This is an optimization exercise on Yosys and OpenROAD, whose aim is small area, a short achievable clock period and few clock cycles per item, not a production implementation.
RTL that was checked went through simulation tests only; none was proved equivalent to the original.
The series may have gaps, and a smaller design here may also do less where the tests do not look.
Function not checked in runs 3, 4 and 11 to 13: the RTL went through the layout flow alone.
Power figures rest on the tool's default switching activity, not on a simulated workload.

Figure 1. Zoomed window (run 1).
Window x 168 to 193, y 241 to 266 um. Cells in grey, sequential cells in the stronger grey; small squares are vias.
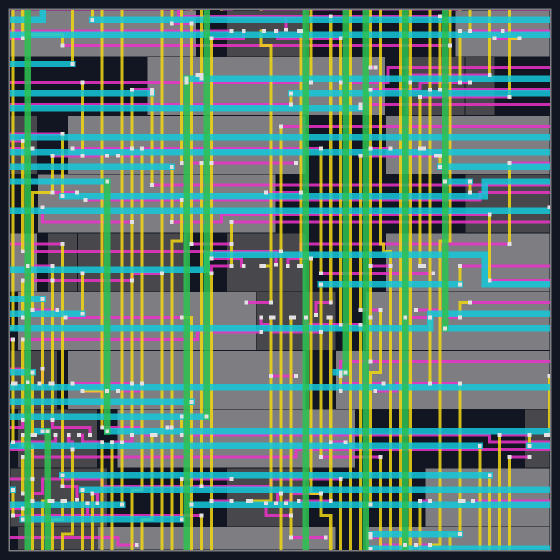
Figure 2. Sequential cells coloured by instance or generate block (run 1).
(2 px per um)
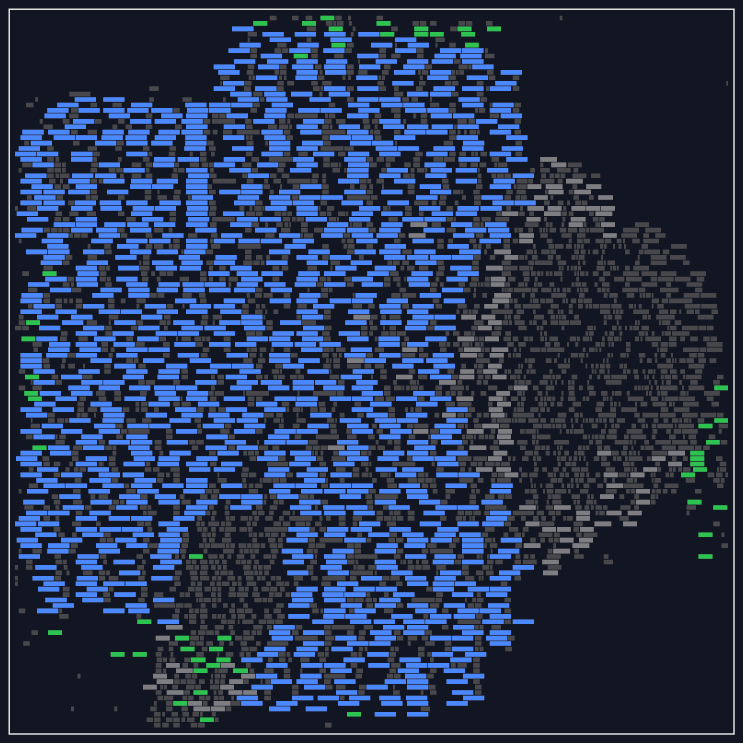
Figure 3. Placement view (run 1).
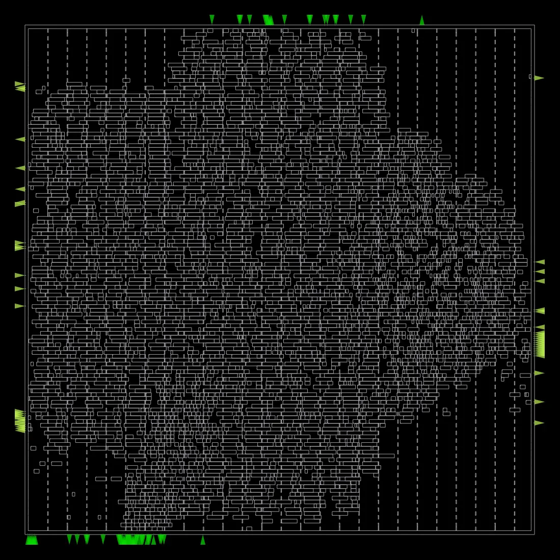
Figure 4. PDN straps and rails (run 1).
(1 px per um) Pins as bars on the die edge.
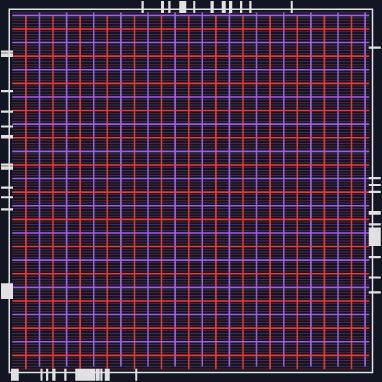
## design/flow/run.sh

```bash
#!/bin/bash
# synth_recipe.tcl (not shown) runs the flow's synth.tcl, then flattens the netlist and writes it again
# the make line also repeats each setting of config.mk as NAME=value (left out here)
make -C /OpenROAD-flow-scripts/flow DESIGN_CONFIG=/design/flow/config.mk WORK_HOME=/design/flow/orfs CLKGATE_MAP_FILE= SYNTH_SCRIPT=/design/flow/synth_recipe.tcl finish
```

## design/flow/config.mk

```make
export PLATFORM = sky130hd
export DESIGN_NAME = mips_rtype_core
export DESIGN_NICKNAME = mips_rtype_core
export VERILOG_FILES = /design/flow/design.v
export SDC_FILE = /design/flow/constraint.sdc
export NUM_CORES = 4
export LEC_CHECK = 0
export CAP_MARGIN = 20
export CORE_MARGIN = 2
export CORE_UTILIZATION = 40
export CTS_BUF_LIST = sky130_fd_sc_hd__clkbuf_4 sky130_fd_sc_hd__clkbuf_8
export CTS_CLUSTER_SIZE = 20
export SETUP_SLACK_MARGIN = 4.8
export SLEW_MARGIN = 20
export SYNTH_HIERARCHICAL = 1
```

## design/flow/constraint.sdc

```tcl
create_clock -name core_clock -period 8.0 [get_ports {clk}]
set_input_delay 1.6000 -clock core_clock [delete_from_list [all_inputs] [get_ports {clk}]]
set_output_delay 1.6000 -clock core_clock [all_outputs]
set_load 0.01 [all_outputs]
```

## design/flow/design.v

```verilog
`timescale 1ns / 1ps
module ALU_unit(ctrl_sig,in1,in2,result);
    input [10:0] ctrl_sig;
    input [31:0] in1;
    input [31:0] in2;
    output [31:0] result;
    wire sub   = ctrl_sig[0];
    wire s_add = ctrl_sig[1];
    wire s_lt  = ctrl_sig[2];
    wire s_ltu = ctrl_sig[3];
    wire s_sh  = ctrl_sig[4];
    wire left  = ctrl_sig[5];
    wire arith = ctrl_sig[6];
    wire [3:0] tt = ctrl_sig[10:7];
    wire [33:0] sum_w = {1'b0,in1,1'b1} + {1'b0,in2,sub};
    wire [32:0] sum = sum_w[33:1];
    wire ltu = !sum[32];
    wire eq = &(in1 ^ in2);
    wire lt = (in1[31] == in2[31]) ? in1[31] : (in1[31] ? (!ltu && !eq) : ltu);
    wire cmp = (s_lt && lt) || (s_ltu && ltu);
    wire [31:0] logic_r = ({32{tt[3]}} & in1 & in2) | ({32{tt[2]}} & in1 & ~in2) |
                          ({32{tt[1]}} & ~in1 & in2);
    wire [31:0] in1_rev;
    genvar i;
    generate
      for (i = 0; i < 32; i = i + 1) begin : rev_in
        assign in1_rev[i] = in1[31-i];
      end
    endgenerate
    wire [31:0] sh_in = left ? in1_rev : in1;
    wire fill = arith && in1[31];
    wire [63:0] sh_wide = {{32{fill}}, sh_in} >> in2[4:0];
    wire [31:0] sh_r = sh_wide[31:0];
    wire [31:0] sh_rev;
    generate
      for (i = 0; i < 32; i = i + 1) begin : rev_out
        assign sh_rev[i] = sh_r[31-i];
      end
    endgenerate
    wire [31:0] sh_out = left ? sh_rev : sh_r;
    assign result = ({32{s_add}} & sum[31:0]) | ({32{s_sh}} & sh_out) |
                    logic_r | {31'b0, cmp};
endmodule
`timescale 1ns / 1ps
module control_unit(load,f7nz,func,ctrl_sig);
    input load;
    input f7nz;
    input [2:0] func;
    output reg [10:0] ctrl_sig;
    always@(*)
      if (load)
        ctrl_sig = {4'b1110,7'b0000000};         
      else if (!f7nz)
        case (func)
          3'b000: ctrl_sig = {4'b0000,7'b0000010};   
          3'b001: ctrl_sig = {4'b0000,7'b0110000};   
          3'b010: ctrl_sig = {4'b0000,7'b0000101};   
          3'b011: ctrl_sig = {4'b0000,7'b0001001};   
          3'b100: ctrl_sig = {4'b0110,7'b0000000};   
          3'b101: ctrl_sig = {4'b0000,7'b0010000};   
          3'b110: ctrl_sig = {4'b1110,7'b0000000};   
          default: ctrl_sig = {4'b1000,7'b0000000};  
        endcase
      else if (func == 3'b000)
        ctrl_sig = {4'b0000,7'b0000011};             
      else
        ctrl_sig = {4'b0000,7'b1010000};             
endmodule
`timescale 1ns / 1ps
module rd_group(d0,s0,d1,s1,d2,s2,y_n);
input d0,s0,d1,s1,d2,s2;
output y_n;
assign y_n = ~((d0 & s0) | (d1 & s1) | (d2 & s2));
endmodule
module rd_port(regs,sel,x0,xs0,x1,xs1,data);
input [1023:0] regs;
input [31:0] sel;
input [31:0] x0;
input xs0;
input [31:0] x1;
input xs1;
output [31:0] data;
genvar j, g;
generate
  for (j = 0; j < 32; j = j + 1) begin : bit_
    wire [11:0] gn;
    for (g = 0; g < 10; g = g + 1) begin : grp
      rd_group G(regs[(3*g)*32+j],sel[3*g],regs[(3*g+1)*32+j],sel[3*g+1],
                 regs[(3*g+2)*32+j],sel[3*g+2],gn[g]);
    end
    rd_group G10(regs[30*32+j],sel[30],regs[31*32+j],sel[31],x0[j],xs0,gn[10]);
    assign gn[11] = ~(x1[j] & xs1);
    assign data[j] = ~&gn;
  end
endgenerate
endmodule
module reg_bank(clk,rs1_addr,rs2_addr,rd1_en,rd2_en,ld_en,ld_data,fw1_en,fw2_en,
                rs1_data,rs2_data,rd_addr,rd_data,rd_we);
input  clk;
input [4:0] rs1_addr;
input [4:0] rs2_addr;
input rd1_en;
input rd2_en;
input ld_en;
input [31:0] ld_data;
input fw1_en;
input fw2_en;
output [31:0] rs1_data;
output [31:0] rs2_data;
input [4:0] rd_addr;
input [31:0] rd_data;
input rd_we;
 reg [31:0] Reg[0:31];
 wire [1023:0] regs;
 wire [31:0] sel1;
 wire [31:0] sel2;
 genvar i;
 generate
   for (i = 0; i < 32; i = i + 1) begin : flat
     assign regs[i*32+31:i*32] = Reg[i];
     assign sel1[i] = rd1_en && rs1_addr == i;
     assign sel2[i] = rd2_en && rs2_addr == i;
   end
 endgenerate
 rd_port P1(regs,sel1,rd_data,fw1_en,ld_data,ld_en,rs1_data);
 rd_port P2(regs,sel2,rd_data,fw2_en,32'b0,1'b0,rs2_data);
 always@ (posedge clk)
   begin
     if (rd_we)
       Reg[rd_addr] <= rd_data;
   end
endmodule
`timescale 1ns / 1ps
module fetch_decode_unit(clk,rst,in_valid,in_load,in_instr,in_data,
                         f_valid,f_load,f_data,f_rs1,f_rs2,f_rd,f_func,f_f7nz);
    input clk;
    input rst;
    input in_valid;
    input in_load;
    input [31:0] in_instr;
    input [31:0] in_data;
    output reg f_valid;
    output reg f_load;
    output reg [31:0] f_data;
    output reg [4:0] f_rs1;
    output reg [4:0] f_rs2;
    output reg [4:0] f_rd;
    output reg [2:0] f_func;
    output reg f_f7nz;
    always@(posedge clk)
    begin
      if (rst)
        f_valid <= 1'b0;
      else
        f_valid <= in_valid;
      f_load <= in_load;
      f_data <= in_data;
      f_rs1 <= in_instr[19:15];
      f_rs2 <= in_instr[24:20];
      f_rd <= in_instr[11:7];
      f_func <= in_instr[14:12];
      f_f7nz <= |in_instr[31:25];
    end
endmodule
`timescale 1ns / 1ps
module mips_rtype_core(clk,rst,in_valid,in_ready,in_load,in_instr,in_data,
                       out_valid,out_rd,out_data);
    input clk;
    input rst;
    input in_valid;
    output in_ready;
    input in_load;
    input [31:0] in_instr;
    input [31:0] in_data;
    output out_valid;
    output [4:0] out_rd;
    output [31:0] out_data;
    wire f_valid;
    wire f_load;
    wire [31:0] f_data;
    wire [4:0] f_rs1;
    wire [4:0] f_rs2;
    wire [4:0] f_rd;
    wire [2:0] f_func;
    wire f_f7nz;
    fetch_decode_unit IF_ID(clk,rst,in_valid,in_load,in_instr,in_data,
                            f_valid,f_load,f_data,f_rs1,f_rs2,f_rd,f_func,f_f7nz);
    reg x_valid;
    reg [4:0] x_rd;
    wire [31:0] result;
    wire [31:0] r_op1;
    wire [31:0] r_op2;
    reg [31:0] x_op1;
    reg [31:0] x_op2;
    wire [10:0] ctrl_sig;
    reg [10:0] x_ctrl;
    reg w_valid;
    reg [4:0] w_rd;
    reg [31:0] w_data;
    wire [4:0] in_rs1 = in_instr[19:15];
    wire [4:0] in_rs2 = in_instr[24:20];
    wire p1x = f_valid && f_rd == in_rs1;
    wire p2x = f_valid && f_rd == in_rs2;
    wire p1w = x_valid && x_rd == in_rs1;
    wire p2w = x_valid && x_rd == in_rs2;
    reg m1x, m2x, use_w1, use_w2, use_r1, use_r2;
    always@(posedge clk)
    begin
      m1x <= !in_load && p1x;
      m2x <= !in_load && p2x;
      use_w1 <= !in_load && !p1x && p1w;
      use_w2 <= !in_load && !p2x && p2w;
      use_r1 <= !in_load && !p1x && !p1w;
      use_r2 <= !in_load && !p2x && !p2w;
    end
    wire use_d1 = f_load;
    reg_bank Register(clk,f_rs1,f_rs2,use_r1,use_r2,use_d1,f_data,use_w1,use_w2,
                      r_op1,r_op2,w_rd,w_data,w_valid);
    control_unit IC(f_load,f_f7nz,f_func,ctrl_sig);
    always@(posedge clk)
    begin
      if (rst)
        x_valid <= 1'b0;
      else
        x_valid <= f_valid;
      x_rd <= f_rd;
      x_ctrl <= ctrl_sig;
      x_op1 <= r_op1 | (result & {32{m1x}});
      x_op2 <= (r_op2 | (result & {32{m2x}})) ^ {32{ctrl_sig[0]}};
    end
    ALU_unit IE(x_ctrl,x_op1,x_op2,result);
    always@(posedge clk)
    begin
      if (rst)
        w_valid <= 1'b0;
      else
        w_valid <= x_valid;
      w_rd <= x_rd;
      w_data <= result;
    end
    assign in_ready = 1'b1;
    assign out_valid = w_valid;
    assign out_rd = w_rd;
    assign out_data = w_data;
endmodule
```

==> results.yml, run 1 <==
grt:
  gr-total-overflow: 0
  grtUsageTotal_pct: 32.1
  grt_pass1_wl_mm: 296
pwr:
  ir_drop_mv: 0.194
  power_frac_seq_pct: 46.6
  pwr-share-clk_pct: 33.6
  switching_power_mw: 4.70
  power.total_mw: 16.2
  switching_share_pct: 29.0
worst_setup_path:
  worstSetupPathDepth: 8
  crit_chain: "nand4bb_2 -> nor2_2 -> buf_4 -> a222oi_1 -> nand4_1 -> a2111o_1 -> a21oi_2 -> xnor2_1"
  worstSetupStartpointType: "flop"
  startpoint: "IF_ID.f_rs2[4]"
  cp.arrival_ns: 3.96
  r2r_setup_slack_ns: 4.76
  r2r_start: "IF_ID.f_rs2[4]"
  r2r_end: "x_op2[30]"
drt:
  ant_nets: 0
  routed.top_layer: "met5"
  met2WireLength_mm: 90.2
  first_pass_iters: 14
placed_design:
  place_area_sq_um: 55500
  hpwl_mm: 115
finish:
  largest_cell_class: "flip-flops and latches"
  multi_input_area_share_pct: 28.2
  clock_cell_area_share_pct: 6.31
  regMostFlops: "Register.Reg"
  seq_share_pct: 55.5
  largest_reg_flops: 1024
  multi_input_area_sq_um: 17500
floorplanning:
  coreArea_sq_um: 127000
  fp.dieH_um: 362
  dieWidth_um: 362
sta:
  grt_setup_unrepaired: "true"
  setup_tns_ns: 0
  maxSlewHeadroom_pct: 37.4
job:
  max-cap-violations: 0
cts:
  htreeDepth: 4
  holdBufCountCts: 0
  cts_tree: "done"
  cts_setup_buffers: 68
  clk_path_buf_depth: 3
  root_buffer: "clkbuf_8"
outcome:
  outcome: "no timing/DRC/antenna violations"
worst_hold_path:
  hold_class: "flop to flop"
  min_delay_path_depth: 0
Testbench counts for the RTL of run 1, summed over its fixed seeds: cycles 24,016, items 24,000.
-- Figure 1 (at the start) --
Key: cyan = met3; green = met4; yellow = met2; magenta = met1
25 logic cells have their middle in the window. Most frequent: edfxtp_1 (12), a222oi_1 (7). Sequential cells in the window: 12. Netlist names of flops here include Register.Reg (12).

-- Figure 2 (at the start) --
Key: blue = Register [placed flops 1024]; green = IF_ID [placed flops 53, where all over the die]
Another 124 sequential cells are not coloured.
Final Non-Filler Cells: 5590
die area: 131000 sq um

-- Figure 3 (at the start) --
Cell Rows: 131
Well Taps: 1662
FF+latch count: 1201
utilization after layout: 48.9%

-- Figure 4 (at the start) --
Key: red = VSS; purple = VDD
The core has 131 rows. 26 straps on met4. 107 signal pins sit on the boundary. 26 straps on met5. 132 met1 rails follow the rows.

Figure 5. Sequential cells coloured by netlist name (run 1).
(1 px per um)
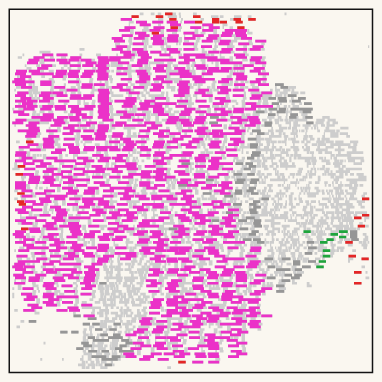

## Run 2: what changed since run 1
--- a/design/flow/config.mk
+++ b/design/flow/config.mk
@@ -12,3 +12,3 @@
 export CTS_CLUSTER_SIZE = 20
-export SETUP_SLACK_MARGIN = 4.8
+export SETUP_SLACK_MARGIN = 4.4
 export SLEW_MARGIN = 20
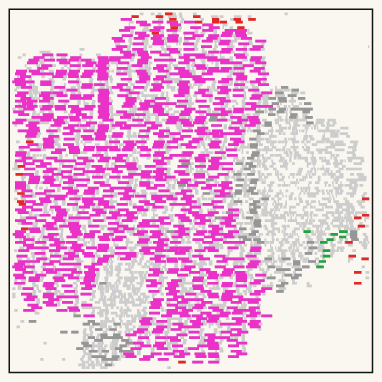
Figure 6: run 2, sequential cells coloured by netlist name.
(1 px per um)
Key: red = IF_ID.f_data [placed flops 32, where all over the die]; green = x_ctrl [placed flops 10]; magenta = Register.Reg [placed flops 1024]
sequential power: 7.56 mW
Seq area share: 57.0%

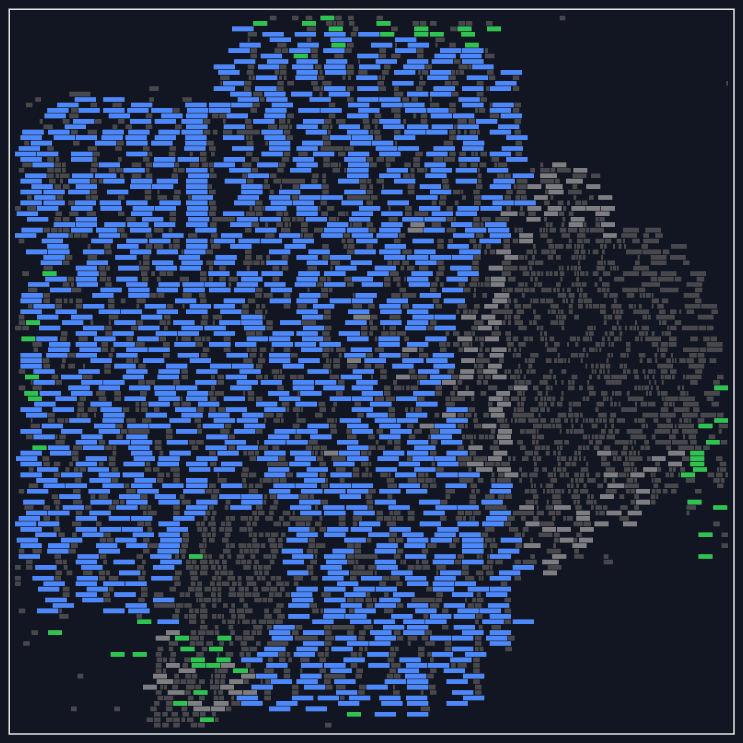
Figure 7: run 2, sequential cells coloured by instance or generate block.
(2 px per um)
Key: blue = Register [placed flops 1024]; green = IF_ID [placed flops 53, where all over the die]
Another 124 sequential cells are not coloured.

==> results.yml, run 2 <==
pwr:
  switching_power_mw: 4.42
  power_frac_seq_pct: 48.6
  power.total_mw: 15.5
  ir_drop_mv: 0.194
floorplanning:
  std_cell_rows: 131
  dieWidth_um: 362
  n_tap_cell: 1662
  die_area_sq_um: 131000
finish:
  largest_reg_flops: 1024
  multi_input_area_share_pct: 28.3
  clock_cell_area_share_pct: 6.50
  multi_input_area_sq_um: 17100
  seq_cells: 1201
  largest_cell_class: "flip-flops and latches"
worst_hold_path:
  hold_class: "flop to flop"
  min_delay_path_depth: 0
sta:
  grt_setup_unrepaired: "true"
  maxSlewHeadroom_pct: 36.8
  setup_tns_ns: 0
drt:
  routed.top_layer: "met5"
  ant_nets: 0
  met2WireLength_mm: 88.9
worst_setup_path:
  worstSetupStartpointType: "flop"
  crit_chain: "clkdlybuf4s50_1"
  worstSetupPathDepth: 1
  r2r_setup_slack_ns: 4.50
  r2r_start: "x_op2[4]"
  startpoint: "w_data[11]"
  r2r_end: "x_op2[24]"
  cp.arrival_ns: 1.98
cts:
  clk_path_buf_depth: 3
  cts_setup_buffers: 3
job:
  max-cap-violations: 0
grt:
  grtUsageTotal_pct: 30.7
  gr-total-overflow: 0
outcome:
  outcome: "no timing/DRC/antenna violations"
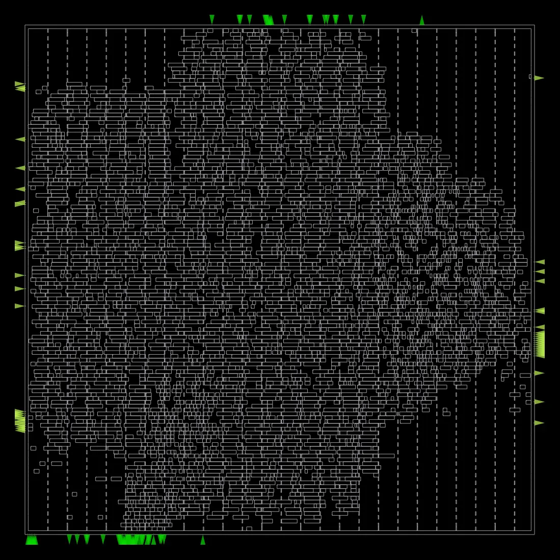
Figure 8: run 2, placement view.
# fillers: 11061
utilization after layout: 47.5%
Core Area: 127000 sq um
Final Non-Filler Cells: 5488

Figure 9. Zoomed window (run 2).
Window x 168 to 193, y 241 to 266 um. Cells in grey, sequential cells in the stronger grey; small squares are vias.
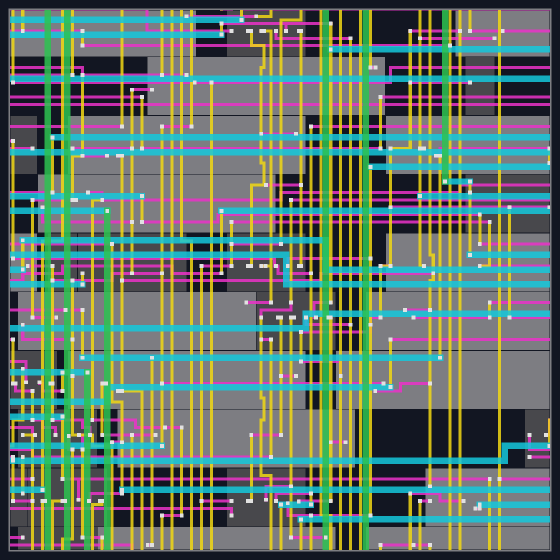

## Run 3: what changed since run 2
--- a/design/flow/design.v
+++ b/design/flow/design.v
@@ -14,4 +14,3 @@
     wire [3:0] tt = ctrl_sig[10:7];
-    wire [33:0] sum_w = {1'b0,in1,1'b1} + {1'b0,in2,sub};
-    wire [32:0] sum = sum_w[33:1];
+    wire [32:0] sum = {1'b0,in1} + {1'b0,in2} + {32'b0,sub};
     wire ltu = !sum[32];
--- a/design/flow/config.mk
+++ b/design/flow/config.mk
@@ -12,3 +12,3 @@
 export CTS_CLUSTER_SIZE = 20
-export SETUP_SLACK_MARGIN = 4.4
+export SETUP_SLACK_MARGIN = 4.8
 export SLEW_MARGIN = 20
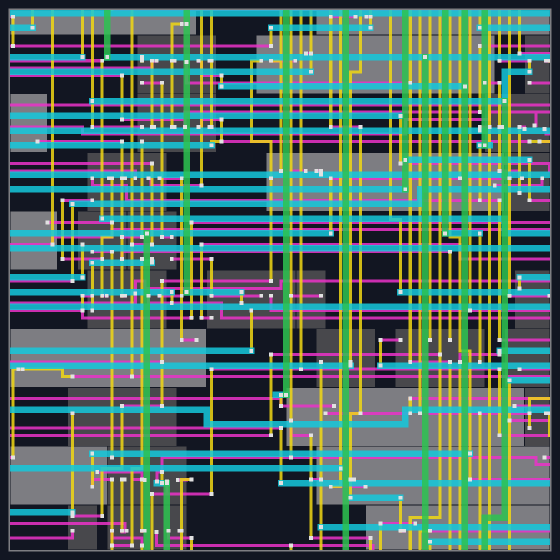
Figure 10: run 3, zoomed window.
Window x 168 to 193, y 240 to 265 um. Cells in grey, sequential cells in the stronger grey; small squares are vias.
Key: green = met4; yellow = met2; magenta = met1; cyan = met3
Sequential cells in the window: 6. Most frequent: a222oi_1 (8), edfxtp_1 (6). Netlist names of flops here include Register.Reg (6). 23 logic cells have their middle in the window.

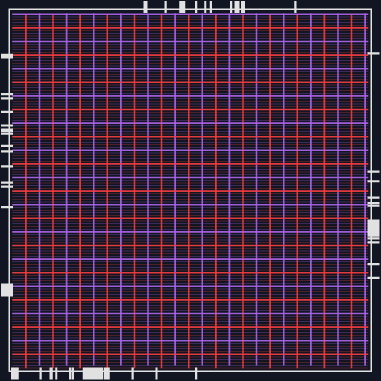
Figure 11: run 3, PDN straps and rails.
(1 px per um) Pins as bars on the die edge.
Key: red = VSS; purple = VDD
131 met1 rails follow the rows. 26 straps on met4. The core has 130 rows. 107 signal pins sit on the boundary.
Core Area: 126000 sq um
Die W: 361 um
chip height: 361 um
worst vdd ir: 0.197 mV

==> results.yml, run 3 <==
outcome:
  outcome: "no timing/DRC/antenna violations"
pwr:
  power.total_mw: 16.3
  switching_share_pct: 28.9
  pwr-share-clk_pct: 33.8
  switching_power_mw: 4.71
  power_frac_seq_pct: 46.3
finish:
  regMostFlops: "Register.Reg"
  clock_cell_area_share_pct: 6.36
  multi_input_area_share_pct: 27.7
  largest_reg_flops: 1024
  seq_cells: 1201
  multi_input_area_sq_um: 17200
  largest_cell_class: "flip-flops and latches"
worst_hold_path:
  hold_class: "flop to flop"
  min_delay_path_depth: 0
drt:
  ant_nets: 0
  first_pass_iters: 13
  routed.top_layer: "met5"
sta:
  setup_tns_ns: 0
  grt_setup_unrepaired: "true"
placed_design:
  place_area_sq_um: 55400
  hpwl_mm: 113
cts:
  clk_path_buf_depth: 3
  cts_setup_buffers: 86
  cts_tree: "done"
  htreeDepth: 4
  root_buffer: "clkbuf_8"
worst_setup_path:
  r2r_start: "x_op2[0]"
  worstSetupStartpointType: "flop"
  worstSetupPathDepth: 17
  cp.arrival_ns: 4.13
  r2r_setup_slack_ns: 4.63
floorplanning:
  std_cell_rows: 130
  n_tap_cell: 1650
  die_area_sq_um: 130000
grt:
  gr-total-overflow: 0
job:
  max-cap-violations: 0
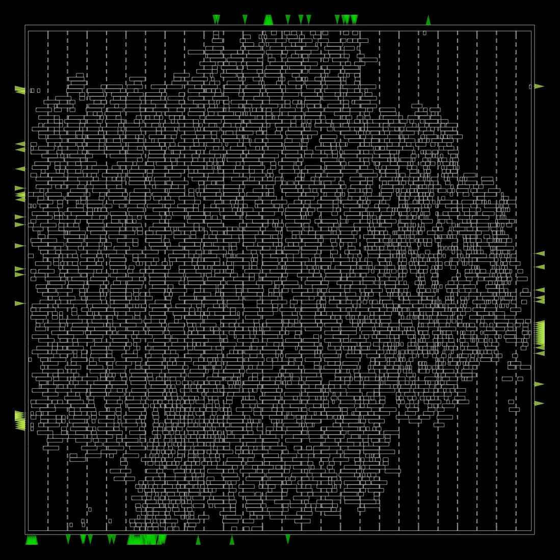
Figure 12: run 3, placement view.
Final Non-Filler Cells: 5575
# fillers: 10766
utilization after layout: 49.4%

## Run 4: what changed since run 3
--- a/design/flow/design.v
+++ b/design/flow/design.v
@@ -14,3 +14,4 @@
     wire [3:0] tt = ctrl_sig[10:7];
-    wire [32:0] sum = {1'b0,in1} + {1'b0,in2} + {32'b0,sub};
+    wire [33:0] sum_w = {1'b0,in1,1'b1} + {1'b0,in2,sub};
+    wire [32:0] sum = sum_w[33:1];
     wire ltu = !sum[32];
@@ -239,6 +240,18 @@
     end
+    reg o_valid;
+    reg [4:0] o_rd;
+    reg [31:0] o_data;
+    always@(posedge clk)
+    begin
+      if (rst)
+        o_valid <= 1'b0;
+      else
+        o_valid <= x_valid;
+      o_rd <= x_rd;
+      o_data <= result;
+    end
     assign in_ready = 1'b1;
-    assign out_valid = w_valid;
-    assign out_rd = w_rd;
-    assign out_data = w_data;
-endmodule
+    assign out_valid = o_valid;
+    assign out_rd = o_rd;
+    assign out_data = o_data;
+endmodule
==> design/flow/flow/run.sh (new file) <==
#!/bin/bash
# The standard layout, with clock tree synthesis told not to add dummy loads,
# to cluster more registers under each leaf buffer and to use a strong root.
cd "$(dirname "$0")/.."
sed -n '1,200p' standard.sh > standard_sh_copy.log
export CTS_ARGS="-sink_clustering_enable -repair_clock_nets -dont_use_dummy_load -sink_clustering_size 16 -sink_clustering_max_diameter 60 -buf_list {sky130_fd_sc_hd__clkbuf_8 sky130_fd_sc_hd__clkbuf_16} -root_buf sky130_fd_sc_hd__clkbuf_16 -sink_clustering_buffer sky130_fd_sc_hd__clkbuf_8"
bash standard.sh > standard.log 2>&1
==> design/flow/standard.sh (new file) <==
#!/bin/bash
# synth_recipe.tcl (not shown) runs the flow's synth.tcl, then flattens the netlist and writes it again
# the make line also repeats each setting of config.mk as NAME=value (left out here)
make -C /OpenROAD-flow-scripts/flow DESIGN_CONFIG=/design/flow/config.mk WORK_HOME=/design/flow/orfs CLKGATE_MAP_FILE= SYNTH_SCRIPT=/design/flow/synth_recipe.tcl "${@:-finish}"
removed: design/flow/run.sh
==> results.yml, run 4 <==
worst_setup_path:
  worstSetupStartpointType: "flop"
  startpoint: "use_r2"
  r2r_setup_slack_ns: 4.76
  r2r_start: "use_r2"
  r2r_end: "x_op2[16]"
cts:
  holdBufCountCts: 0
  clk_path_buf_depth: 3
  cts_tree: "done"
  root_buffer: "clkbuf_16"
drt:
  ant_nets: 0
  routed.top_layer: "met5"
  met2WireLength_mm: 88.8
  first_pass_iters: 14
grt:
  grt_pass1_wl_mm: 286
  grtUsageTotal_pct: 30.8
finish:
  largest_reg_flops: 1024
  multi_input_area_sq_um: 17500
  regMostFlops: "Register.Reg"
  clock_cell_area_share_pct: 2.52
  multi_input_area_share_pct: 29.7
  final-instance-count-excl-fill: 5275
sta:
  grt_setup_unrepaired: "true"
  maxSlewHeadroom_pct: 38.6
floorplanning:
  n_tap_cell: 1662
  std_cell_rows: 131
pwr:
  switching_power_mw: 3.93
outcome:
  outcome: "no timing/DRC/antenna violations"
worst_hold_path:
  min_delay_path_depth: 0
  hold_class: "flop to flop"
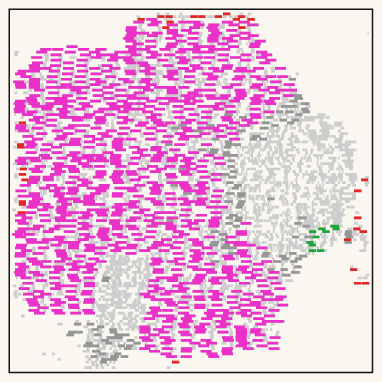
Figure 13: run 4, sequential cells coloured by netlist name.
(1 px per um)
Seq area share: 58.3%
utilization after layout: 46.5%
Register Area: 34500 sq um
sequential power: 7.58 mW

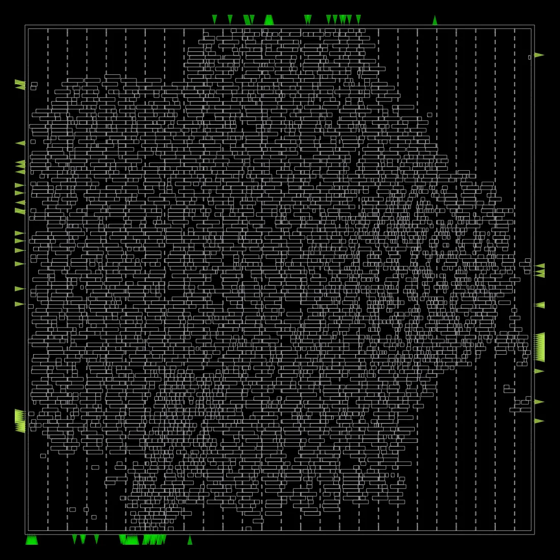
Figure 14: run 4, placement view.
Core Area: 127000 sq um
# fillers: 11118

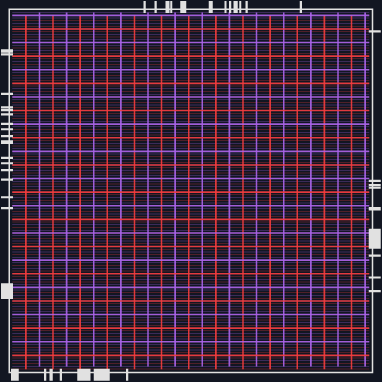
Figure 15: run 4, PDN straps and rails.
(1 px per um) Pins as bars on the die edge.
chip height: 362 um
worst vdd ir: 0.170 mV
Die W: 362 um

## Run 5: what changed since run 4
--- a/design/flow/design.v
+++ b/design/flow/design.v
@@ -96,9 +96,9 @@
 endmodule
-module reg_bank(clk,rs1_addr,rs2_addr,rd1_en,rd2_en,ld_en,ld_data,fw1_en,fw2_en,
+module reg_bank(clk,rs1_hi,rs1_lo,rs2_hi,rs2_lo,ld_en,ld_data,fw1_en,fw2_en,
                 rs1_data,rs2_data,rd_addr,rd_data,rd_we);
 input  clk;
-input [4:0] rs1_addr;
-input [4:0] rs2_addr;
-input rd1_en;
-input rd2_en;
+input [3:0] rs1_hi;
+input [7:0] rs1_lo;
+input [3:0] rs2_hi;
+input [7:0] rs2_lo;
 input ld_en;
@@ -120,4 +120,4 @@
      assign regs[i*32+31:i*32] = Reg[i];
-     assign sel1[i] = rd1_en && rs1_addr == i;
-     assign sel2[i] = rd2_en && rs2_addr == i;
+     assign sel1[i] = rs1_hi[i/8] && rs1_lo[i%8];
+     assign sel2[i] = rs2_hi[i/8] && rs2_lo[i%8];
    end
@@ -134,3 +134,3 @@
 module fetch_decode_unit(clk,rst,in_valid,in_load,in_instr,in_data,
-                         f_valid,f_load,f_data,f_rs1,f_rs2,f_rd,f_func,f_f7nz);
+                         f_valid,f_load,f_data,f_rd,f_func,f_f7nz);
     input clk;
@@ -144,4 +144,2 @@
     output reg [31:0] f_data;
-    output reg [4:0] f_rs1;
-    output reg [4:0] f_rs2;
     output reg [4:0] f_rd;
@@ -157,4 +155,2 @@
       f_data <= in_data;
-      f_rs1 <= in_instr[19:15];
-      f_rs2 <= in_instr[24:20];
       f_rd <= in_instr[11:7];
@@ -180,4 +176,2 @@
     wire [31:0] f_data;
-    wire [4:0] f_rs1;
-    wire [4:0] f_rs2;
     wire [4:0] f_rd;
@@ -186,3 +180,3 @@
     fetch_decode_unit IF_ID(clk,rst,in_valid,in_load,in_instr,in_data,
-                            f_valid,f_load,f_data,f_rs1,f_rs2,f_rd,f_func,f_f7nz);
+                            f_valid,f_load,f_data,f_rd,f_func,f_f7nz);
     reg x_valid;
@@ -205,3 +199,10 @@
     wire p2w = x_valid && x_rd == in_rs2;
-    reg m1x, m2x, use_w1, use_w2, use_r1, use_r2;
+    wire rd1 = !in_load && !p1x && !p1w;
+    wire rd2 = !in_load && !p2x && !p2w;
+    reg m1x, m2x, use_w1, use_w2;
+    reg [3:0] rs1_hi;
+    reg [7:0] rs1_lo;
+    reg [3:0] rs2_hi;
+    reg [7:0] rs2_lo;
+    integer k;
     always@(posedge clk)
@@ -212,7 +213,15 @@
       use_w2 <= !in_load && !p2x && p2w;
-      use_r1 <= !in_load && !p1x && !p1w;
-      use_r2 <= !in_load && !p2x && !p2w;
+      for (k = 0; k < 4; k = k + 1)
+        begin
+          rs1_hi[k] <= rd1 && in_rs1[4:3] == k;
+          rs2_hi[k] <= rd2 && in_rs2[4:3] == k;
+        end
+      for (k = 0; k < 8; k = k + 1)
+        begin
+          rs1_lo[k] <= in_rs1[2:0] == k;
+          rs2_lo[k] <= in_rs2[2:0] == k;
+        end
     end
     wire use_d1 = f_load;
-    reg_bank Register(clk,f_rs1,f_rs2,use_r1,use_r2,use_d1,f_data,use_w1,use_w2,
+    reg_bank Register(clk,rs1_hi,rs1_lo,rs2_hi,rs2_lo,use_d1,f_data,use_w1,use_w2,
                       r_op1,r_op2,w_rd,w_data,w_valid);
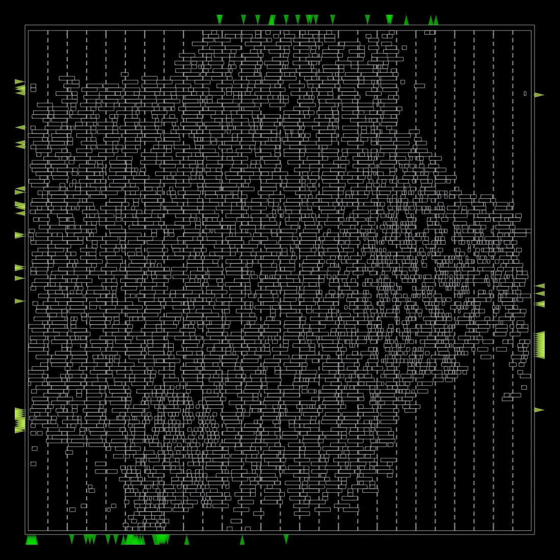
Figure 16: run 5, placement view.
Seq area share: 59.1%
# fillers: 11124
Final Non-Filler Cells: 5262
FF+latch count: 1213
Core Area: 128000 sq um

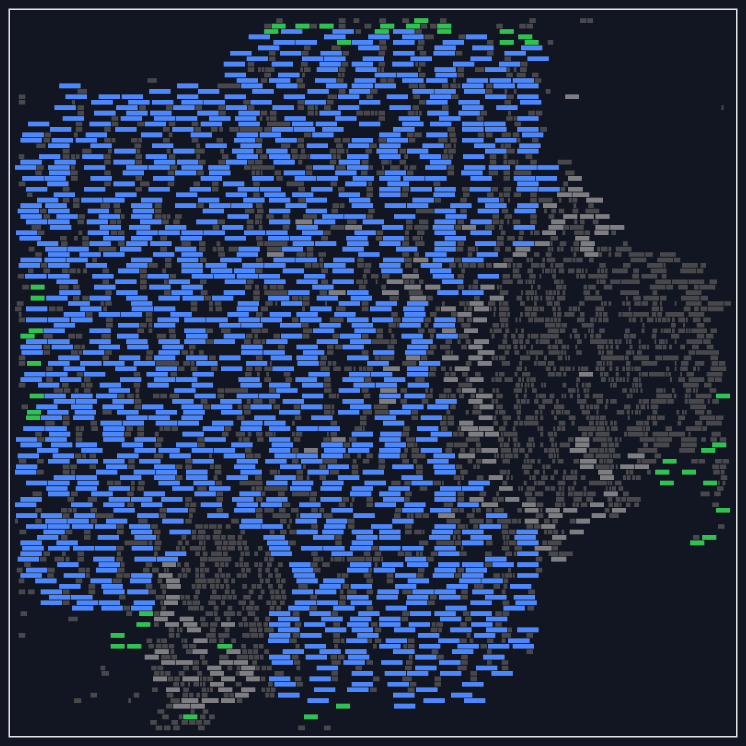
Figure 17: run 5, sequential cells coloured by instance or generate block.
(2 px per um)
die area: 132000 sq um
utilization after layout: 45.9%

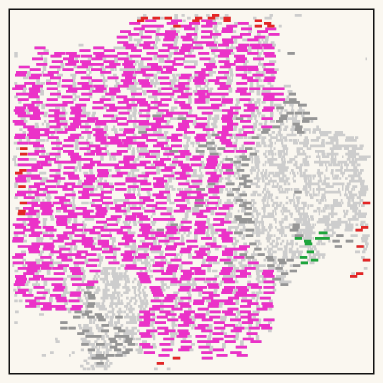
Figure 18: run 5, sequential cells coloured by netlist name.
(1 px per um)
Register Area: 34700 sq um
sequential power: 7.62 mW

==> results.yml, run 5 <==
sta:
  slew_violations: 0
  setup_tns_ns: 0
placed_design:
  place_area_sq_um: 55600
  hpwl_mm: 114
worst_setup_path:
  r2r_start: "x_op1[8]"
  cp_top_family: "multiplexers"
  startpoint: "x_op1[8]"
  r2r_setup_slack_ns: 4.80
  cp.arrival_ns: 3.71
  crit_chain: "mux2i_1 -> mux4_2 -> mux2_2 -> nor2_1 -> a211oi_2 -> a21o_1 -> mux2_2 -> o21ai_2 -> a21oi_1 -> xnor2_1"
worst_hold_path:
  min_delay_path_depth: 0
  hold_class: "flop to flop"
drt:
  first_pass_iters: 12
  routed.top_layer: "met5"
  met2WireLength_mm: 87.8
  ant_nets: 0
finish:
  largest_cell_class: "flip-flops and latches"
  multi_input_area_sq_um: 17200
  regMostFlops: "Register.Reg"
  largest_reg_flops: 1024
  clock_cell_area_share_pct: 2.54
outcome:
  outcome: "no timing/DRC/antenna violations"
cts:
  holdBufCountCts: 0
  cts.sinks: 1213
  cts_tree: "done"
  clk_path_buf_depth: 3
  cts_setup_buffers: 15
  root_buffer: "clkbuf_16"
pwr:
  power_frac_seq_pct: 56.3
  switching_power_mw: 3.88
  switching_share_pct: 28.7
  power.total_mw: 13.5
  ir_drop_mv: 0.159
  pwr-share-clk_pct: 23.8
floorplanning:
  std_cell_rows: 131
  dieWidth_um: 363
  n_tap_cell: 1662
grt:
  gr-total-overflow: 0
  grt_pass1_wl_mm: 283
  grt_busiest_layer: "met2"
  grtUsageTotal_pct: 30.2
job:
  max-cap-violations: 0
Testbench counts for the RTL of run 5, summed over its fixed seeds: cycles 24,016, items 24,000.
## Run 6: what changed since run 5
--- a/design/flow/config.mk
+++ b/design/flow/config.mk
@@ -12,3 +12,3 @@
 export CTS_CLUSTER_SIZE = 20
-export SETUP_SLACK_MARGIN = 4.8
+export SETUP_SLACK_MARGIN = 5.0
 export SLEW_MARGIN = 20
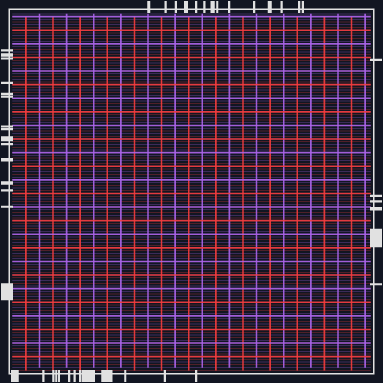
Figure 19: run 6, PDN straps and rails.
(1 px per um) Pins as bars on the die edge.
worst vdd ir: 0.169 mV
chip height: 363 um

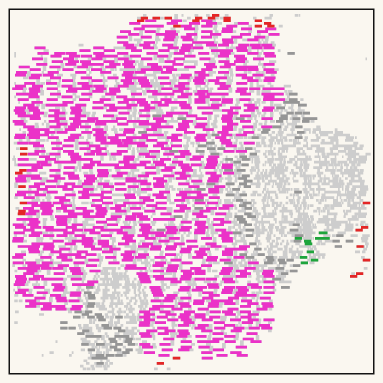
Figure 20: run 6, sequential cells coloured by netlist name.
(1 px per um)
Key: green = x_ctrl [placed flops 10]; red = IF_ID.f_data [placed flops 32, where all over the die]; magenta = Register.Reg [placed flops 1024]

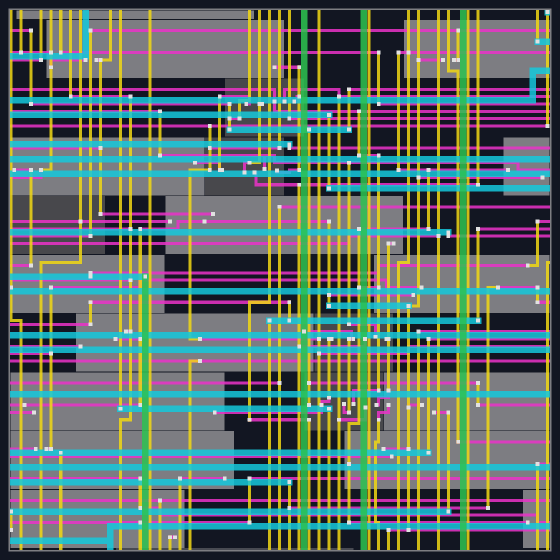
Figure 21: run 6, zoomed window.
Window x 169 to 194, y 242 to 267 um. Cells in grey, sequential cells in the stronger grey; small squares are vias.
Key: yellow = met2; green = met4; cyan = met3; magenta = met1
Netlist names of flops here include Register.Reg (11), w_data (1). 17 logic cells have their middle in the window. Most frequent: edfxtp_1 (11), a222oi_1 (4). Sequential cells in the window: 12.

==> results.yml, run 6 <==
cts:
  clk_path_buf_depth: 3
  root_buffer: "clkbuf_16"
  holdBufCountCts: 0
  htreeDepth: 3
pwr:
  pwr-share-clk_pct: 22.8
  p_seq_mw: 7.61
  switching_power_mw: 4.15
  switching_share_pct: 29.3
finish:
  clock_cell_area_share_pct: 2.47
  largest_reg_flops: 1024
  multi_input_area_share_pct: 29.3
  fillCellCount: 10954
  seq_share_pct: 57.6
job:
  max-cap-violations: 0
worst_setup_path:
  r2r_setup_slack_ns: 4.90
  r2r_end: "x_op2[27]"
  worstSetupStartpointType: "flop"
  startpoint: "x_op2[0]"
  crit_chain: "buf_16 -> mux4_2 -> mux2_4 -> mux4_2 -> buf_4 -> nand2_2 -> o21ai_4 -> a21oi_4 -> o221a_1 -> nand3_2 -> a21oi_2 -> xnor2_1"
  cp_top_family: "multiplexers"
floorplanning:
  n_tap_cell: 1662
  dieWidth_um: 363
  die_area_sq_um: 132000
  coreArea_sq_um: 128000
drt:
  routed.top_layer: "met5"
outcome:
  outcome: "no timing/DRC/antenna violations"
## Run 7: what changed since run 6
--- a/design/flow/config.mk
+++ b/design/flow/config.mk
@@ -9,3 +9,3 @@
 export CORE_MARGIN = 2
-export CORE_UTILIZATION = 40
+export CORE_UTILIZATION = 35
 export CTS_BUF_LIST = sky130_fd_sc_hd__clkbuf_4 sky130_fd_sc_hd__clkbuf_8
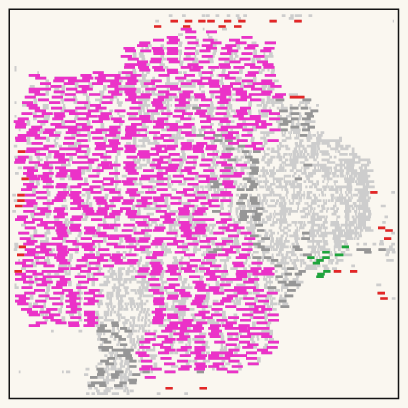
Figure 22: run 7, sequential cells coloured by netlist name.
(1 px per um)
Key: magenta = Register.Reg [placed flops 1024]; red = IF_ID.f_data [placed flops 32, where all over the die]; green = x_ctrl [placed flops 10]
Seq area share: 57.2%
Register Area: 34800 sq um

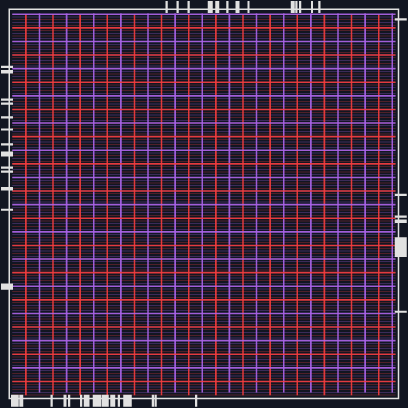
Figure 23: run 7, PDN straps and rails.
(1 px per um) Pins as bars on the die edge.
Key: red = VSS; purple = VDD
28 straps on met4. 28 straps on met5.

==> results.yml, run 7 <==
grt:
  gr-total-overflow: 0
  grt_busiest_layer: "met2"
  grtUsageTotal_pct: 27.6
  met1_usage_pct: 35.2
  grt_pass1_vias: 38007
  grt_pass1_wl_mm: 295
placed_design:
  hpwl_mm: 115
  place_area_sq_um: 55900
floorplanning:
  dieWidth_um: 388
  coreArea_sq_um: 146000
  die_area_sq_um: 150000
  fp.dieH_um: 388
cts:
  root_buffer: "clkbuf_16"
  clk_path_buf_depth: 3
  cts_tree: "done"
  holdBufCountCts: 0
  htreeDepth: 3
  cts.sinks: 1213
pwr:
  switching_power_mw: 4.18
  power_frac_seq_pct: 53.7
  p_seq_mw: 7.63
  power.total_mw: 14.2
  pwr-share-clk_pct: 22.8
drt:
  first_pass_iters: 15
  wl_met3_mm: 37.5
  vias_per_cell: 7.19
  ant_nets: 0
  routed.top_layer: "met5"
  drtIter0Drc: 9678
finish:
  clock_cell_area_share_pct: 2.46
  area_growth_pct: 17.8
  multi_input_area_sq_um: 17600
  multi_input_area_share_pct: 28.9
  final_core_util_pct: 41.6
  seq_cells: 1213
  largest_cell_class: "flip-flops and latches"
worst_hold_path:
  min_delay_path_depth: 0
  hold_class: "flop to flop"
worst_setup_path:
  cp_top_family: "multiplexers"
  worstSetupStartpointType: "flop"
  cp.arrival_ns: 3.66
  worstSetupPathDepth: 11
  r2r_setup_slack_ns: 4.78
  r2r_start: "x_op2[0]"
  r2r_end: "x_op2[4]"
  startpoint: "x_op2[0]"
sta:
  grt_setup_unrepaired: "true"
  maxSlewHeadroom_pct: 36.4
  setup_tns_ns: 0
job:
  max-cap-violations: 0
outcome:
  outcome: "no timing/DRC/antenna violations"
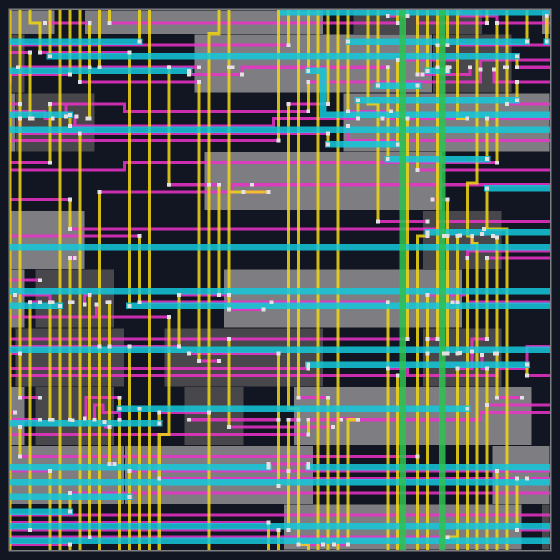
Figure 24: run 7, zoomed window.
Window x 181 to 206, y 259 to 284 um. Cells in grey, sequential cells in the stronger grey; small squares are vias.

## Run 8: what changed since run 7
--- a/design/flow/config.mk
+++ b/design/flow/config.mk
@@ -9,6 +9,6 @@
 export CORE_MARGIN = 2
-export CORE_UTILIZATION = 35
+export CORE_UTILIZATION = 48
 export CTS_BUF_LIST = sky130_fd_sc_hd__clkbuf_4 sky130_fd_sc_hd__clkbuf_8
 export CTS_CLUSTER_SIZE = 20
-export SETUP_SLACK_MARGIN = 5.0
+export SETUP_SLACK_MARGIN = 4.8
 export SLEW_MARGIN = 20
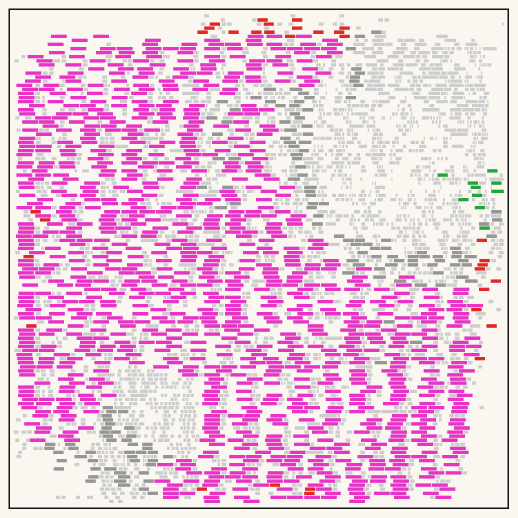
Figure 25: run 8, sequential cells coloured by netlist name.
(1.5 px per um)
Register Area: 34700 sq um
Seq area share: 58.9%
utilization after layout: 55.1%
sequential power: 7.64 mW

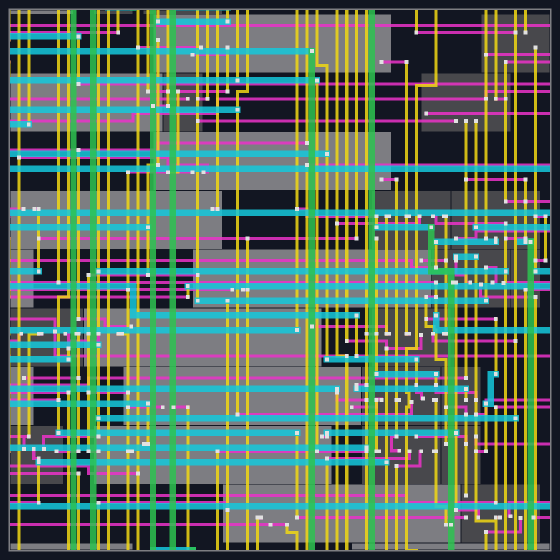
Figure 26: run 8, zoomed window.
Window x 153 to 178, y 220 to 245 um. Cells in grey, sequential cells in the stronger grey; small squares are vias.
Key: magenta = met1; green = met4; yellow = met2; cyan = met3
Netlist names of flops here include Register.Reg (9). Most frequent: edfxtp_1 (9), a222oi_1 (8). 24 logic cells have their middle in the window. Sequential cells in the window: 9.

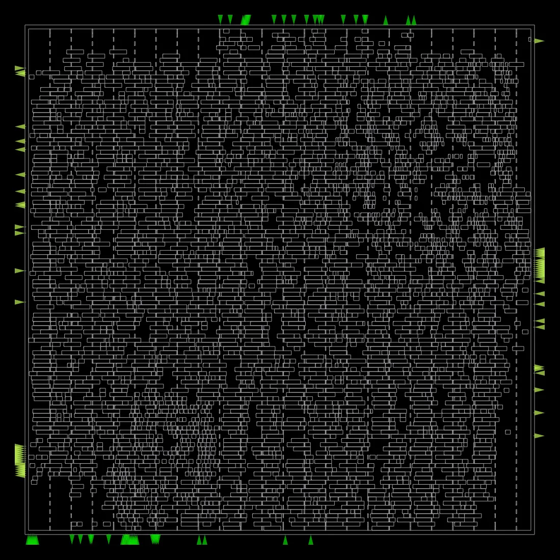
Figure 27: run 8, placement view.
Final Non-Filler Cells: 5027
Core Area: 107000 sq um

==> results.yml, run 8 <==
sta:
  setup_tns_ns: 0
  slew_violations: 0
  grt_setup_unrepaired: "true"
  maxSlewHeadroom_pct: 41.7
drt:
  ant_nets: 0
  vias_per_cell: 7.93
  first_pass_iters: 14
pwr:
  switching_power_mw: 4.02
  power.total_mw: 13.8
  power_frac_seq_pct: 55.6
  switching_share_pct: 29.2
  ir_drop_mv: 0.179
worst_setup_path:
  worstSetupStartpointType: "flop"
  r2r_end: "x_op1[15]"
  r2r_start: "x_op2[0]"
outcome:
  outcome: "no timing/DRC/antenna violations"
grt:
  grtUsageTotal_pct: 37.3
  grt_pass1_vias: 38592
job:
  max-cap-violations: 0
floorplanning:
  dieWidth_um: 332
  fp.dieH_um: 332
  die_area_sq_um: 110000
cts:
  root_buffer: "clkbuf_16"
  holdBufCountCts: 0
finish:
  multi_input_area_share_pct: 29.5
  largest_reg_flops: 1024
  fillCellCount: 8498
  seq_cells: 1213
Figure 28. PDN straps and rails (run 8).
(1.5 px per um) Pins as bars on the die edge.
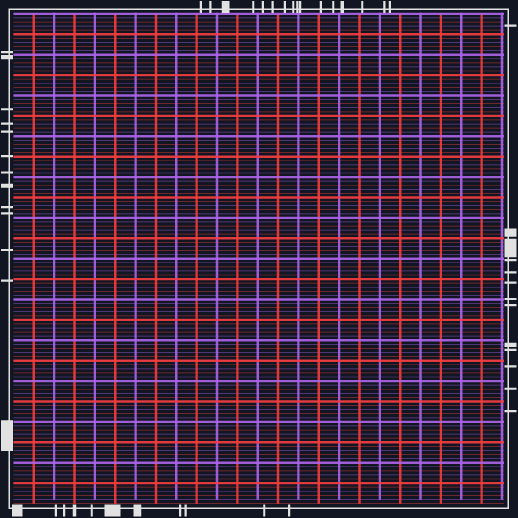

## Run 9: what changed since run 8
--- a/design/flow/design.v
+++ b/design/flow/design.v
@@ -255,7 +255,13 @@
       if (rst)
-        o_valid <= 1'b0;
-      else
-        o_valid <= x_valid;
-      o_rd <= x_rd;
-      o_data <= result;
+        begin
+          o_valid <= 1'b0;
+          o_rd <= 5'b0;
+          o_data <= 32'b0;
+        end
+      else
+        begin
+          o_valid <= x_valid;
+          o_rd <= x_rd;
+          o_data <= result;
+        end
     end
--- a/design/flow/config.mk
+++ b/design/flow/config.mk
@@ -9,3 +9,3 @@
 export CORE_MARGIN = 2
-export CORE_UTILIZATION = 48
+export CORE_UTILIZATION = 40
 export CTS_BUF_LIST = sky130_fd_sc_hd__clkbuf_4 sky130_fd_sc_hd__clkbuf_8
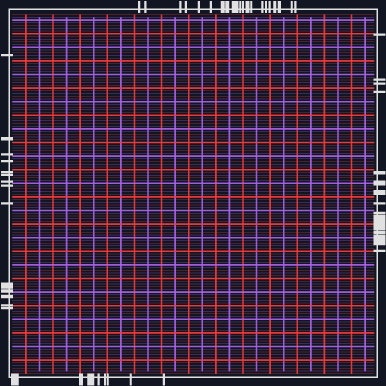
Figure 29: run 9, PDN straps and rails.
(1 px per um) Pins as bars on the die edge.
worst vdd ir: 0.157 mV
Core Area: 130000 sq um
Die W: 366 um
chip height: 366 um

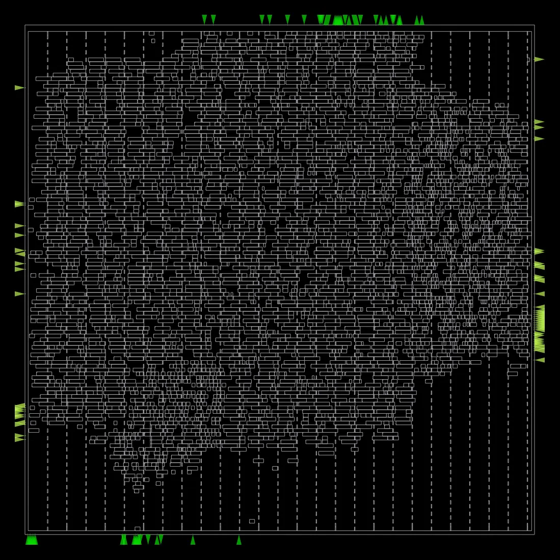
Figure 30: run 9, placement view.
Well Taps: 1742
Final Non-Filler Cells: 5422
FF+latch count: 1250

==> results.yml, run 9 <==
worst_hold_path:
  min_delay_path_depth: 0
  hold_class: "flop to flop"
sta:
  grt_setup_unrepaired: "true"
  maxSlewHeadroom_pct: 17.4
  slew_violations: 0
finish:
  clock_cell_area_share_pct: 2.47
  largest_reg_flops: 1024
  fillCellCount: 11443
  multi_input_area_sq_um: 17700
  largest_cell_class: "flip-flops and latches"
pwr:
  p_seq_mw: 7.90
  switching_power_mw: 3.83
  power.total_mw: 13.5
  pwr-share-clk_pct: 23.9
  power_frac_seq_pct: 58.4
  switching_share_pct: 28.3
worst_setup_path:
  r2r_start: "x_ctrl[5]"
  cp.arrival_ns: 3.81
  worstSetupPathDepth: 10
  r2r_setup_slack_ns: 4.76
  crit_chain: "buf_12 -> mux4_2 -> mux4_2 -> and2_1 -> o31a_1 -> mux2_4 -> a221oi_2 -> o21ai_2 -> buf_4 -> a21o_1"
  r2r_end: "x_op1[19]"
  worstSetupStartpointType: "flop"
placed_design:
  place_area_sq_um: 56700
  hpwl_mm: 113
drt:
  vias_per_cell: 7.33
  drtIter0Drc: 9246
  routed.top_layer: "met5"
  ant_nets: 0
  wl_met3_mm: 32.7
  met2WireLength_mm: 88.4
grt:
  grt_pass1_wl_mm: 282
  grt_pass1_vias: 38397
  gr-total-overflow: 0
  grt_busiest_layer: "met2"
  grtUsageTotal_pct: 29.3
floorplanning:
  std_cell_rows: 132
cts:
  cts_setup_buffers: 31
  cts_tree: "done"
  root_buffer: "clkbuf_16"
  htreeDepth: 3
job:
  max-cap-violations: 0
outcome:
  outcome: "no timing/DRC/antenna violations"
Testbench counts for the RTL of run 9, summed over its fixed seeds: cycles 24,016, items 24,000.
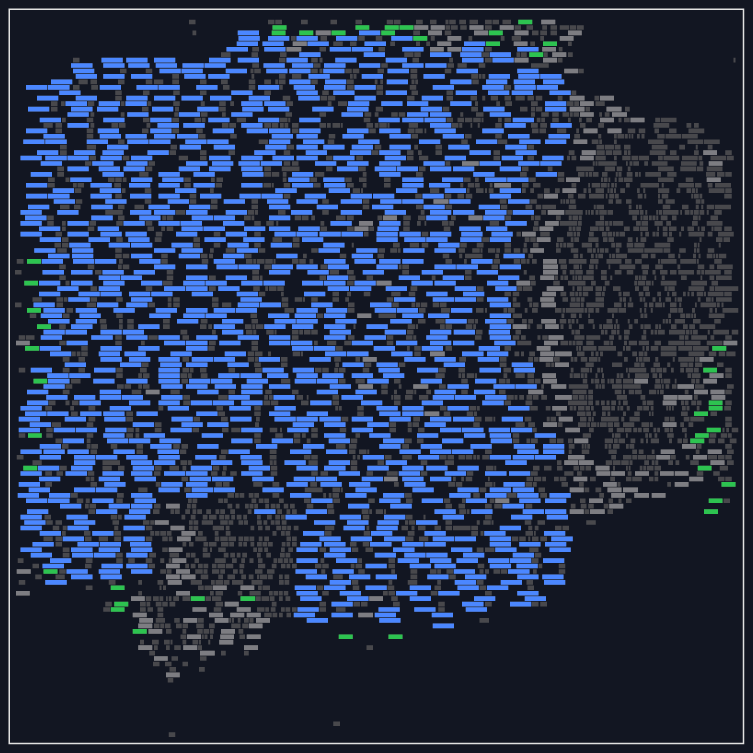
Figure 31: run 9, sequential cells coloured by instance or generate block.
(2 px per um)
die area: 134000 sq um
utilization after layout: 45.6%

## Run 10: what changed since run 9
--- a/design/flow/design.v
+++ b/design/flow/design.v
@@ -255,13 +255,7 @@
       if (rst)
-        begin
-          o_valid <= 1'b0;
-          o_rd <= 5'b0;
-          o_data <= 32'b0;
-        end
-      else
-        begin
-          o_valid <= x_valid;
-          o_rd <= x_rd;
-          o_data <= result;
-        end
+        o_valid <= 1'b0;
+      else
+        o_valid <= x_valid;
+      o_rd <= x_rd;
+      o_data <= result;
     end
==> design/flow/flow/run.sh (replaced) <==
#!/bin/bash
# The standard layout, with clock tree synthesis told not to add dummy loads,
# to cluster more registers under each leaf buffer and to use a strong root.
cd "$(dirname "$0")/.."
sed -n '1,200p' standard.sh > standard_sh_copy.log
export CTS_ARGS="-sink_clustering_enable -repair_clock_nets -dont_use_dummy_load -sink_clustering_size 12 -sink_clustering_max_diameter 50 -buf_list {sky130_fd_sc_hd__clkbuf_8 sky130_fd_sc_hd__clkbuf_16} -root_buf sky130_fd_sc_hd__clkbuf_16 -sink_clustering_buffer sky130_fd_sc_hd__clkbuf_8"
bash standard.sh > standard.log 2>&1
--- a/design/flow/config.mk
+++ b/design/flow/config.mk
@@ -12,3 +12,3 @@
 export CTS_CLUSTER_SIZE = 20
-export SETUP_SLACK_MARGIN = 4.8
+export SETUP_SLACK_MARGIN = 5.0
 export SLEW_MARGIN = 20
==> results.yml, run 10 <==
worst_setup_path:
  worstSetupStartpointType: "flop"
  r2r_start: "x_op2[0]"
  cp_top_family: "compound AO/OA/AOI/OAI gates"
  r2r_setup_slack_ns: 4.83
  crit_chain: "buf_4 -> buf_16 -> nand3b_1 -> o31ai_4 -> mux4_2 -> and2_1 -> o31a_1 -> mux2_4 -> a221oi_2 -> o21ai_2 -> a21oi_2 -> xnor2_1"
  r2r_end: "x_op2[19]"
  cp.arrival_ns: 3.76
  startpoint: "x_op2[0]"
grt:
  grt_busiest_layer: "met2"
  met1_usage_pct: 41.8
finish:
  area_growth_pct: 18.9
  multi_input_area_share_pct: 28.9
  fillCellCount: 10836
  final-instance-count-excl-fill: 5422
  seq_cells: 1213
  clock_cell_area_share_pct: 3.32
  largest_cell_class: "flip-flops and latches"
  largest_reg_flops: 1024
pwr:
  switching_power_mw: 4.31
  power.total_mw: 14.8
  ir_drop_mv: 0.141
  switching_share_pct: 29.0
  pwr-share-clk_pct: 25.5
cts:
  htreeDepth: 4
  clk_path_buf_depth: 3
  holdBufCountCts: 0
  cts_tree: "done"
  cts_setup_buffers: 99
  cts.sinks: 1213
  root_buffer: "clkbuf_16"
drt:
  vias_per_cell: 7.54
  routed.top_layer: "met5"
  first_pass_iters: 14
floorplanning:
  std_cell_rows: 131
  n_tap_cell: 1662
  die_area_sq_um: 132000
  coreArea_sq_um: 128000
  dieWidth_um: 363
  fp.dieH_um: 363
sta:
  maxSlewHeadroom_pct: 10.8
  grt_setup_unrepaired: "true"
  setup_tns_ns: 0
job:
  max-cap-violations: 0
outcome:
  outcome: "no timing/DRC/antenna violations"
placed_design:
  place_area_sq_um: 55600
worst_hold_path:
  hold_class: "flop to flop"
Testbench counts for the RTL of run 10, summed over its fixed seeds: cycles 24,016, items 24,000.
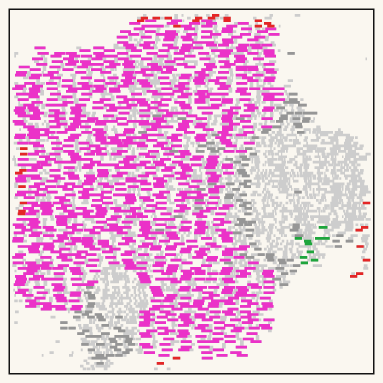
Figure 32: run 10, sequential cells coloured by netlist name.
(1 px per um)
Key: magenta = Register.Reg [placed flops 1024]; red = IF_ID.f_data [placed flops 32, where all over the die]; green = x_ctrl [placed flops 10]
Another 147 sequential cells are not coloured.
Register Area: 34700 sq um
Seq area share: 56.7%
utilization after layout: 48.0%
sequential power: 7.62 mW

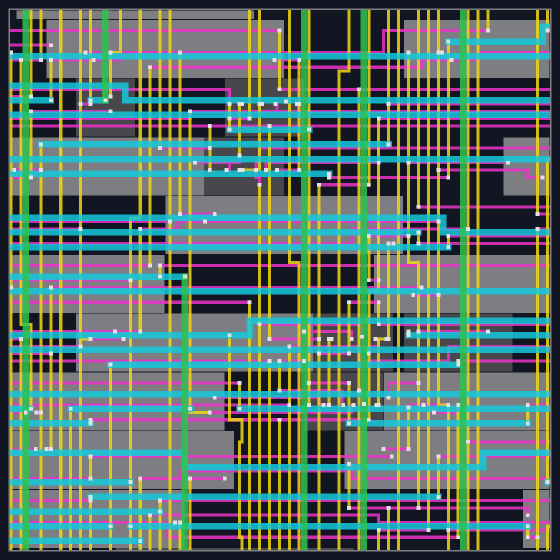
Figure 33: run 10, zoomed window.
Window x 169 to 194, y 242 to 267 um. Cells in grey, sequential cells in the stronger grey; small squares are vias.
Key: yellow = met2; green = met4; magenta = met1; cyan = met3
18 logic cells have their middle in the window. Most frequent: edfxtp_1 (11), a222oi_1 (4). Netlist names of flops here include Register.Reg (11), w_data (1). Sequential cells in the window: 12.

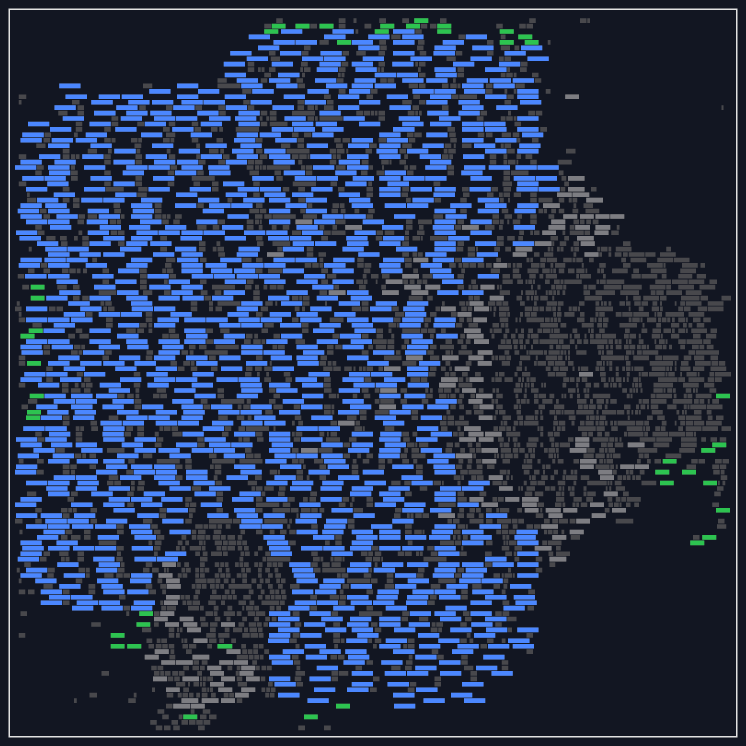
Figure 34: run 10, sequential cells coloured by instance or generate block.
(2 px per um)
Key: green = IF_ID [placed flops 43, where all over the die]; blue = Register [placed flops 1024]
Another 146 sequential cells are not coloured.

## Run 11: files that changed since run 10, shown whole
removed: design/flow/flow/run.sh
removed: design/flow/standard.sh
==> design/flow/design.v <==
`timescale 1ns / 1ps
module ALU_unit(ctrl_sig,in1,in2,result);
    input [10:0] ctrl_sig;
    input [31:0] in1;
    input [31:0] in2;
    output [31:0] result;
    wire sub   = ctrl_sig[0];
    wire s_add = ctrl_sig[1];
    wire s_lt  = ctrl_sig[2];
    wire s_ltu = ctrl_sig[3];
    wire s_sh  = ctrl_sig[4];
    wire left  = ctrl_sig[5];
    wire arith = ctrl_sig[6];
    wire [3:0] tt = ctrl_sig[10:7];
    wire [32:0] sum = {1'b0,in1} + {1'b0,in2 ^ {32{sub}}} + {32'b0,sub};
    wire ltu = !sum[32];
    wire eq = in1 == in2;
    wire lt = (in1[31] != in2[31]) ? in1[31] : (in1[31] ? (!ltu && !eq) : ltu);
    wire cmp = (s_lt && lt) || (s_ltu && ltu);
    wire [31:0] logic_r = ({32{tt[3]}} & in1 & in2) | ({32{tt[2]}} & in1 & ~in2) |
                          ({32{tt[1]}} & ~in1 & in2);
    wire [31:0] in1_rev;
    genvar i;
    generate
      for (i = 0; i < 32; i = i + 1) begin : rev_in
        assign in1_rev[i] = in1[31-i];
      end
    endgenerate
    wire [31:0] sh_in = left ? in1_rev : in1;
    wire fill = arith && in1[31];
    wire [63:0] sh_wide = {{32{fill}}, sh_in} >> in2[4:0];
    wire [31:0] sh_r = sh_wide[31:0];
    wire [31:0] sh_rev;
    generate
      for (i = 0; i < 32; i = i + 1) begin : rev_out
        assign sh_rev[i] = sh_r[31-i];
      end
    endgenerate
    wire [31:0] sh_out = left ? sh_rev : sh_r;
    assign result = ({32{s_add}} & sum[31:0]) | ({32{s_sh}} & sh_out) |
                    logic_r | {31'b0, cmp};
endmodule
`timescale 1ns / 1ps
module control_unit(load,f7nz,func,ctrl_sig);
    input load;
    input f7nz;
    input [2:0] func;
    output reg [10:0] ctrl_sig;
    always@(*)
      if (load)
        ctrl_sig = {4'b1110,7'b0000000};         
      else if (!f7nz)
        case (func)
          3'b000: ctrl_sig = {4'b0000,7'b0000010};   
          3'b001: ctrl_sig = {4'b0000,7'b0110000};   
          3'b010: ctrl_sig = {4'b0000,7'b0000101};   
          3'b011: ctrl_sig = {4'b0000,7'b0001001};   
          3'b100: ctrl_sig = {4'b0110,7'b0000000};   
          3'b101: ctrl_sig = {4'b0000,7'b0010000};   
          3'b110: ctrl_sig = {4'b1110,7'b0000000};   
          default: ctrl_sig = {4'b1000,7'b0000000};  
        endcase
      else if (func == 3'b000)
        ctrl_sig = {4'b0000,7'b0000011};             
      else
        ctrl_sig = {4'b0000,7'b1010000};             
endmodule
`timescale 1ns / 1ps
module rd_group(d0,s0,d1,s1,d2,s2,y_n);
input d0,s0,d1,s1,d2,s2;
output y_n;
assign y_n = ~((d0 & s0) | (d1 & s1) | (d2 & s2));
endmodule
module rd_port(regs,sel,x0,xs0,x1,xs1,data);
input [1023:0] regs;
input [31:0] sel;
input [31:0] x0;
input xs0;
input [31:0] x1;
input xs1;
output [31:0] data;
genvar j, g;
generate
  for (j = 0; j < 32; j = j + 1) begin : bit_
    wire [11:0] gn;
    for (g = 0; g < 10; g = g + 1) begin : grp
      rd_group G(regs[(3*g)*32+j],sel[3*g],regs[(3*g+1)*32+j],sel[3*g+1],
                 regs[(3*g+2)*32+j],sel[3*g+2],gn[g]);
    end
    rd_group G10(regs[30*32+j],sel[30],regs[31*32+j],sel[31],x0[j],xs0,gn[10]);
    assign gn[11] = ~(x1[j] & xs1);
    assign data[j] = ~&gn;
  end
endgenerate
endmodule
module reg_bank(clk,rs1_addr,rs2_addr,rd1_en,rd2_en,ld_en,ld_data,fw1_en,fw2_en,
                rs1_data,rs2_data,rd_addr,rd_data,rd_we);
input  clk;
input [4:0] rs1_addr;
input [4:0] rs2_addr;
input rd1_en;
input rd2_en;
input ld_en;
input [31:0] ld_data;
input fw1_en;
input fw2_en;
output [31:0] rs1_data;
output [31:0] rs2_data;
input [4:0] rd_addr;
input [31:0] rd_data;
input rd_we;
 reg [31:0] Reg[0:31];
 wire [1023:0] regs;
 wire [31:0] sel1;
 wire [31:0] sel2;
 genvar i;
 generate
   for (i = 0; i < 32; i = i + 1) begin : flat
     assign regs[i*32+31:i*32] = Reg[i];
     assign sel1[i] = rd1_en && rs1_addr == i;
     assign sel2[i] = rd2_en && rs2_addr == i;
   end
 endgenerate
 rd_port P1(regs,sel1,rd_data,fw1_en,ld_data,ld_en,rs1_data);
 rd_port P2(regs,sel2,rd_data,fw2_en,32'b0,1'b0,rs2_data);
 always@ (posedge clk)
   begin
     if (rd_we)
       Reg[rd_addr] <= rd_data;
   end
endmodule
`timescale 1ns / 1ps
module fetch_decode_unit(clk,rst,in_valid,in_load,in_instr,in_data,
                         f_valid,f_load,f_data,f_rs1,f_rs2,f_rd,f_func,f_f7nz);
    input clk;
    input rst;
    input in_valid;
    input in_load;
    input [31:0] in_instr;
    input [31:0] in_data;
    output reg f_valid;
    output reg f_load;
    output reg [31:0] f_data;
    output reg [4:0] f_rs1;
    output reg [4:0] f_rs2;
    output reg [4:0] f_rd;
    output reg [2:0] f_func;
    output reg f_f7nz;
    always@(posedge clk)
    begin
      if (rst)
        f_valid <= 1'b0;
      else
        f_valid <= in_valid;
      f_load <= in_load;
      f_data <= in_data;
      f_rs1 <= in_instr[19:15];
      f_rs2 <= in_instr[24:20];
      f_rd <= in_instr[11:7];
      f_func <= in_instr[14:12];
      f_f7nz <= |in_instr[31:25];
    end
endmodule
`timescale 1ns / 1ps
module mips_rtype_core(clk,rst,in_valid,in_ready,in_load,in_instr,in_data,
                       out_valid,out_rd,out_data);
    input clk;
    input rst;
    input in_valid;
    output in_ready;
    input in_load;
    input [31:0] in_instr;
    input [31:0] in_data;
    output out_valid;
    output [4:0] out_rd;
    output [31:0] out_data;
    wire f_valid;
    wire f_load;
    wire [31:0] f_data;
    wire [4:0] f_rs1;
    wire [4:0] f_rs2;
    wire [4:0] f_rd;
    wire [2:0] f_func;
    wire f_f7nz;
    fetch_decode_unit IF_ID(clk,rst,in_valid,in_load,in_instr,in_data,
                            f_valid,f_load,f_data,f_rs1,f_rs2,f_rd,f_func,f_f7nz);
    reg x_valid;
    reg [4:0] x_rd;
    wire [31:0] result;
    wire [31:0] r_op1;
    wire [31:0] r_op2;
    reg [31:0] x_op1;
    reg [31:0] x_op2;
    wire [10:0] ctrl_sig;
    reg [10:0] x_ctrl;
    reg w_valid;
    reg [4:0] w_rd;
    reg [31:0] w_data;
    wire m1x = x_valid && x_rd == f_rs1;
    wire m2x = x_valid && x_rd == f_rs2;
    wire m1w = w_valid && w_rd == f_rs1;
    wire m2w = w_valid && w_rd == f_rs2;
    wire use_d1 = f_load;
    wire use_w1 = !f_load && !m1x && m1w;
    wire use_r1 = !f_load && !m1x && !m1w;
    wire use_w2 = !f_load && !m2x && m2w;
    wire use_r2 = !f_load && !m2x && !m2w;
    reg_bank Register(clk,f_rs1,f_rs2,use_r1,use_r2,use_d1,f_data,use_w1,use_w2,
                      r_op1,r_op2,w_rd,w_data,w_valid);
    control_unit IC(f_load,f_f7nz,f_func,ctrl_sig);
    always@(posedge clk)
    begin
      if (rst)
        x_valid <= 1'b0;
      else
        x_valid <= f_valid;
      x_rd <= f_rd;
      x_ctrl <= ctrl_sig;
      x_op1 <= r_op1 | (result & {32{!f_load && m1x}});
      x_op2 <= r_op2 | (result & {32{!f_load && m2x}});
    end
    ALU_unit IE(x_ctrl,x_op1,x_op2,result);
    always@(posedge clk)
    begin
      if (rst)
        w_valid <= 1'b0;
      else
        w_valid <= x_valid;
      w_rd <= x_rd;
      w_data <= result;
    end
    assign in_ready = 1'b1;
    assign out_valid = w_valid;
    assign out_rd = w_rd;
    assign out_data = w_data;
endmodule
==> design/flow/run.sh <==
#!/bin/bash
# synth_recipe.tcl (not shown) runs the flow's synth.tcl, then flattens the netlist and writes it again
# the make line also repeats each setting of config.mk as NAME=value (left out here)
make -C /OpenROAD-flow-scripts/flow DESIGN_CONFIG=/design/flow/config.mk WORK_HOME=/design/flow/orfs CLKGATE_MAP_FILE= SYNTH_SCRIPT=/design/flow/synth_recipe.tcl finish
==> design/flow/config.mk <==
export PLATFORM = sky130hd
export DESIGN_NAME = mips_rtype_core
export DESIGN_NICKNAME = mips_rtype_core
export VERILOG_FILES = /design/flow/design.v
export SDC_FILE = /design/flow/constraint.sdc
export NUM_CORES = 4
export LEC_CHECK = 0
export CAP_MARGIN = 20
export CORE_MARGIN = 2
export CORE_UTILIZATION = 50
export CTS_BUF_LIST = sky130_fd_sc_hd__clkbuf_4 sky130_fd_sc_hd__clkbuf_8
export CTS_CLUSTER_SIZE = 20
export SETUP_SLACK_MARGIN = 4.8
export SLEW_MARGIN = 20
export SYNTH_HIERARCHICAL = 1
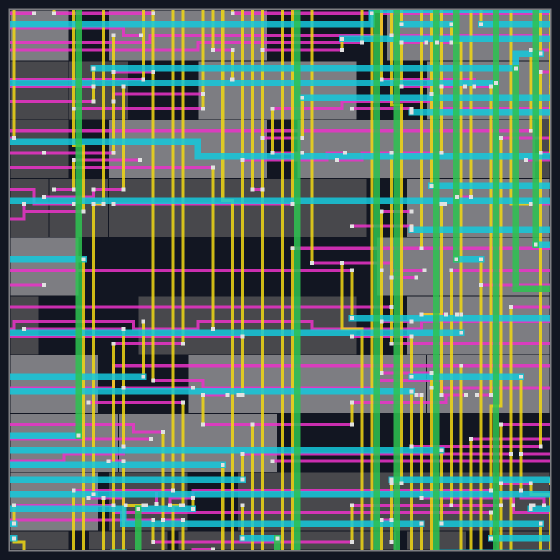
Figure 35: run 11, zoomed window.
Window x 150 to 175, y 214 to 239 um. Cells in grey, sequential cells in the stronger grey; small squares are vias.
Key: magenta = met1; green = met4; cyan = met3; yellow = met2
Most frequent: edfxtp_1 (8), dfxtp_1 (4). Sequential cells in the window: 12. 21 logic cells have their middle in the window. Netlist names of flops here include Register.Reg (8), x_op1 (3).

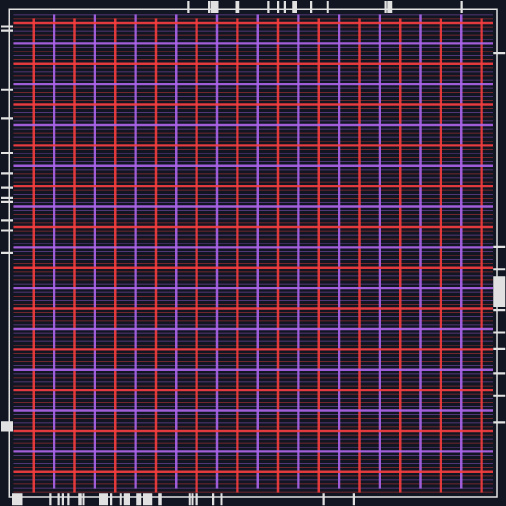
Figure 36: run 11, PDN straps and rails.
(1.5 px per um) Pins as bars on the die edge.
Key: purple = VDD; red = VSS
107 signal pins sit on the boundary. 118 met1 rails follow the rows. 23 straps on met5. The core has 117 rows.

==> results.yml, run 11 <==
sta:
  slew_violations: 0
  maxSlewHeadroom_pct: 30.8
  setup_viol: 0
outcome:
  outcome: "no timing/DRC/antenna violations"
finish:
  multi_input_area_sq_um: 17800
  seq_cells: 1195
  fillCellCount: 7375
  clock_cell_area_share_pct: 6.25
  largest_reg_flops: 1024
  final_core_util_pct: 64.1
  area_growth_pct: 27.2
  largest_cell_class: "flip-flops and latches"
  multi_input_area_share_pct: 27.4
  final-instance-count-excl-fill: 5515
pwr:
  power.total_mw: 16.3
  switching_power_mw: 4.72
  ir_drop_mv: 0.182
  p_seq_mw: 7.48
drt:
  routed.top_layer: "met5"
  ant_nets: 0
  first_pass_iters: 15
  met2WireLength_mm: 100
  wl_met3_mm: 41.4
  vias_per_cell: 7.84
  drtIter0Drc: 10770
grt:
  grtUsageTotal_pct: 44.2
  grt_busiest_layer: "met2"
  grt_pass1_vias: 40715
  grt_pass1_wl_mm: 318
cts:
  cts_tree: "done"
  holdBufCountCts: 0
  cts_setup_buffers: 184
  htreeDepth: 4
  root_buffer: "clkbuf_8"
  clk_path_buf_depth: 3
worst_hold_path:
  hold_class: "flop to flop"
  min_delay_path_depth: 0
worst_setup_path:
  r2r_setup_slack_ns: 4.16
  startpoint: "IF_ID.f_rs2[3]"
  r2r_end: "x_op2[4]"
  crit_chain: "xor2_1 -> nor4_1 -> nand3_1 -> nor3b_4 -> nand4b_1 -> buf_4 -> nor2_4 -> buf_12 -> a222oi_1 -> nand4_1 -> a2111o_1 -> a21o_1"
  worstSetupPathDepth: 12
  cp_top_family: "simple AND/OR/NAND/NOR gates"
  cp.arrival_ns: 4.61
  worstSetupStartpointType: "flop"
floorplanning:
  fp.dieH_um: 324
  n_tap_cell: 1368
  coreArea_sq_um: 102000
  die_area_sq_um: 105000
  std_cell_rows: 117
placed_design:
  dp_cells: 4826
  place_area_sq_um: 55100
job:
  max-cap-violations: 0
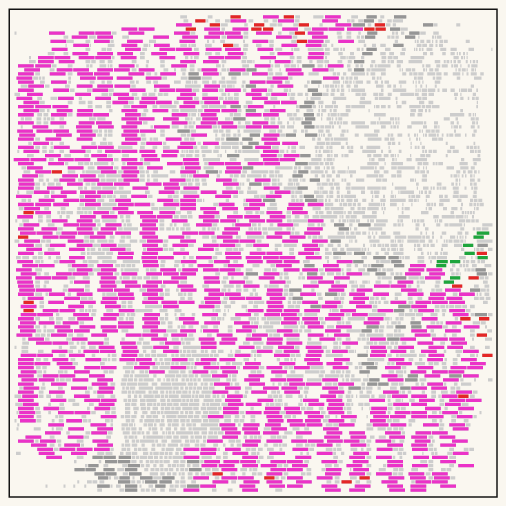
Figure 37: run 11, sequential cells coloured by netlist name.
(1.5 px per um)
Register Area: 34400 sq um
Seq area share: 52.7%

Figure 38. Sequential cells coloured by instance or generate block (run 11).
(2 px per um)
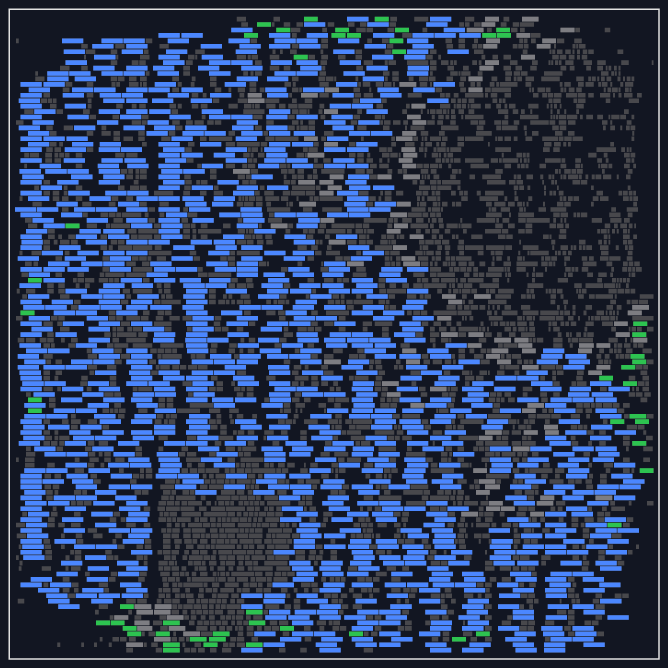

## Run 12: what changed since run 11
--- a/design/flow/design.v
+++ b/design/flow/design.v
@@ -68,29 +68,2 @@
 `timescale 1ns / 1ps
-module rd_group(d0,s0,d1,s1,d2,s2,y_n);
-input d0,s0,d1,s1,d2,s2;
-output y_n;
-assign y_n = ~((d0 & s0) | (d1 & s1) | (d2 & s2));
-endmodule
-module rd_port(regs,sel,x0,xs0,x1,xs1,data);
-input [1023:0] regs;
-input [31:0] sel;
-input [31:0] x0;
-input xs0;
-input [31:0] x1;
-input xs1;
-output [31:0] data;
-genvar j, g;
-generate
-  for (j = 0; j < 32; j = j + 1) begin : bit_
-    wire [11:0] gn;
-    for (g = 0; g < 10; g = g + 1) begin : grp
-      rd_group G(regs[(3*g)*32+j],sel[3*g],regs[(3*g+1)*32+j],sel[3*g+1],
-                 regs[(3*g+2)*32+j],sel[3*g+2],gn[g]);
-    end
-    rd_group G10(regs[30*32+j],sel[30],regs[31*32+j],sel[31],x0[j],xs0,gn[10]);
-    assign gn[11] = ~(x1[j] & xs1);
-    assign data[j] = ~&gn;
-  end
-endgenerate
-endmodule
 module reg_bank(clk,rs1_addr,rs2_addr,rd1_en,rd2_en,ld_en,ld_data,fw1_en,fw2_en,
@@ -106,4 +79,4 @@
 input fw2_en;
-output [31:0] rs1_data;
-output [31:0] rs2_data;
+output reg [31:0] rs1_data;
+output reg [31:0] rs2_data;
 input [4:0] rd_addr;
@@ -112,15 +85,13 @@
  reg [31:0] Reg[0:31];
- wire [1023:0] regs;
- wire [31:0] sel1;
- wire [31:0] sel2;
- genvar i;
- generate
-   for (i = 0; i < 32; i = i + 1) begin : flat
-     assign regs[i*32+31:i*32] = Reg[i];
-     assign sel1[i] = rd1_en && rs1_addr == i;
-     assign sel2[i] = rd2_en && rs2_addr == i;
+ integer k;
+ always@(*)
+   begin
+     rs1_data = ({32{ld_en}} & ld_data) | ({32{fw1_en}} & rd_data);
+     rs2_data = {32{fw2_en}} & rd_data;
+     for (k = 0; k < 32; k = k + 1)
+       begin
+         rs1_data = rs1_data | ({32{rd1_en && rs1_addr == k}} & Reg[k]);
+         rs2_data = rs2_data | ({32{rd2_en && rs2_addr == k}} & Reg[k]);
+       end
    end
- endgenerate
- rd_port P1(regs,sel1,rd_data,fw1_en,ld_data,ld_en,rs1_data);
- rd_port P2(regs,sel2,rd_data,fw2_en,32'b0,1'b0,rs2_data);
  always@ (posedge clk)
@@ -188,3 +159,4 @@
     reg [4:0] x_rd;
-    wire [31:0] result;
+    reg x_byp1;
+    reg x_byp2;
     wire [31:0] r_op1;
@@ -217,7 +189,12 @@
       x_rd <= f_rd;
+      x_byp1 <= !f_load && m1x;
+      x_byp2 <= !f_load && m2x;
       x_ctrl <= ctrl_sig;
-      x_op1 <= r_op1 | (result & {32{!f_load && m1x}});
-      x_op2 <= r_op2 | (result & {32{!f_load && m2x}});
+      x_op1 <= r_op1;
+      x_op2 <= r_op2;
     end
-    ALU_unit IE(x_ctrl,x_op1,x_op2,result);
+    wire [31:0] a = x_op1 | (w_data & {32{x_byp1}});
+    wire [31:0] b = x_op2 | (w_data & {32{x_byp2}});
+    wire [31:0] result;
+    ALU_unit IE(x_ctrl,a,b,result);
     always@(posedge clk)
==> design/flow/config.mk (replaced) <==
export PLATFORM = sky130hd
export DESIGN_NAME = mips_rtype_core
export DESIGN_NICKNAME = mips_rtype_core
export VERILOG_FILES = /design/flow/design.v
export SDC_FILE = /design/flow/constraint.sdc
export NUM_CORES = 4
export LEC_CHECK = 0
export CAP_MARGIN = 20
export CORE_MARGIN = 2
export CORE_UTILIZATION = 40
export SLEW_MARGIN = 20
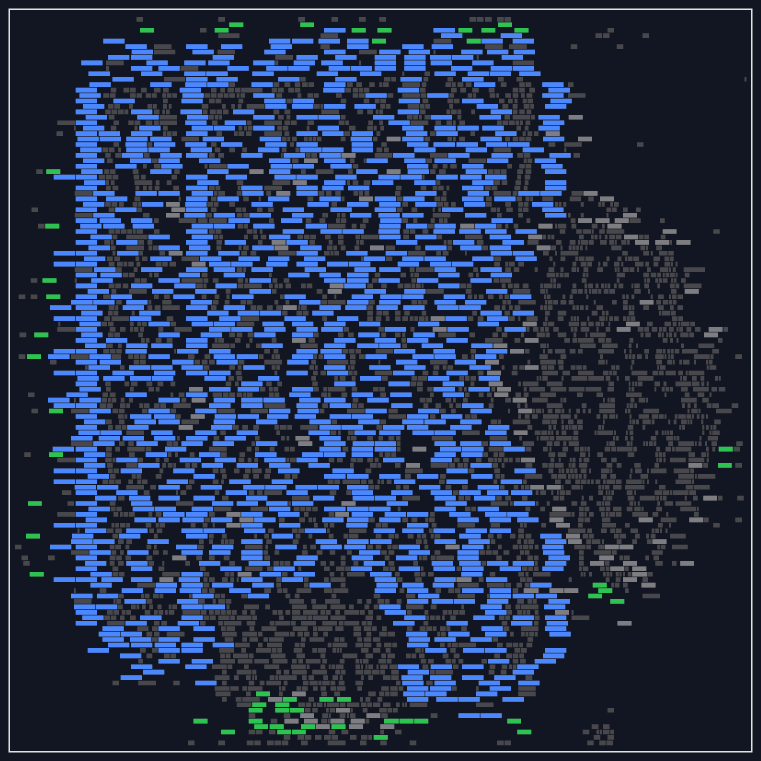
Figure 39: run 12, sequential cells coloured by instance or generate block.
(2 px per um)
Key: green = IF_ID [placed flops 53, where all over the die]; blue = Register [placed flops 1024]

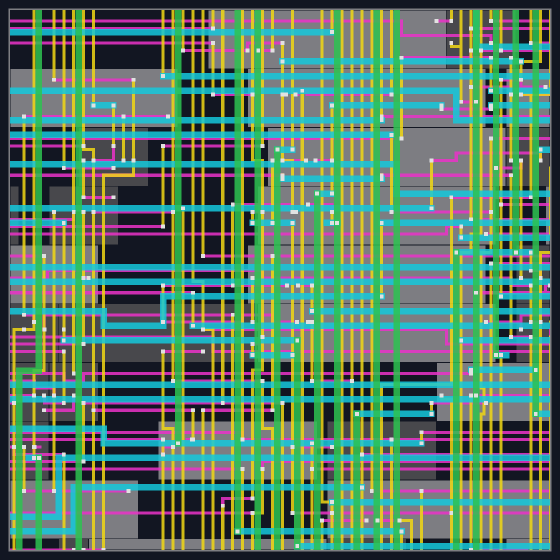
Figure 40: run 12, zoomed window.
Window x 173 to 198, y 247 to 272 um. Cells in grey, sequential cells in the stronger grey; small squares are vias.
Key: magenta = met1; cyan = met3; green = met4; yellow = met2
Sequential cells in the window: 10. Most frequent: edfxtp_1 (9). 20 logic cells have their middle in the window. Netlist names of flops here include Register.Reg (9), x_op2 (1).

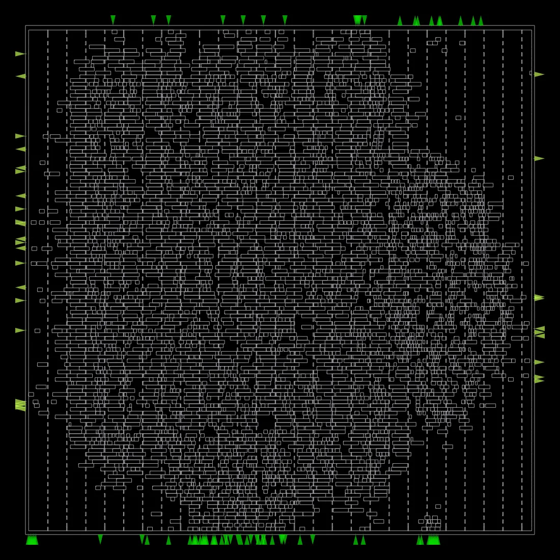
Figure 41: run 12, placement view.
Cell Rows: 134
# fillers: 11809
Well Taps: 1768
FF+latch count: 1196
Seq area share: 55.1%

==> results.yml, run 12 <==
outcome:
  outcome: "no timing/DRC/antenna violations"
sta:
  setup_viol: 0
  grt_setup_unrepaired: "false"
drt:
  met2WireLength_mm: 107
  wl_met3_mm: 46.7
  drtIter0Drc: 10372
  ant_nets: 0
finish:
  largest_cell_class: "flip-flops and latches"
  final_core_util_pct: 46.5
  area_growth_pct: 15.5
  multi_input_area_share_pct: 30.2
cts:
  cts_setup_buffers: 0
  cts.sinks: 1196
  clk_path_buf_depth: 3
  cts_tree: "done"
grt:
  grt_pass1_vias: 41776
  grt_busiest_layer: "met2"
  grt_pass1_wl_mm: 350
placed_design:
  hpwl_mm: 133
  place_area_sq_um: 57600
worst_setup_path:
  crit_chain: "buf_4 -> a21oi_1 -> xnor2_1 -> ha_1 -> and4_1 -> nor3b_1 -> a21oi_1 -> a211oi_1 -> o31ai_1 -> o31ai_1 -> nand3_1 -> o211ai_1"
  startpoint: "x_byp2"
  cp_top_family: "compound AO/OA/AOI/OAI gates"
  r2r_setup_slack_ns: 3.28
  worstSetupStartpointType: "flop"
  r2r_start: "x_byp2"
floorplanning:
  coreArea_sq_um: 133000
  die_area_sq_um: 137000
  fp.dieH_um: 371
pwr:
  power.total_mw: 16.2
  pwr-share-clk_pct: 39.1
  ir_drop_mv: 0.197
  p_seq_mw: 7.48
--- run 13 (changed files replaced; the others as in run 12) ---
==> design/flow/design.v <==
`timescale 1ns / 1ps
module ALU_unit( ctrl_sig,in1,in2,result,clk);
    input clk;
    input [3:0] ctrl_sig;
    input signed [31:0] in1;
    input signed [31:0] in2;
    output reg signed [31:0] result;
    always@(posedge clk)
        case(ctrl_sig)
            4'b0001: result<=in1 + in2;
            4'b0010: result<=in1 - in2;
            4'b0011: result<=in1 << in2[4:0];
            4'b0100:    begin
                            if(in1[31]==0 && in2[31]==0)
                                begin
                                    if(in1 < in2)
                                    result<=32'b1;
                                    else
                                    result<=32'b0;
                                end
                                else if(in1[31]==1 && in2[31]==0)
                                      result<=32'b1;
                                else if(in1[31]==0 && in2[31]==1)
                                      result<=32'b0;
                                 else if(in1[31]==1&&in2[31]==1)
                                    begin
                                    if(in1[30:0] > in2[30:0])
                                    result<=32'b1;
                                    else
                                    result<=32'b0;
                                    end
                         end
            4'b0101:  if(in1[31:0] < in2[31:0])
                        result<=32'b1;
                        else
                        result<=32'b0;
            4'b0110: result<=in1 ^ in2;
            4'b0111: result<=in1 >> in2[4:0];
            4'b1000: result<=in1 >>> in2[4:0];
            4'b1001: result<=in1 | in2;
            4'b1010: result<=in1 & in2;
        endcase
endmodule
`timescale 1ns / 1ps
module control_unit(instr,func,opcode,ctrl_sig);
    input [31:0] instr;
    input [2:0] func;
    input [6:0] opcode; 
    output reg [3:0] ctrl_sig;   
    always@(*)
        if( instr[31:25]==7'b0)
            case(func) 
                3'b000: ctrl_sig=4'b0001;
                3'b001: ctrl_sig=4'b0011;
                3'b010: ctrl_sig=4'b0100;
                3'b011: ctrl_sig=4'b0101;
                3'b100: ctrl_sig=4'b0110;
                3'b101: ctrl_sig=4'b0111;
                3'b110: ctrl_sig=4'b1001;
                3'b111: ctrl_sig=4'b1010;
                default:ctrl_sig=4'b0000;
             endcase
         else
            if( func==3'b000)
             ctrl_sig=4'b0010;
             else
             ctrl_sig=4'b1000;
endmodule
`timescale 1ns / 1ps
module reg_bank(rs1_addr,rs2_addr,rs1_data,rs2_data,rd_addr,rd_data,rd_we,clk);
input  clk;  	
input [4:0] rs1_addr;	
input [4:0] rs2_addr;	
output [31:0] rs1_data;	
output [31:0] rs2_data;	
input [4:0] rd_addr;	
input [31:0] rd_data;	
input rd_we;
 reg [31:0] Reg[0:31];
		assign rs1_data = Reg[rs1_addr];
		assign rs2_data = Reg[rs2_addr];
	always@ (posedge clk)
		begin
		 if (rd_we)
		   Reg[rd_addr] <= rd_data;
		end	
endmodule
`timescale 1ns / 1ps
module fetch_decode_unit(clk,rst,in_valid,in_load,in_instr,in_data,
                         instr,d_valid,d_load,d_data,opcode,rs1_addr,rs2_addr,rd_addr,func,f7);
    input clk;
    input rst;
    input in_valid;
    input in_load;
    input [31:0] in_instr;
    input [31:0] in_data;
    output reg [31:0] instr;
    output reg d_valid;
    output reg d_load;
    output reg [31:0] d_data;
    output reg [6:0] opcode;
    output reg [4:0] rs1_addr;
    output reg [4:0] rs2_addr;
    output reg [4:0] rd_addr;
    output reg [2:0] func;
    output reg [6:0] f7;
     reg f_valid;
     reg f_load;
     reg [31:0] f_data;
     always@(posedge clk)
     begin
      if (rst)
        f_valid <= 1'b0;
      else
        f_valid <= in_valid;
      f_load <= in_load;
      instr <= in_instr;
      f_data <= in_data;
     end
 always@(posedge clk)
 begin
    if (rst)
      d_valid <= 1'b0;
    else
      d_valid <= f_valid;
    d_load <= f_load;
    d_data <= f_data;
    opcode <= instr[6:0];
	rs1_addr <= instr[19:15];
	rs2_addr <= instr[24:20];
	rd_addr <= instr[11:7];
	func <= instr[14:12];
	f7 <= instr[31:25];
 end
endmodule
`timescale 1ns / 1ps
module mips_rtype_core(clk,rst,in_valid,in_ready,in_load,in_instr,in_data,
                       out_valid,out_rd,out_data);
    input clk;
    input rst;
    input in_valid;
    output in_ready;
    input in_load;
    input [31:0] in_instr;
    input [31:0] in_data;
    output out_valid;
    output [4:0] out_rd;
    output [31:0] out_data;
    wire [31:0] instr;
    wire d_valid;
    wire d_load;
    wire [31:0] d_data;
    wire [6:0] opcode;
    wire [4:0] rs1_addr;
    wire [4:0] rs2_addr;
    wire [4:0] rd_addr;
    wire [2:0] func;
    wire [6:0] f7;
    wire [3:0] ctrl_sig;
    wire [31:0] rs1_data;
    wire [31:0] rs2_data;
    wire [31:0] rd_data;
    reg e_valid;
    reg [4:0] e_rd;
    fetch_decode_unit IF_ID(clk,rst,in_valid,in_load,in_instr,in_data,
                            instr,d_valid,d_load,d_data,opcode,rs1_addr,rs2_addr,rd_addr,func,f7);
    control_unit IC({f7,25'b0},func,opcode,ctrl_sig);
    reg_bank Register(rs1_addr,rs2_addr,rs1_data,rs2_data,e_rd,rd_data,e_valid,clk);
    wire [31:0] op1 = (e_valid && e_rd == rs1_addr) ? rd_data : rs1_data;
    wire [31:0] op2 = (e_valid && e_rd == rs2_addr) ? rd_data : rs2_data;
    wire [31:0] alu_in1 = d_load ? d_data : op1;
    wire [31:0] alu_in2 = d_load ? 32'b0 : op2;
    wire [3:0] alu_ctrl = d_load ? 4'b0001 : ctrl_sig;
    ALU_unit IE(alu_ctrl,alu_in1,alu_in2,rd_data,clk);
    always@(posedge clk)
    begin
      if (rst)
        e_valid <= 1'b0;
      else
        e_valid <= d_valid;
      e_rd <= rd_addr;
    end
    assign in_ready = 1'b1;
    assign out_valid = e_valid;
    assign out_rd = e_rd;
    assign out_data = rd_data;
endmodule
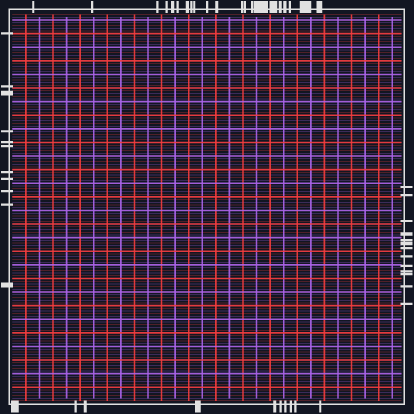
Figure 42: run 13, PDN straps and rails.
(1 px per um) Pins as bars on the die edge.
Key: red = VSS; purple = VDD
28 straps on met5. 107 signal pins sit on the boundary. 28 straps on met4. The core has 142 rows. 143 met1 rails follow the rows.

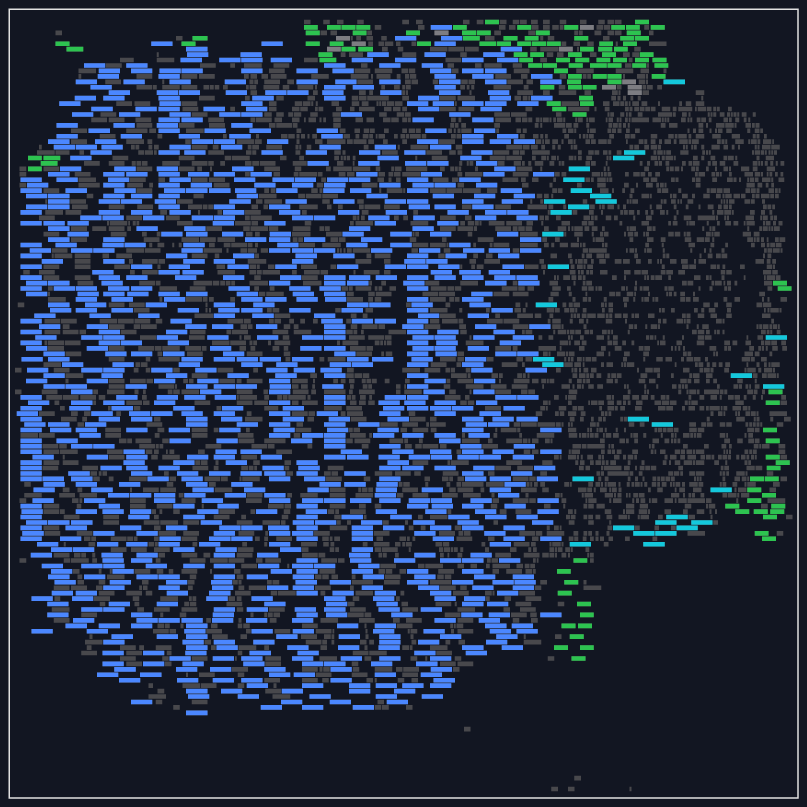
Figure 43: run 13, sequential cells coloured by instance or generate block.
(2 px per um)
Key: blue = Register [placed flops 1024]; green = IF_ID [placed flops 118]; cyan = IE [placed flops 32]
Another 10 sequential cells are not coloured.
die area: 155000 sq um
utilization after layout: 46.0%
Final Non-Filler Cells: 6356

==> results.yml, run 13 <==
worst_setup_path:
  r2r_end: "IE.result[30]"
  startpoint: "IF_ID.rs1_addr[4]"
  r2r_start: "IF_ID.rs1_addr[4]"
  worstSetupPathDepth: 17
  crit_chain: "xnor2_1 -> and4_1 -> a21oi_1 -> buf_4 -> nand4_1 -> o311ai_0 -> inv_1 -> ha_1 -> or3_1 -> nand2b_1 -> nor2_1 -> nand3_1 -> o22a_1 -> o21ai_0 -> o41ai_1 -> o41ai_1 -> o211ai_1"
  r2r_setup_slack_ns: 0.87
  cp.arrival_ns: 7.55
  cp_top_family: "compound AO/OA/AOI/OAI gates"
  worstSetupStartpointType: "flop"
grt:
  grt_pass1_wl_mm: 306
  grt_pass1_vias: 40500
  grt_busiest_layer: "met2"
  met1_usage_pct: 36.4
  gr-total-overflow: 0
  grtUsageTotal_pct: 27.7
cts:
  htreeDepth: 3
  cts_tree: "done"
  holdBufCountCts: 0
  cts.sinks: 1184
  cts_setup_buffers: 0
  root_buffer: "clkbuf_16"
  clk_path_buf_depth: 3
floorplanning:
  fp.dieH_um: 394
  dieWidth_um: 394
pwr:
  switching_share_pct: 28.8
  switching_power_mw: 4.62
  power.total_mw: 16.1
  power_frac_seq_pct: 45.7
  pwr-share-clk_pct: 35.9
  ir_drop_mv: 0.183
  p_seq_mw: 7.34
sta:
  grt_setup_unrepaired: "false"
  setup_viol: 0
  skew_ns: 0.0869
  maxSlewHeadroom_pct: 18.7
finish:
  largest_cell_class: "flip-flops and latches"
  regMostFlops: "Register.Reg"
  fillCellCount: 13175
  seq_share_pct: 49.6
  area_growth_pct: 14.0
  seq_area_sq_um: 34300
  multi_input_area_sq_um: 24900
  largest_reg_flops: 1024
  clock_cell_area_share_pct: 5.87
  multi_input_area_share_pct: 36.0
worst_hold_path:
  hold_class: "flop to flop"
  min_delay_path_depth: 0
  hold_start: "IF_ID.f_data[7]"
drt:
  first_pass_iters: 6
  wl_met3_mm: 23.9
  drtIter0Drc: 6063
  ant_nets: 0
  met2WireLength_mm: 103
  routed.top_layer: "met5"
  vias_per_cell: 6.51
placed_design:
  hpwl_mm: 144
  place_area_sq_um: 65100
  dp_cells: 6126
job:
  max-cap-violations: 0
outcome:
  outcome: "no timing/DRC/antenna violations"
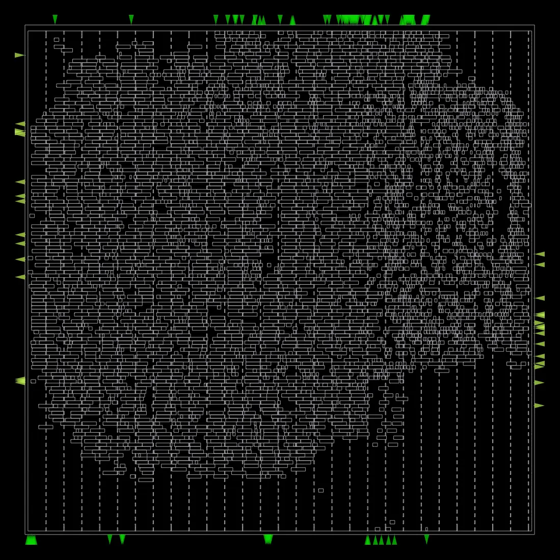
Figure 44: run 13, placement view.
Core Area: 150000 sq um
Cell Rows: 142
FF+latch count: 1184
Well Taps: 2016

-- what the ideal ports hide --
No port has a modelled driver above. Below, the same layouts with a new extraction and two added sets of constraints.
Step 1 assumes that a clkbuf_16 drives the clock port and a buf_2 every other input.
Step 2 moves the port delays by t, midway between the first and last clock arrival at a register: inputs arrive t later, outputs are due t later. That takes back most of the time a late clock gives input paths.
Slacks: no drivers / after step 1 / after step 2; pairs: no drivers / after step 1.
run | t, ns | slack for setup (ns) | hold WS [ns]
run 1 | 0.961 | 4.760 / 4.760 / 4.740 | 0.380 / 0.380 / 0.380
run 2 | 0.974 | 4.422 / 4.348 / 4.501 | 0.379 / 0.379 / 0.379
run 3 | 1.001 | 4.630 / 4.630 / 4.630 | 0.383 / 0.383 / 0.383
run 4 | 0.750 | 4.762 / 4.739 / 4.683 | 0.364 / 0.364 / 0.364
run 5 | 0.733 | 4.798 / 4.751 / 4.609 | 0.386 / 0.386 / 0.386
run 6 | 0.735 | 4.898 / 4.898 / 4.608 | 0.386 / 0.386 / 0.386
run 7 | 0.756 | 4.785 / 4.785 / 4.641 | 0.343 / 0.343 / 0.343
run 8 | 0.708 | 4.682 / 4.682 / 4.651 | 0.385 / 0.385 / 0.385
run 9 | 0.752 | 4.756 / 4.756 / 4.642 | 0.399 / 0.399 / 0.399
run 10 | 0.799 | 4.835 / 4.835 / 4.604 | 0.368 / 0.368 / 0.368
run 11 | 0.964 | 4.159 / 4.159 / 4.159 | 0.322 / 0.322 / 0.322
run 12 | 0.851 | 3.278 / 3.278 / 3.278 | 0.327 / 0.327 / 0.327
run 13 | 0.819 | 0.866 / 0.866 / 0.866 | 0.322 / 0.322 / 0.322
After both steps every run listed still meets setup and hold. For run 6, which loses most, drivers alone change the setup slack by 0.000 ns; drivers and shift together by -0.290 ns.
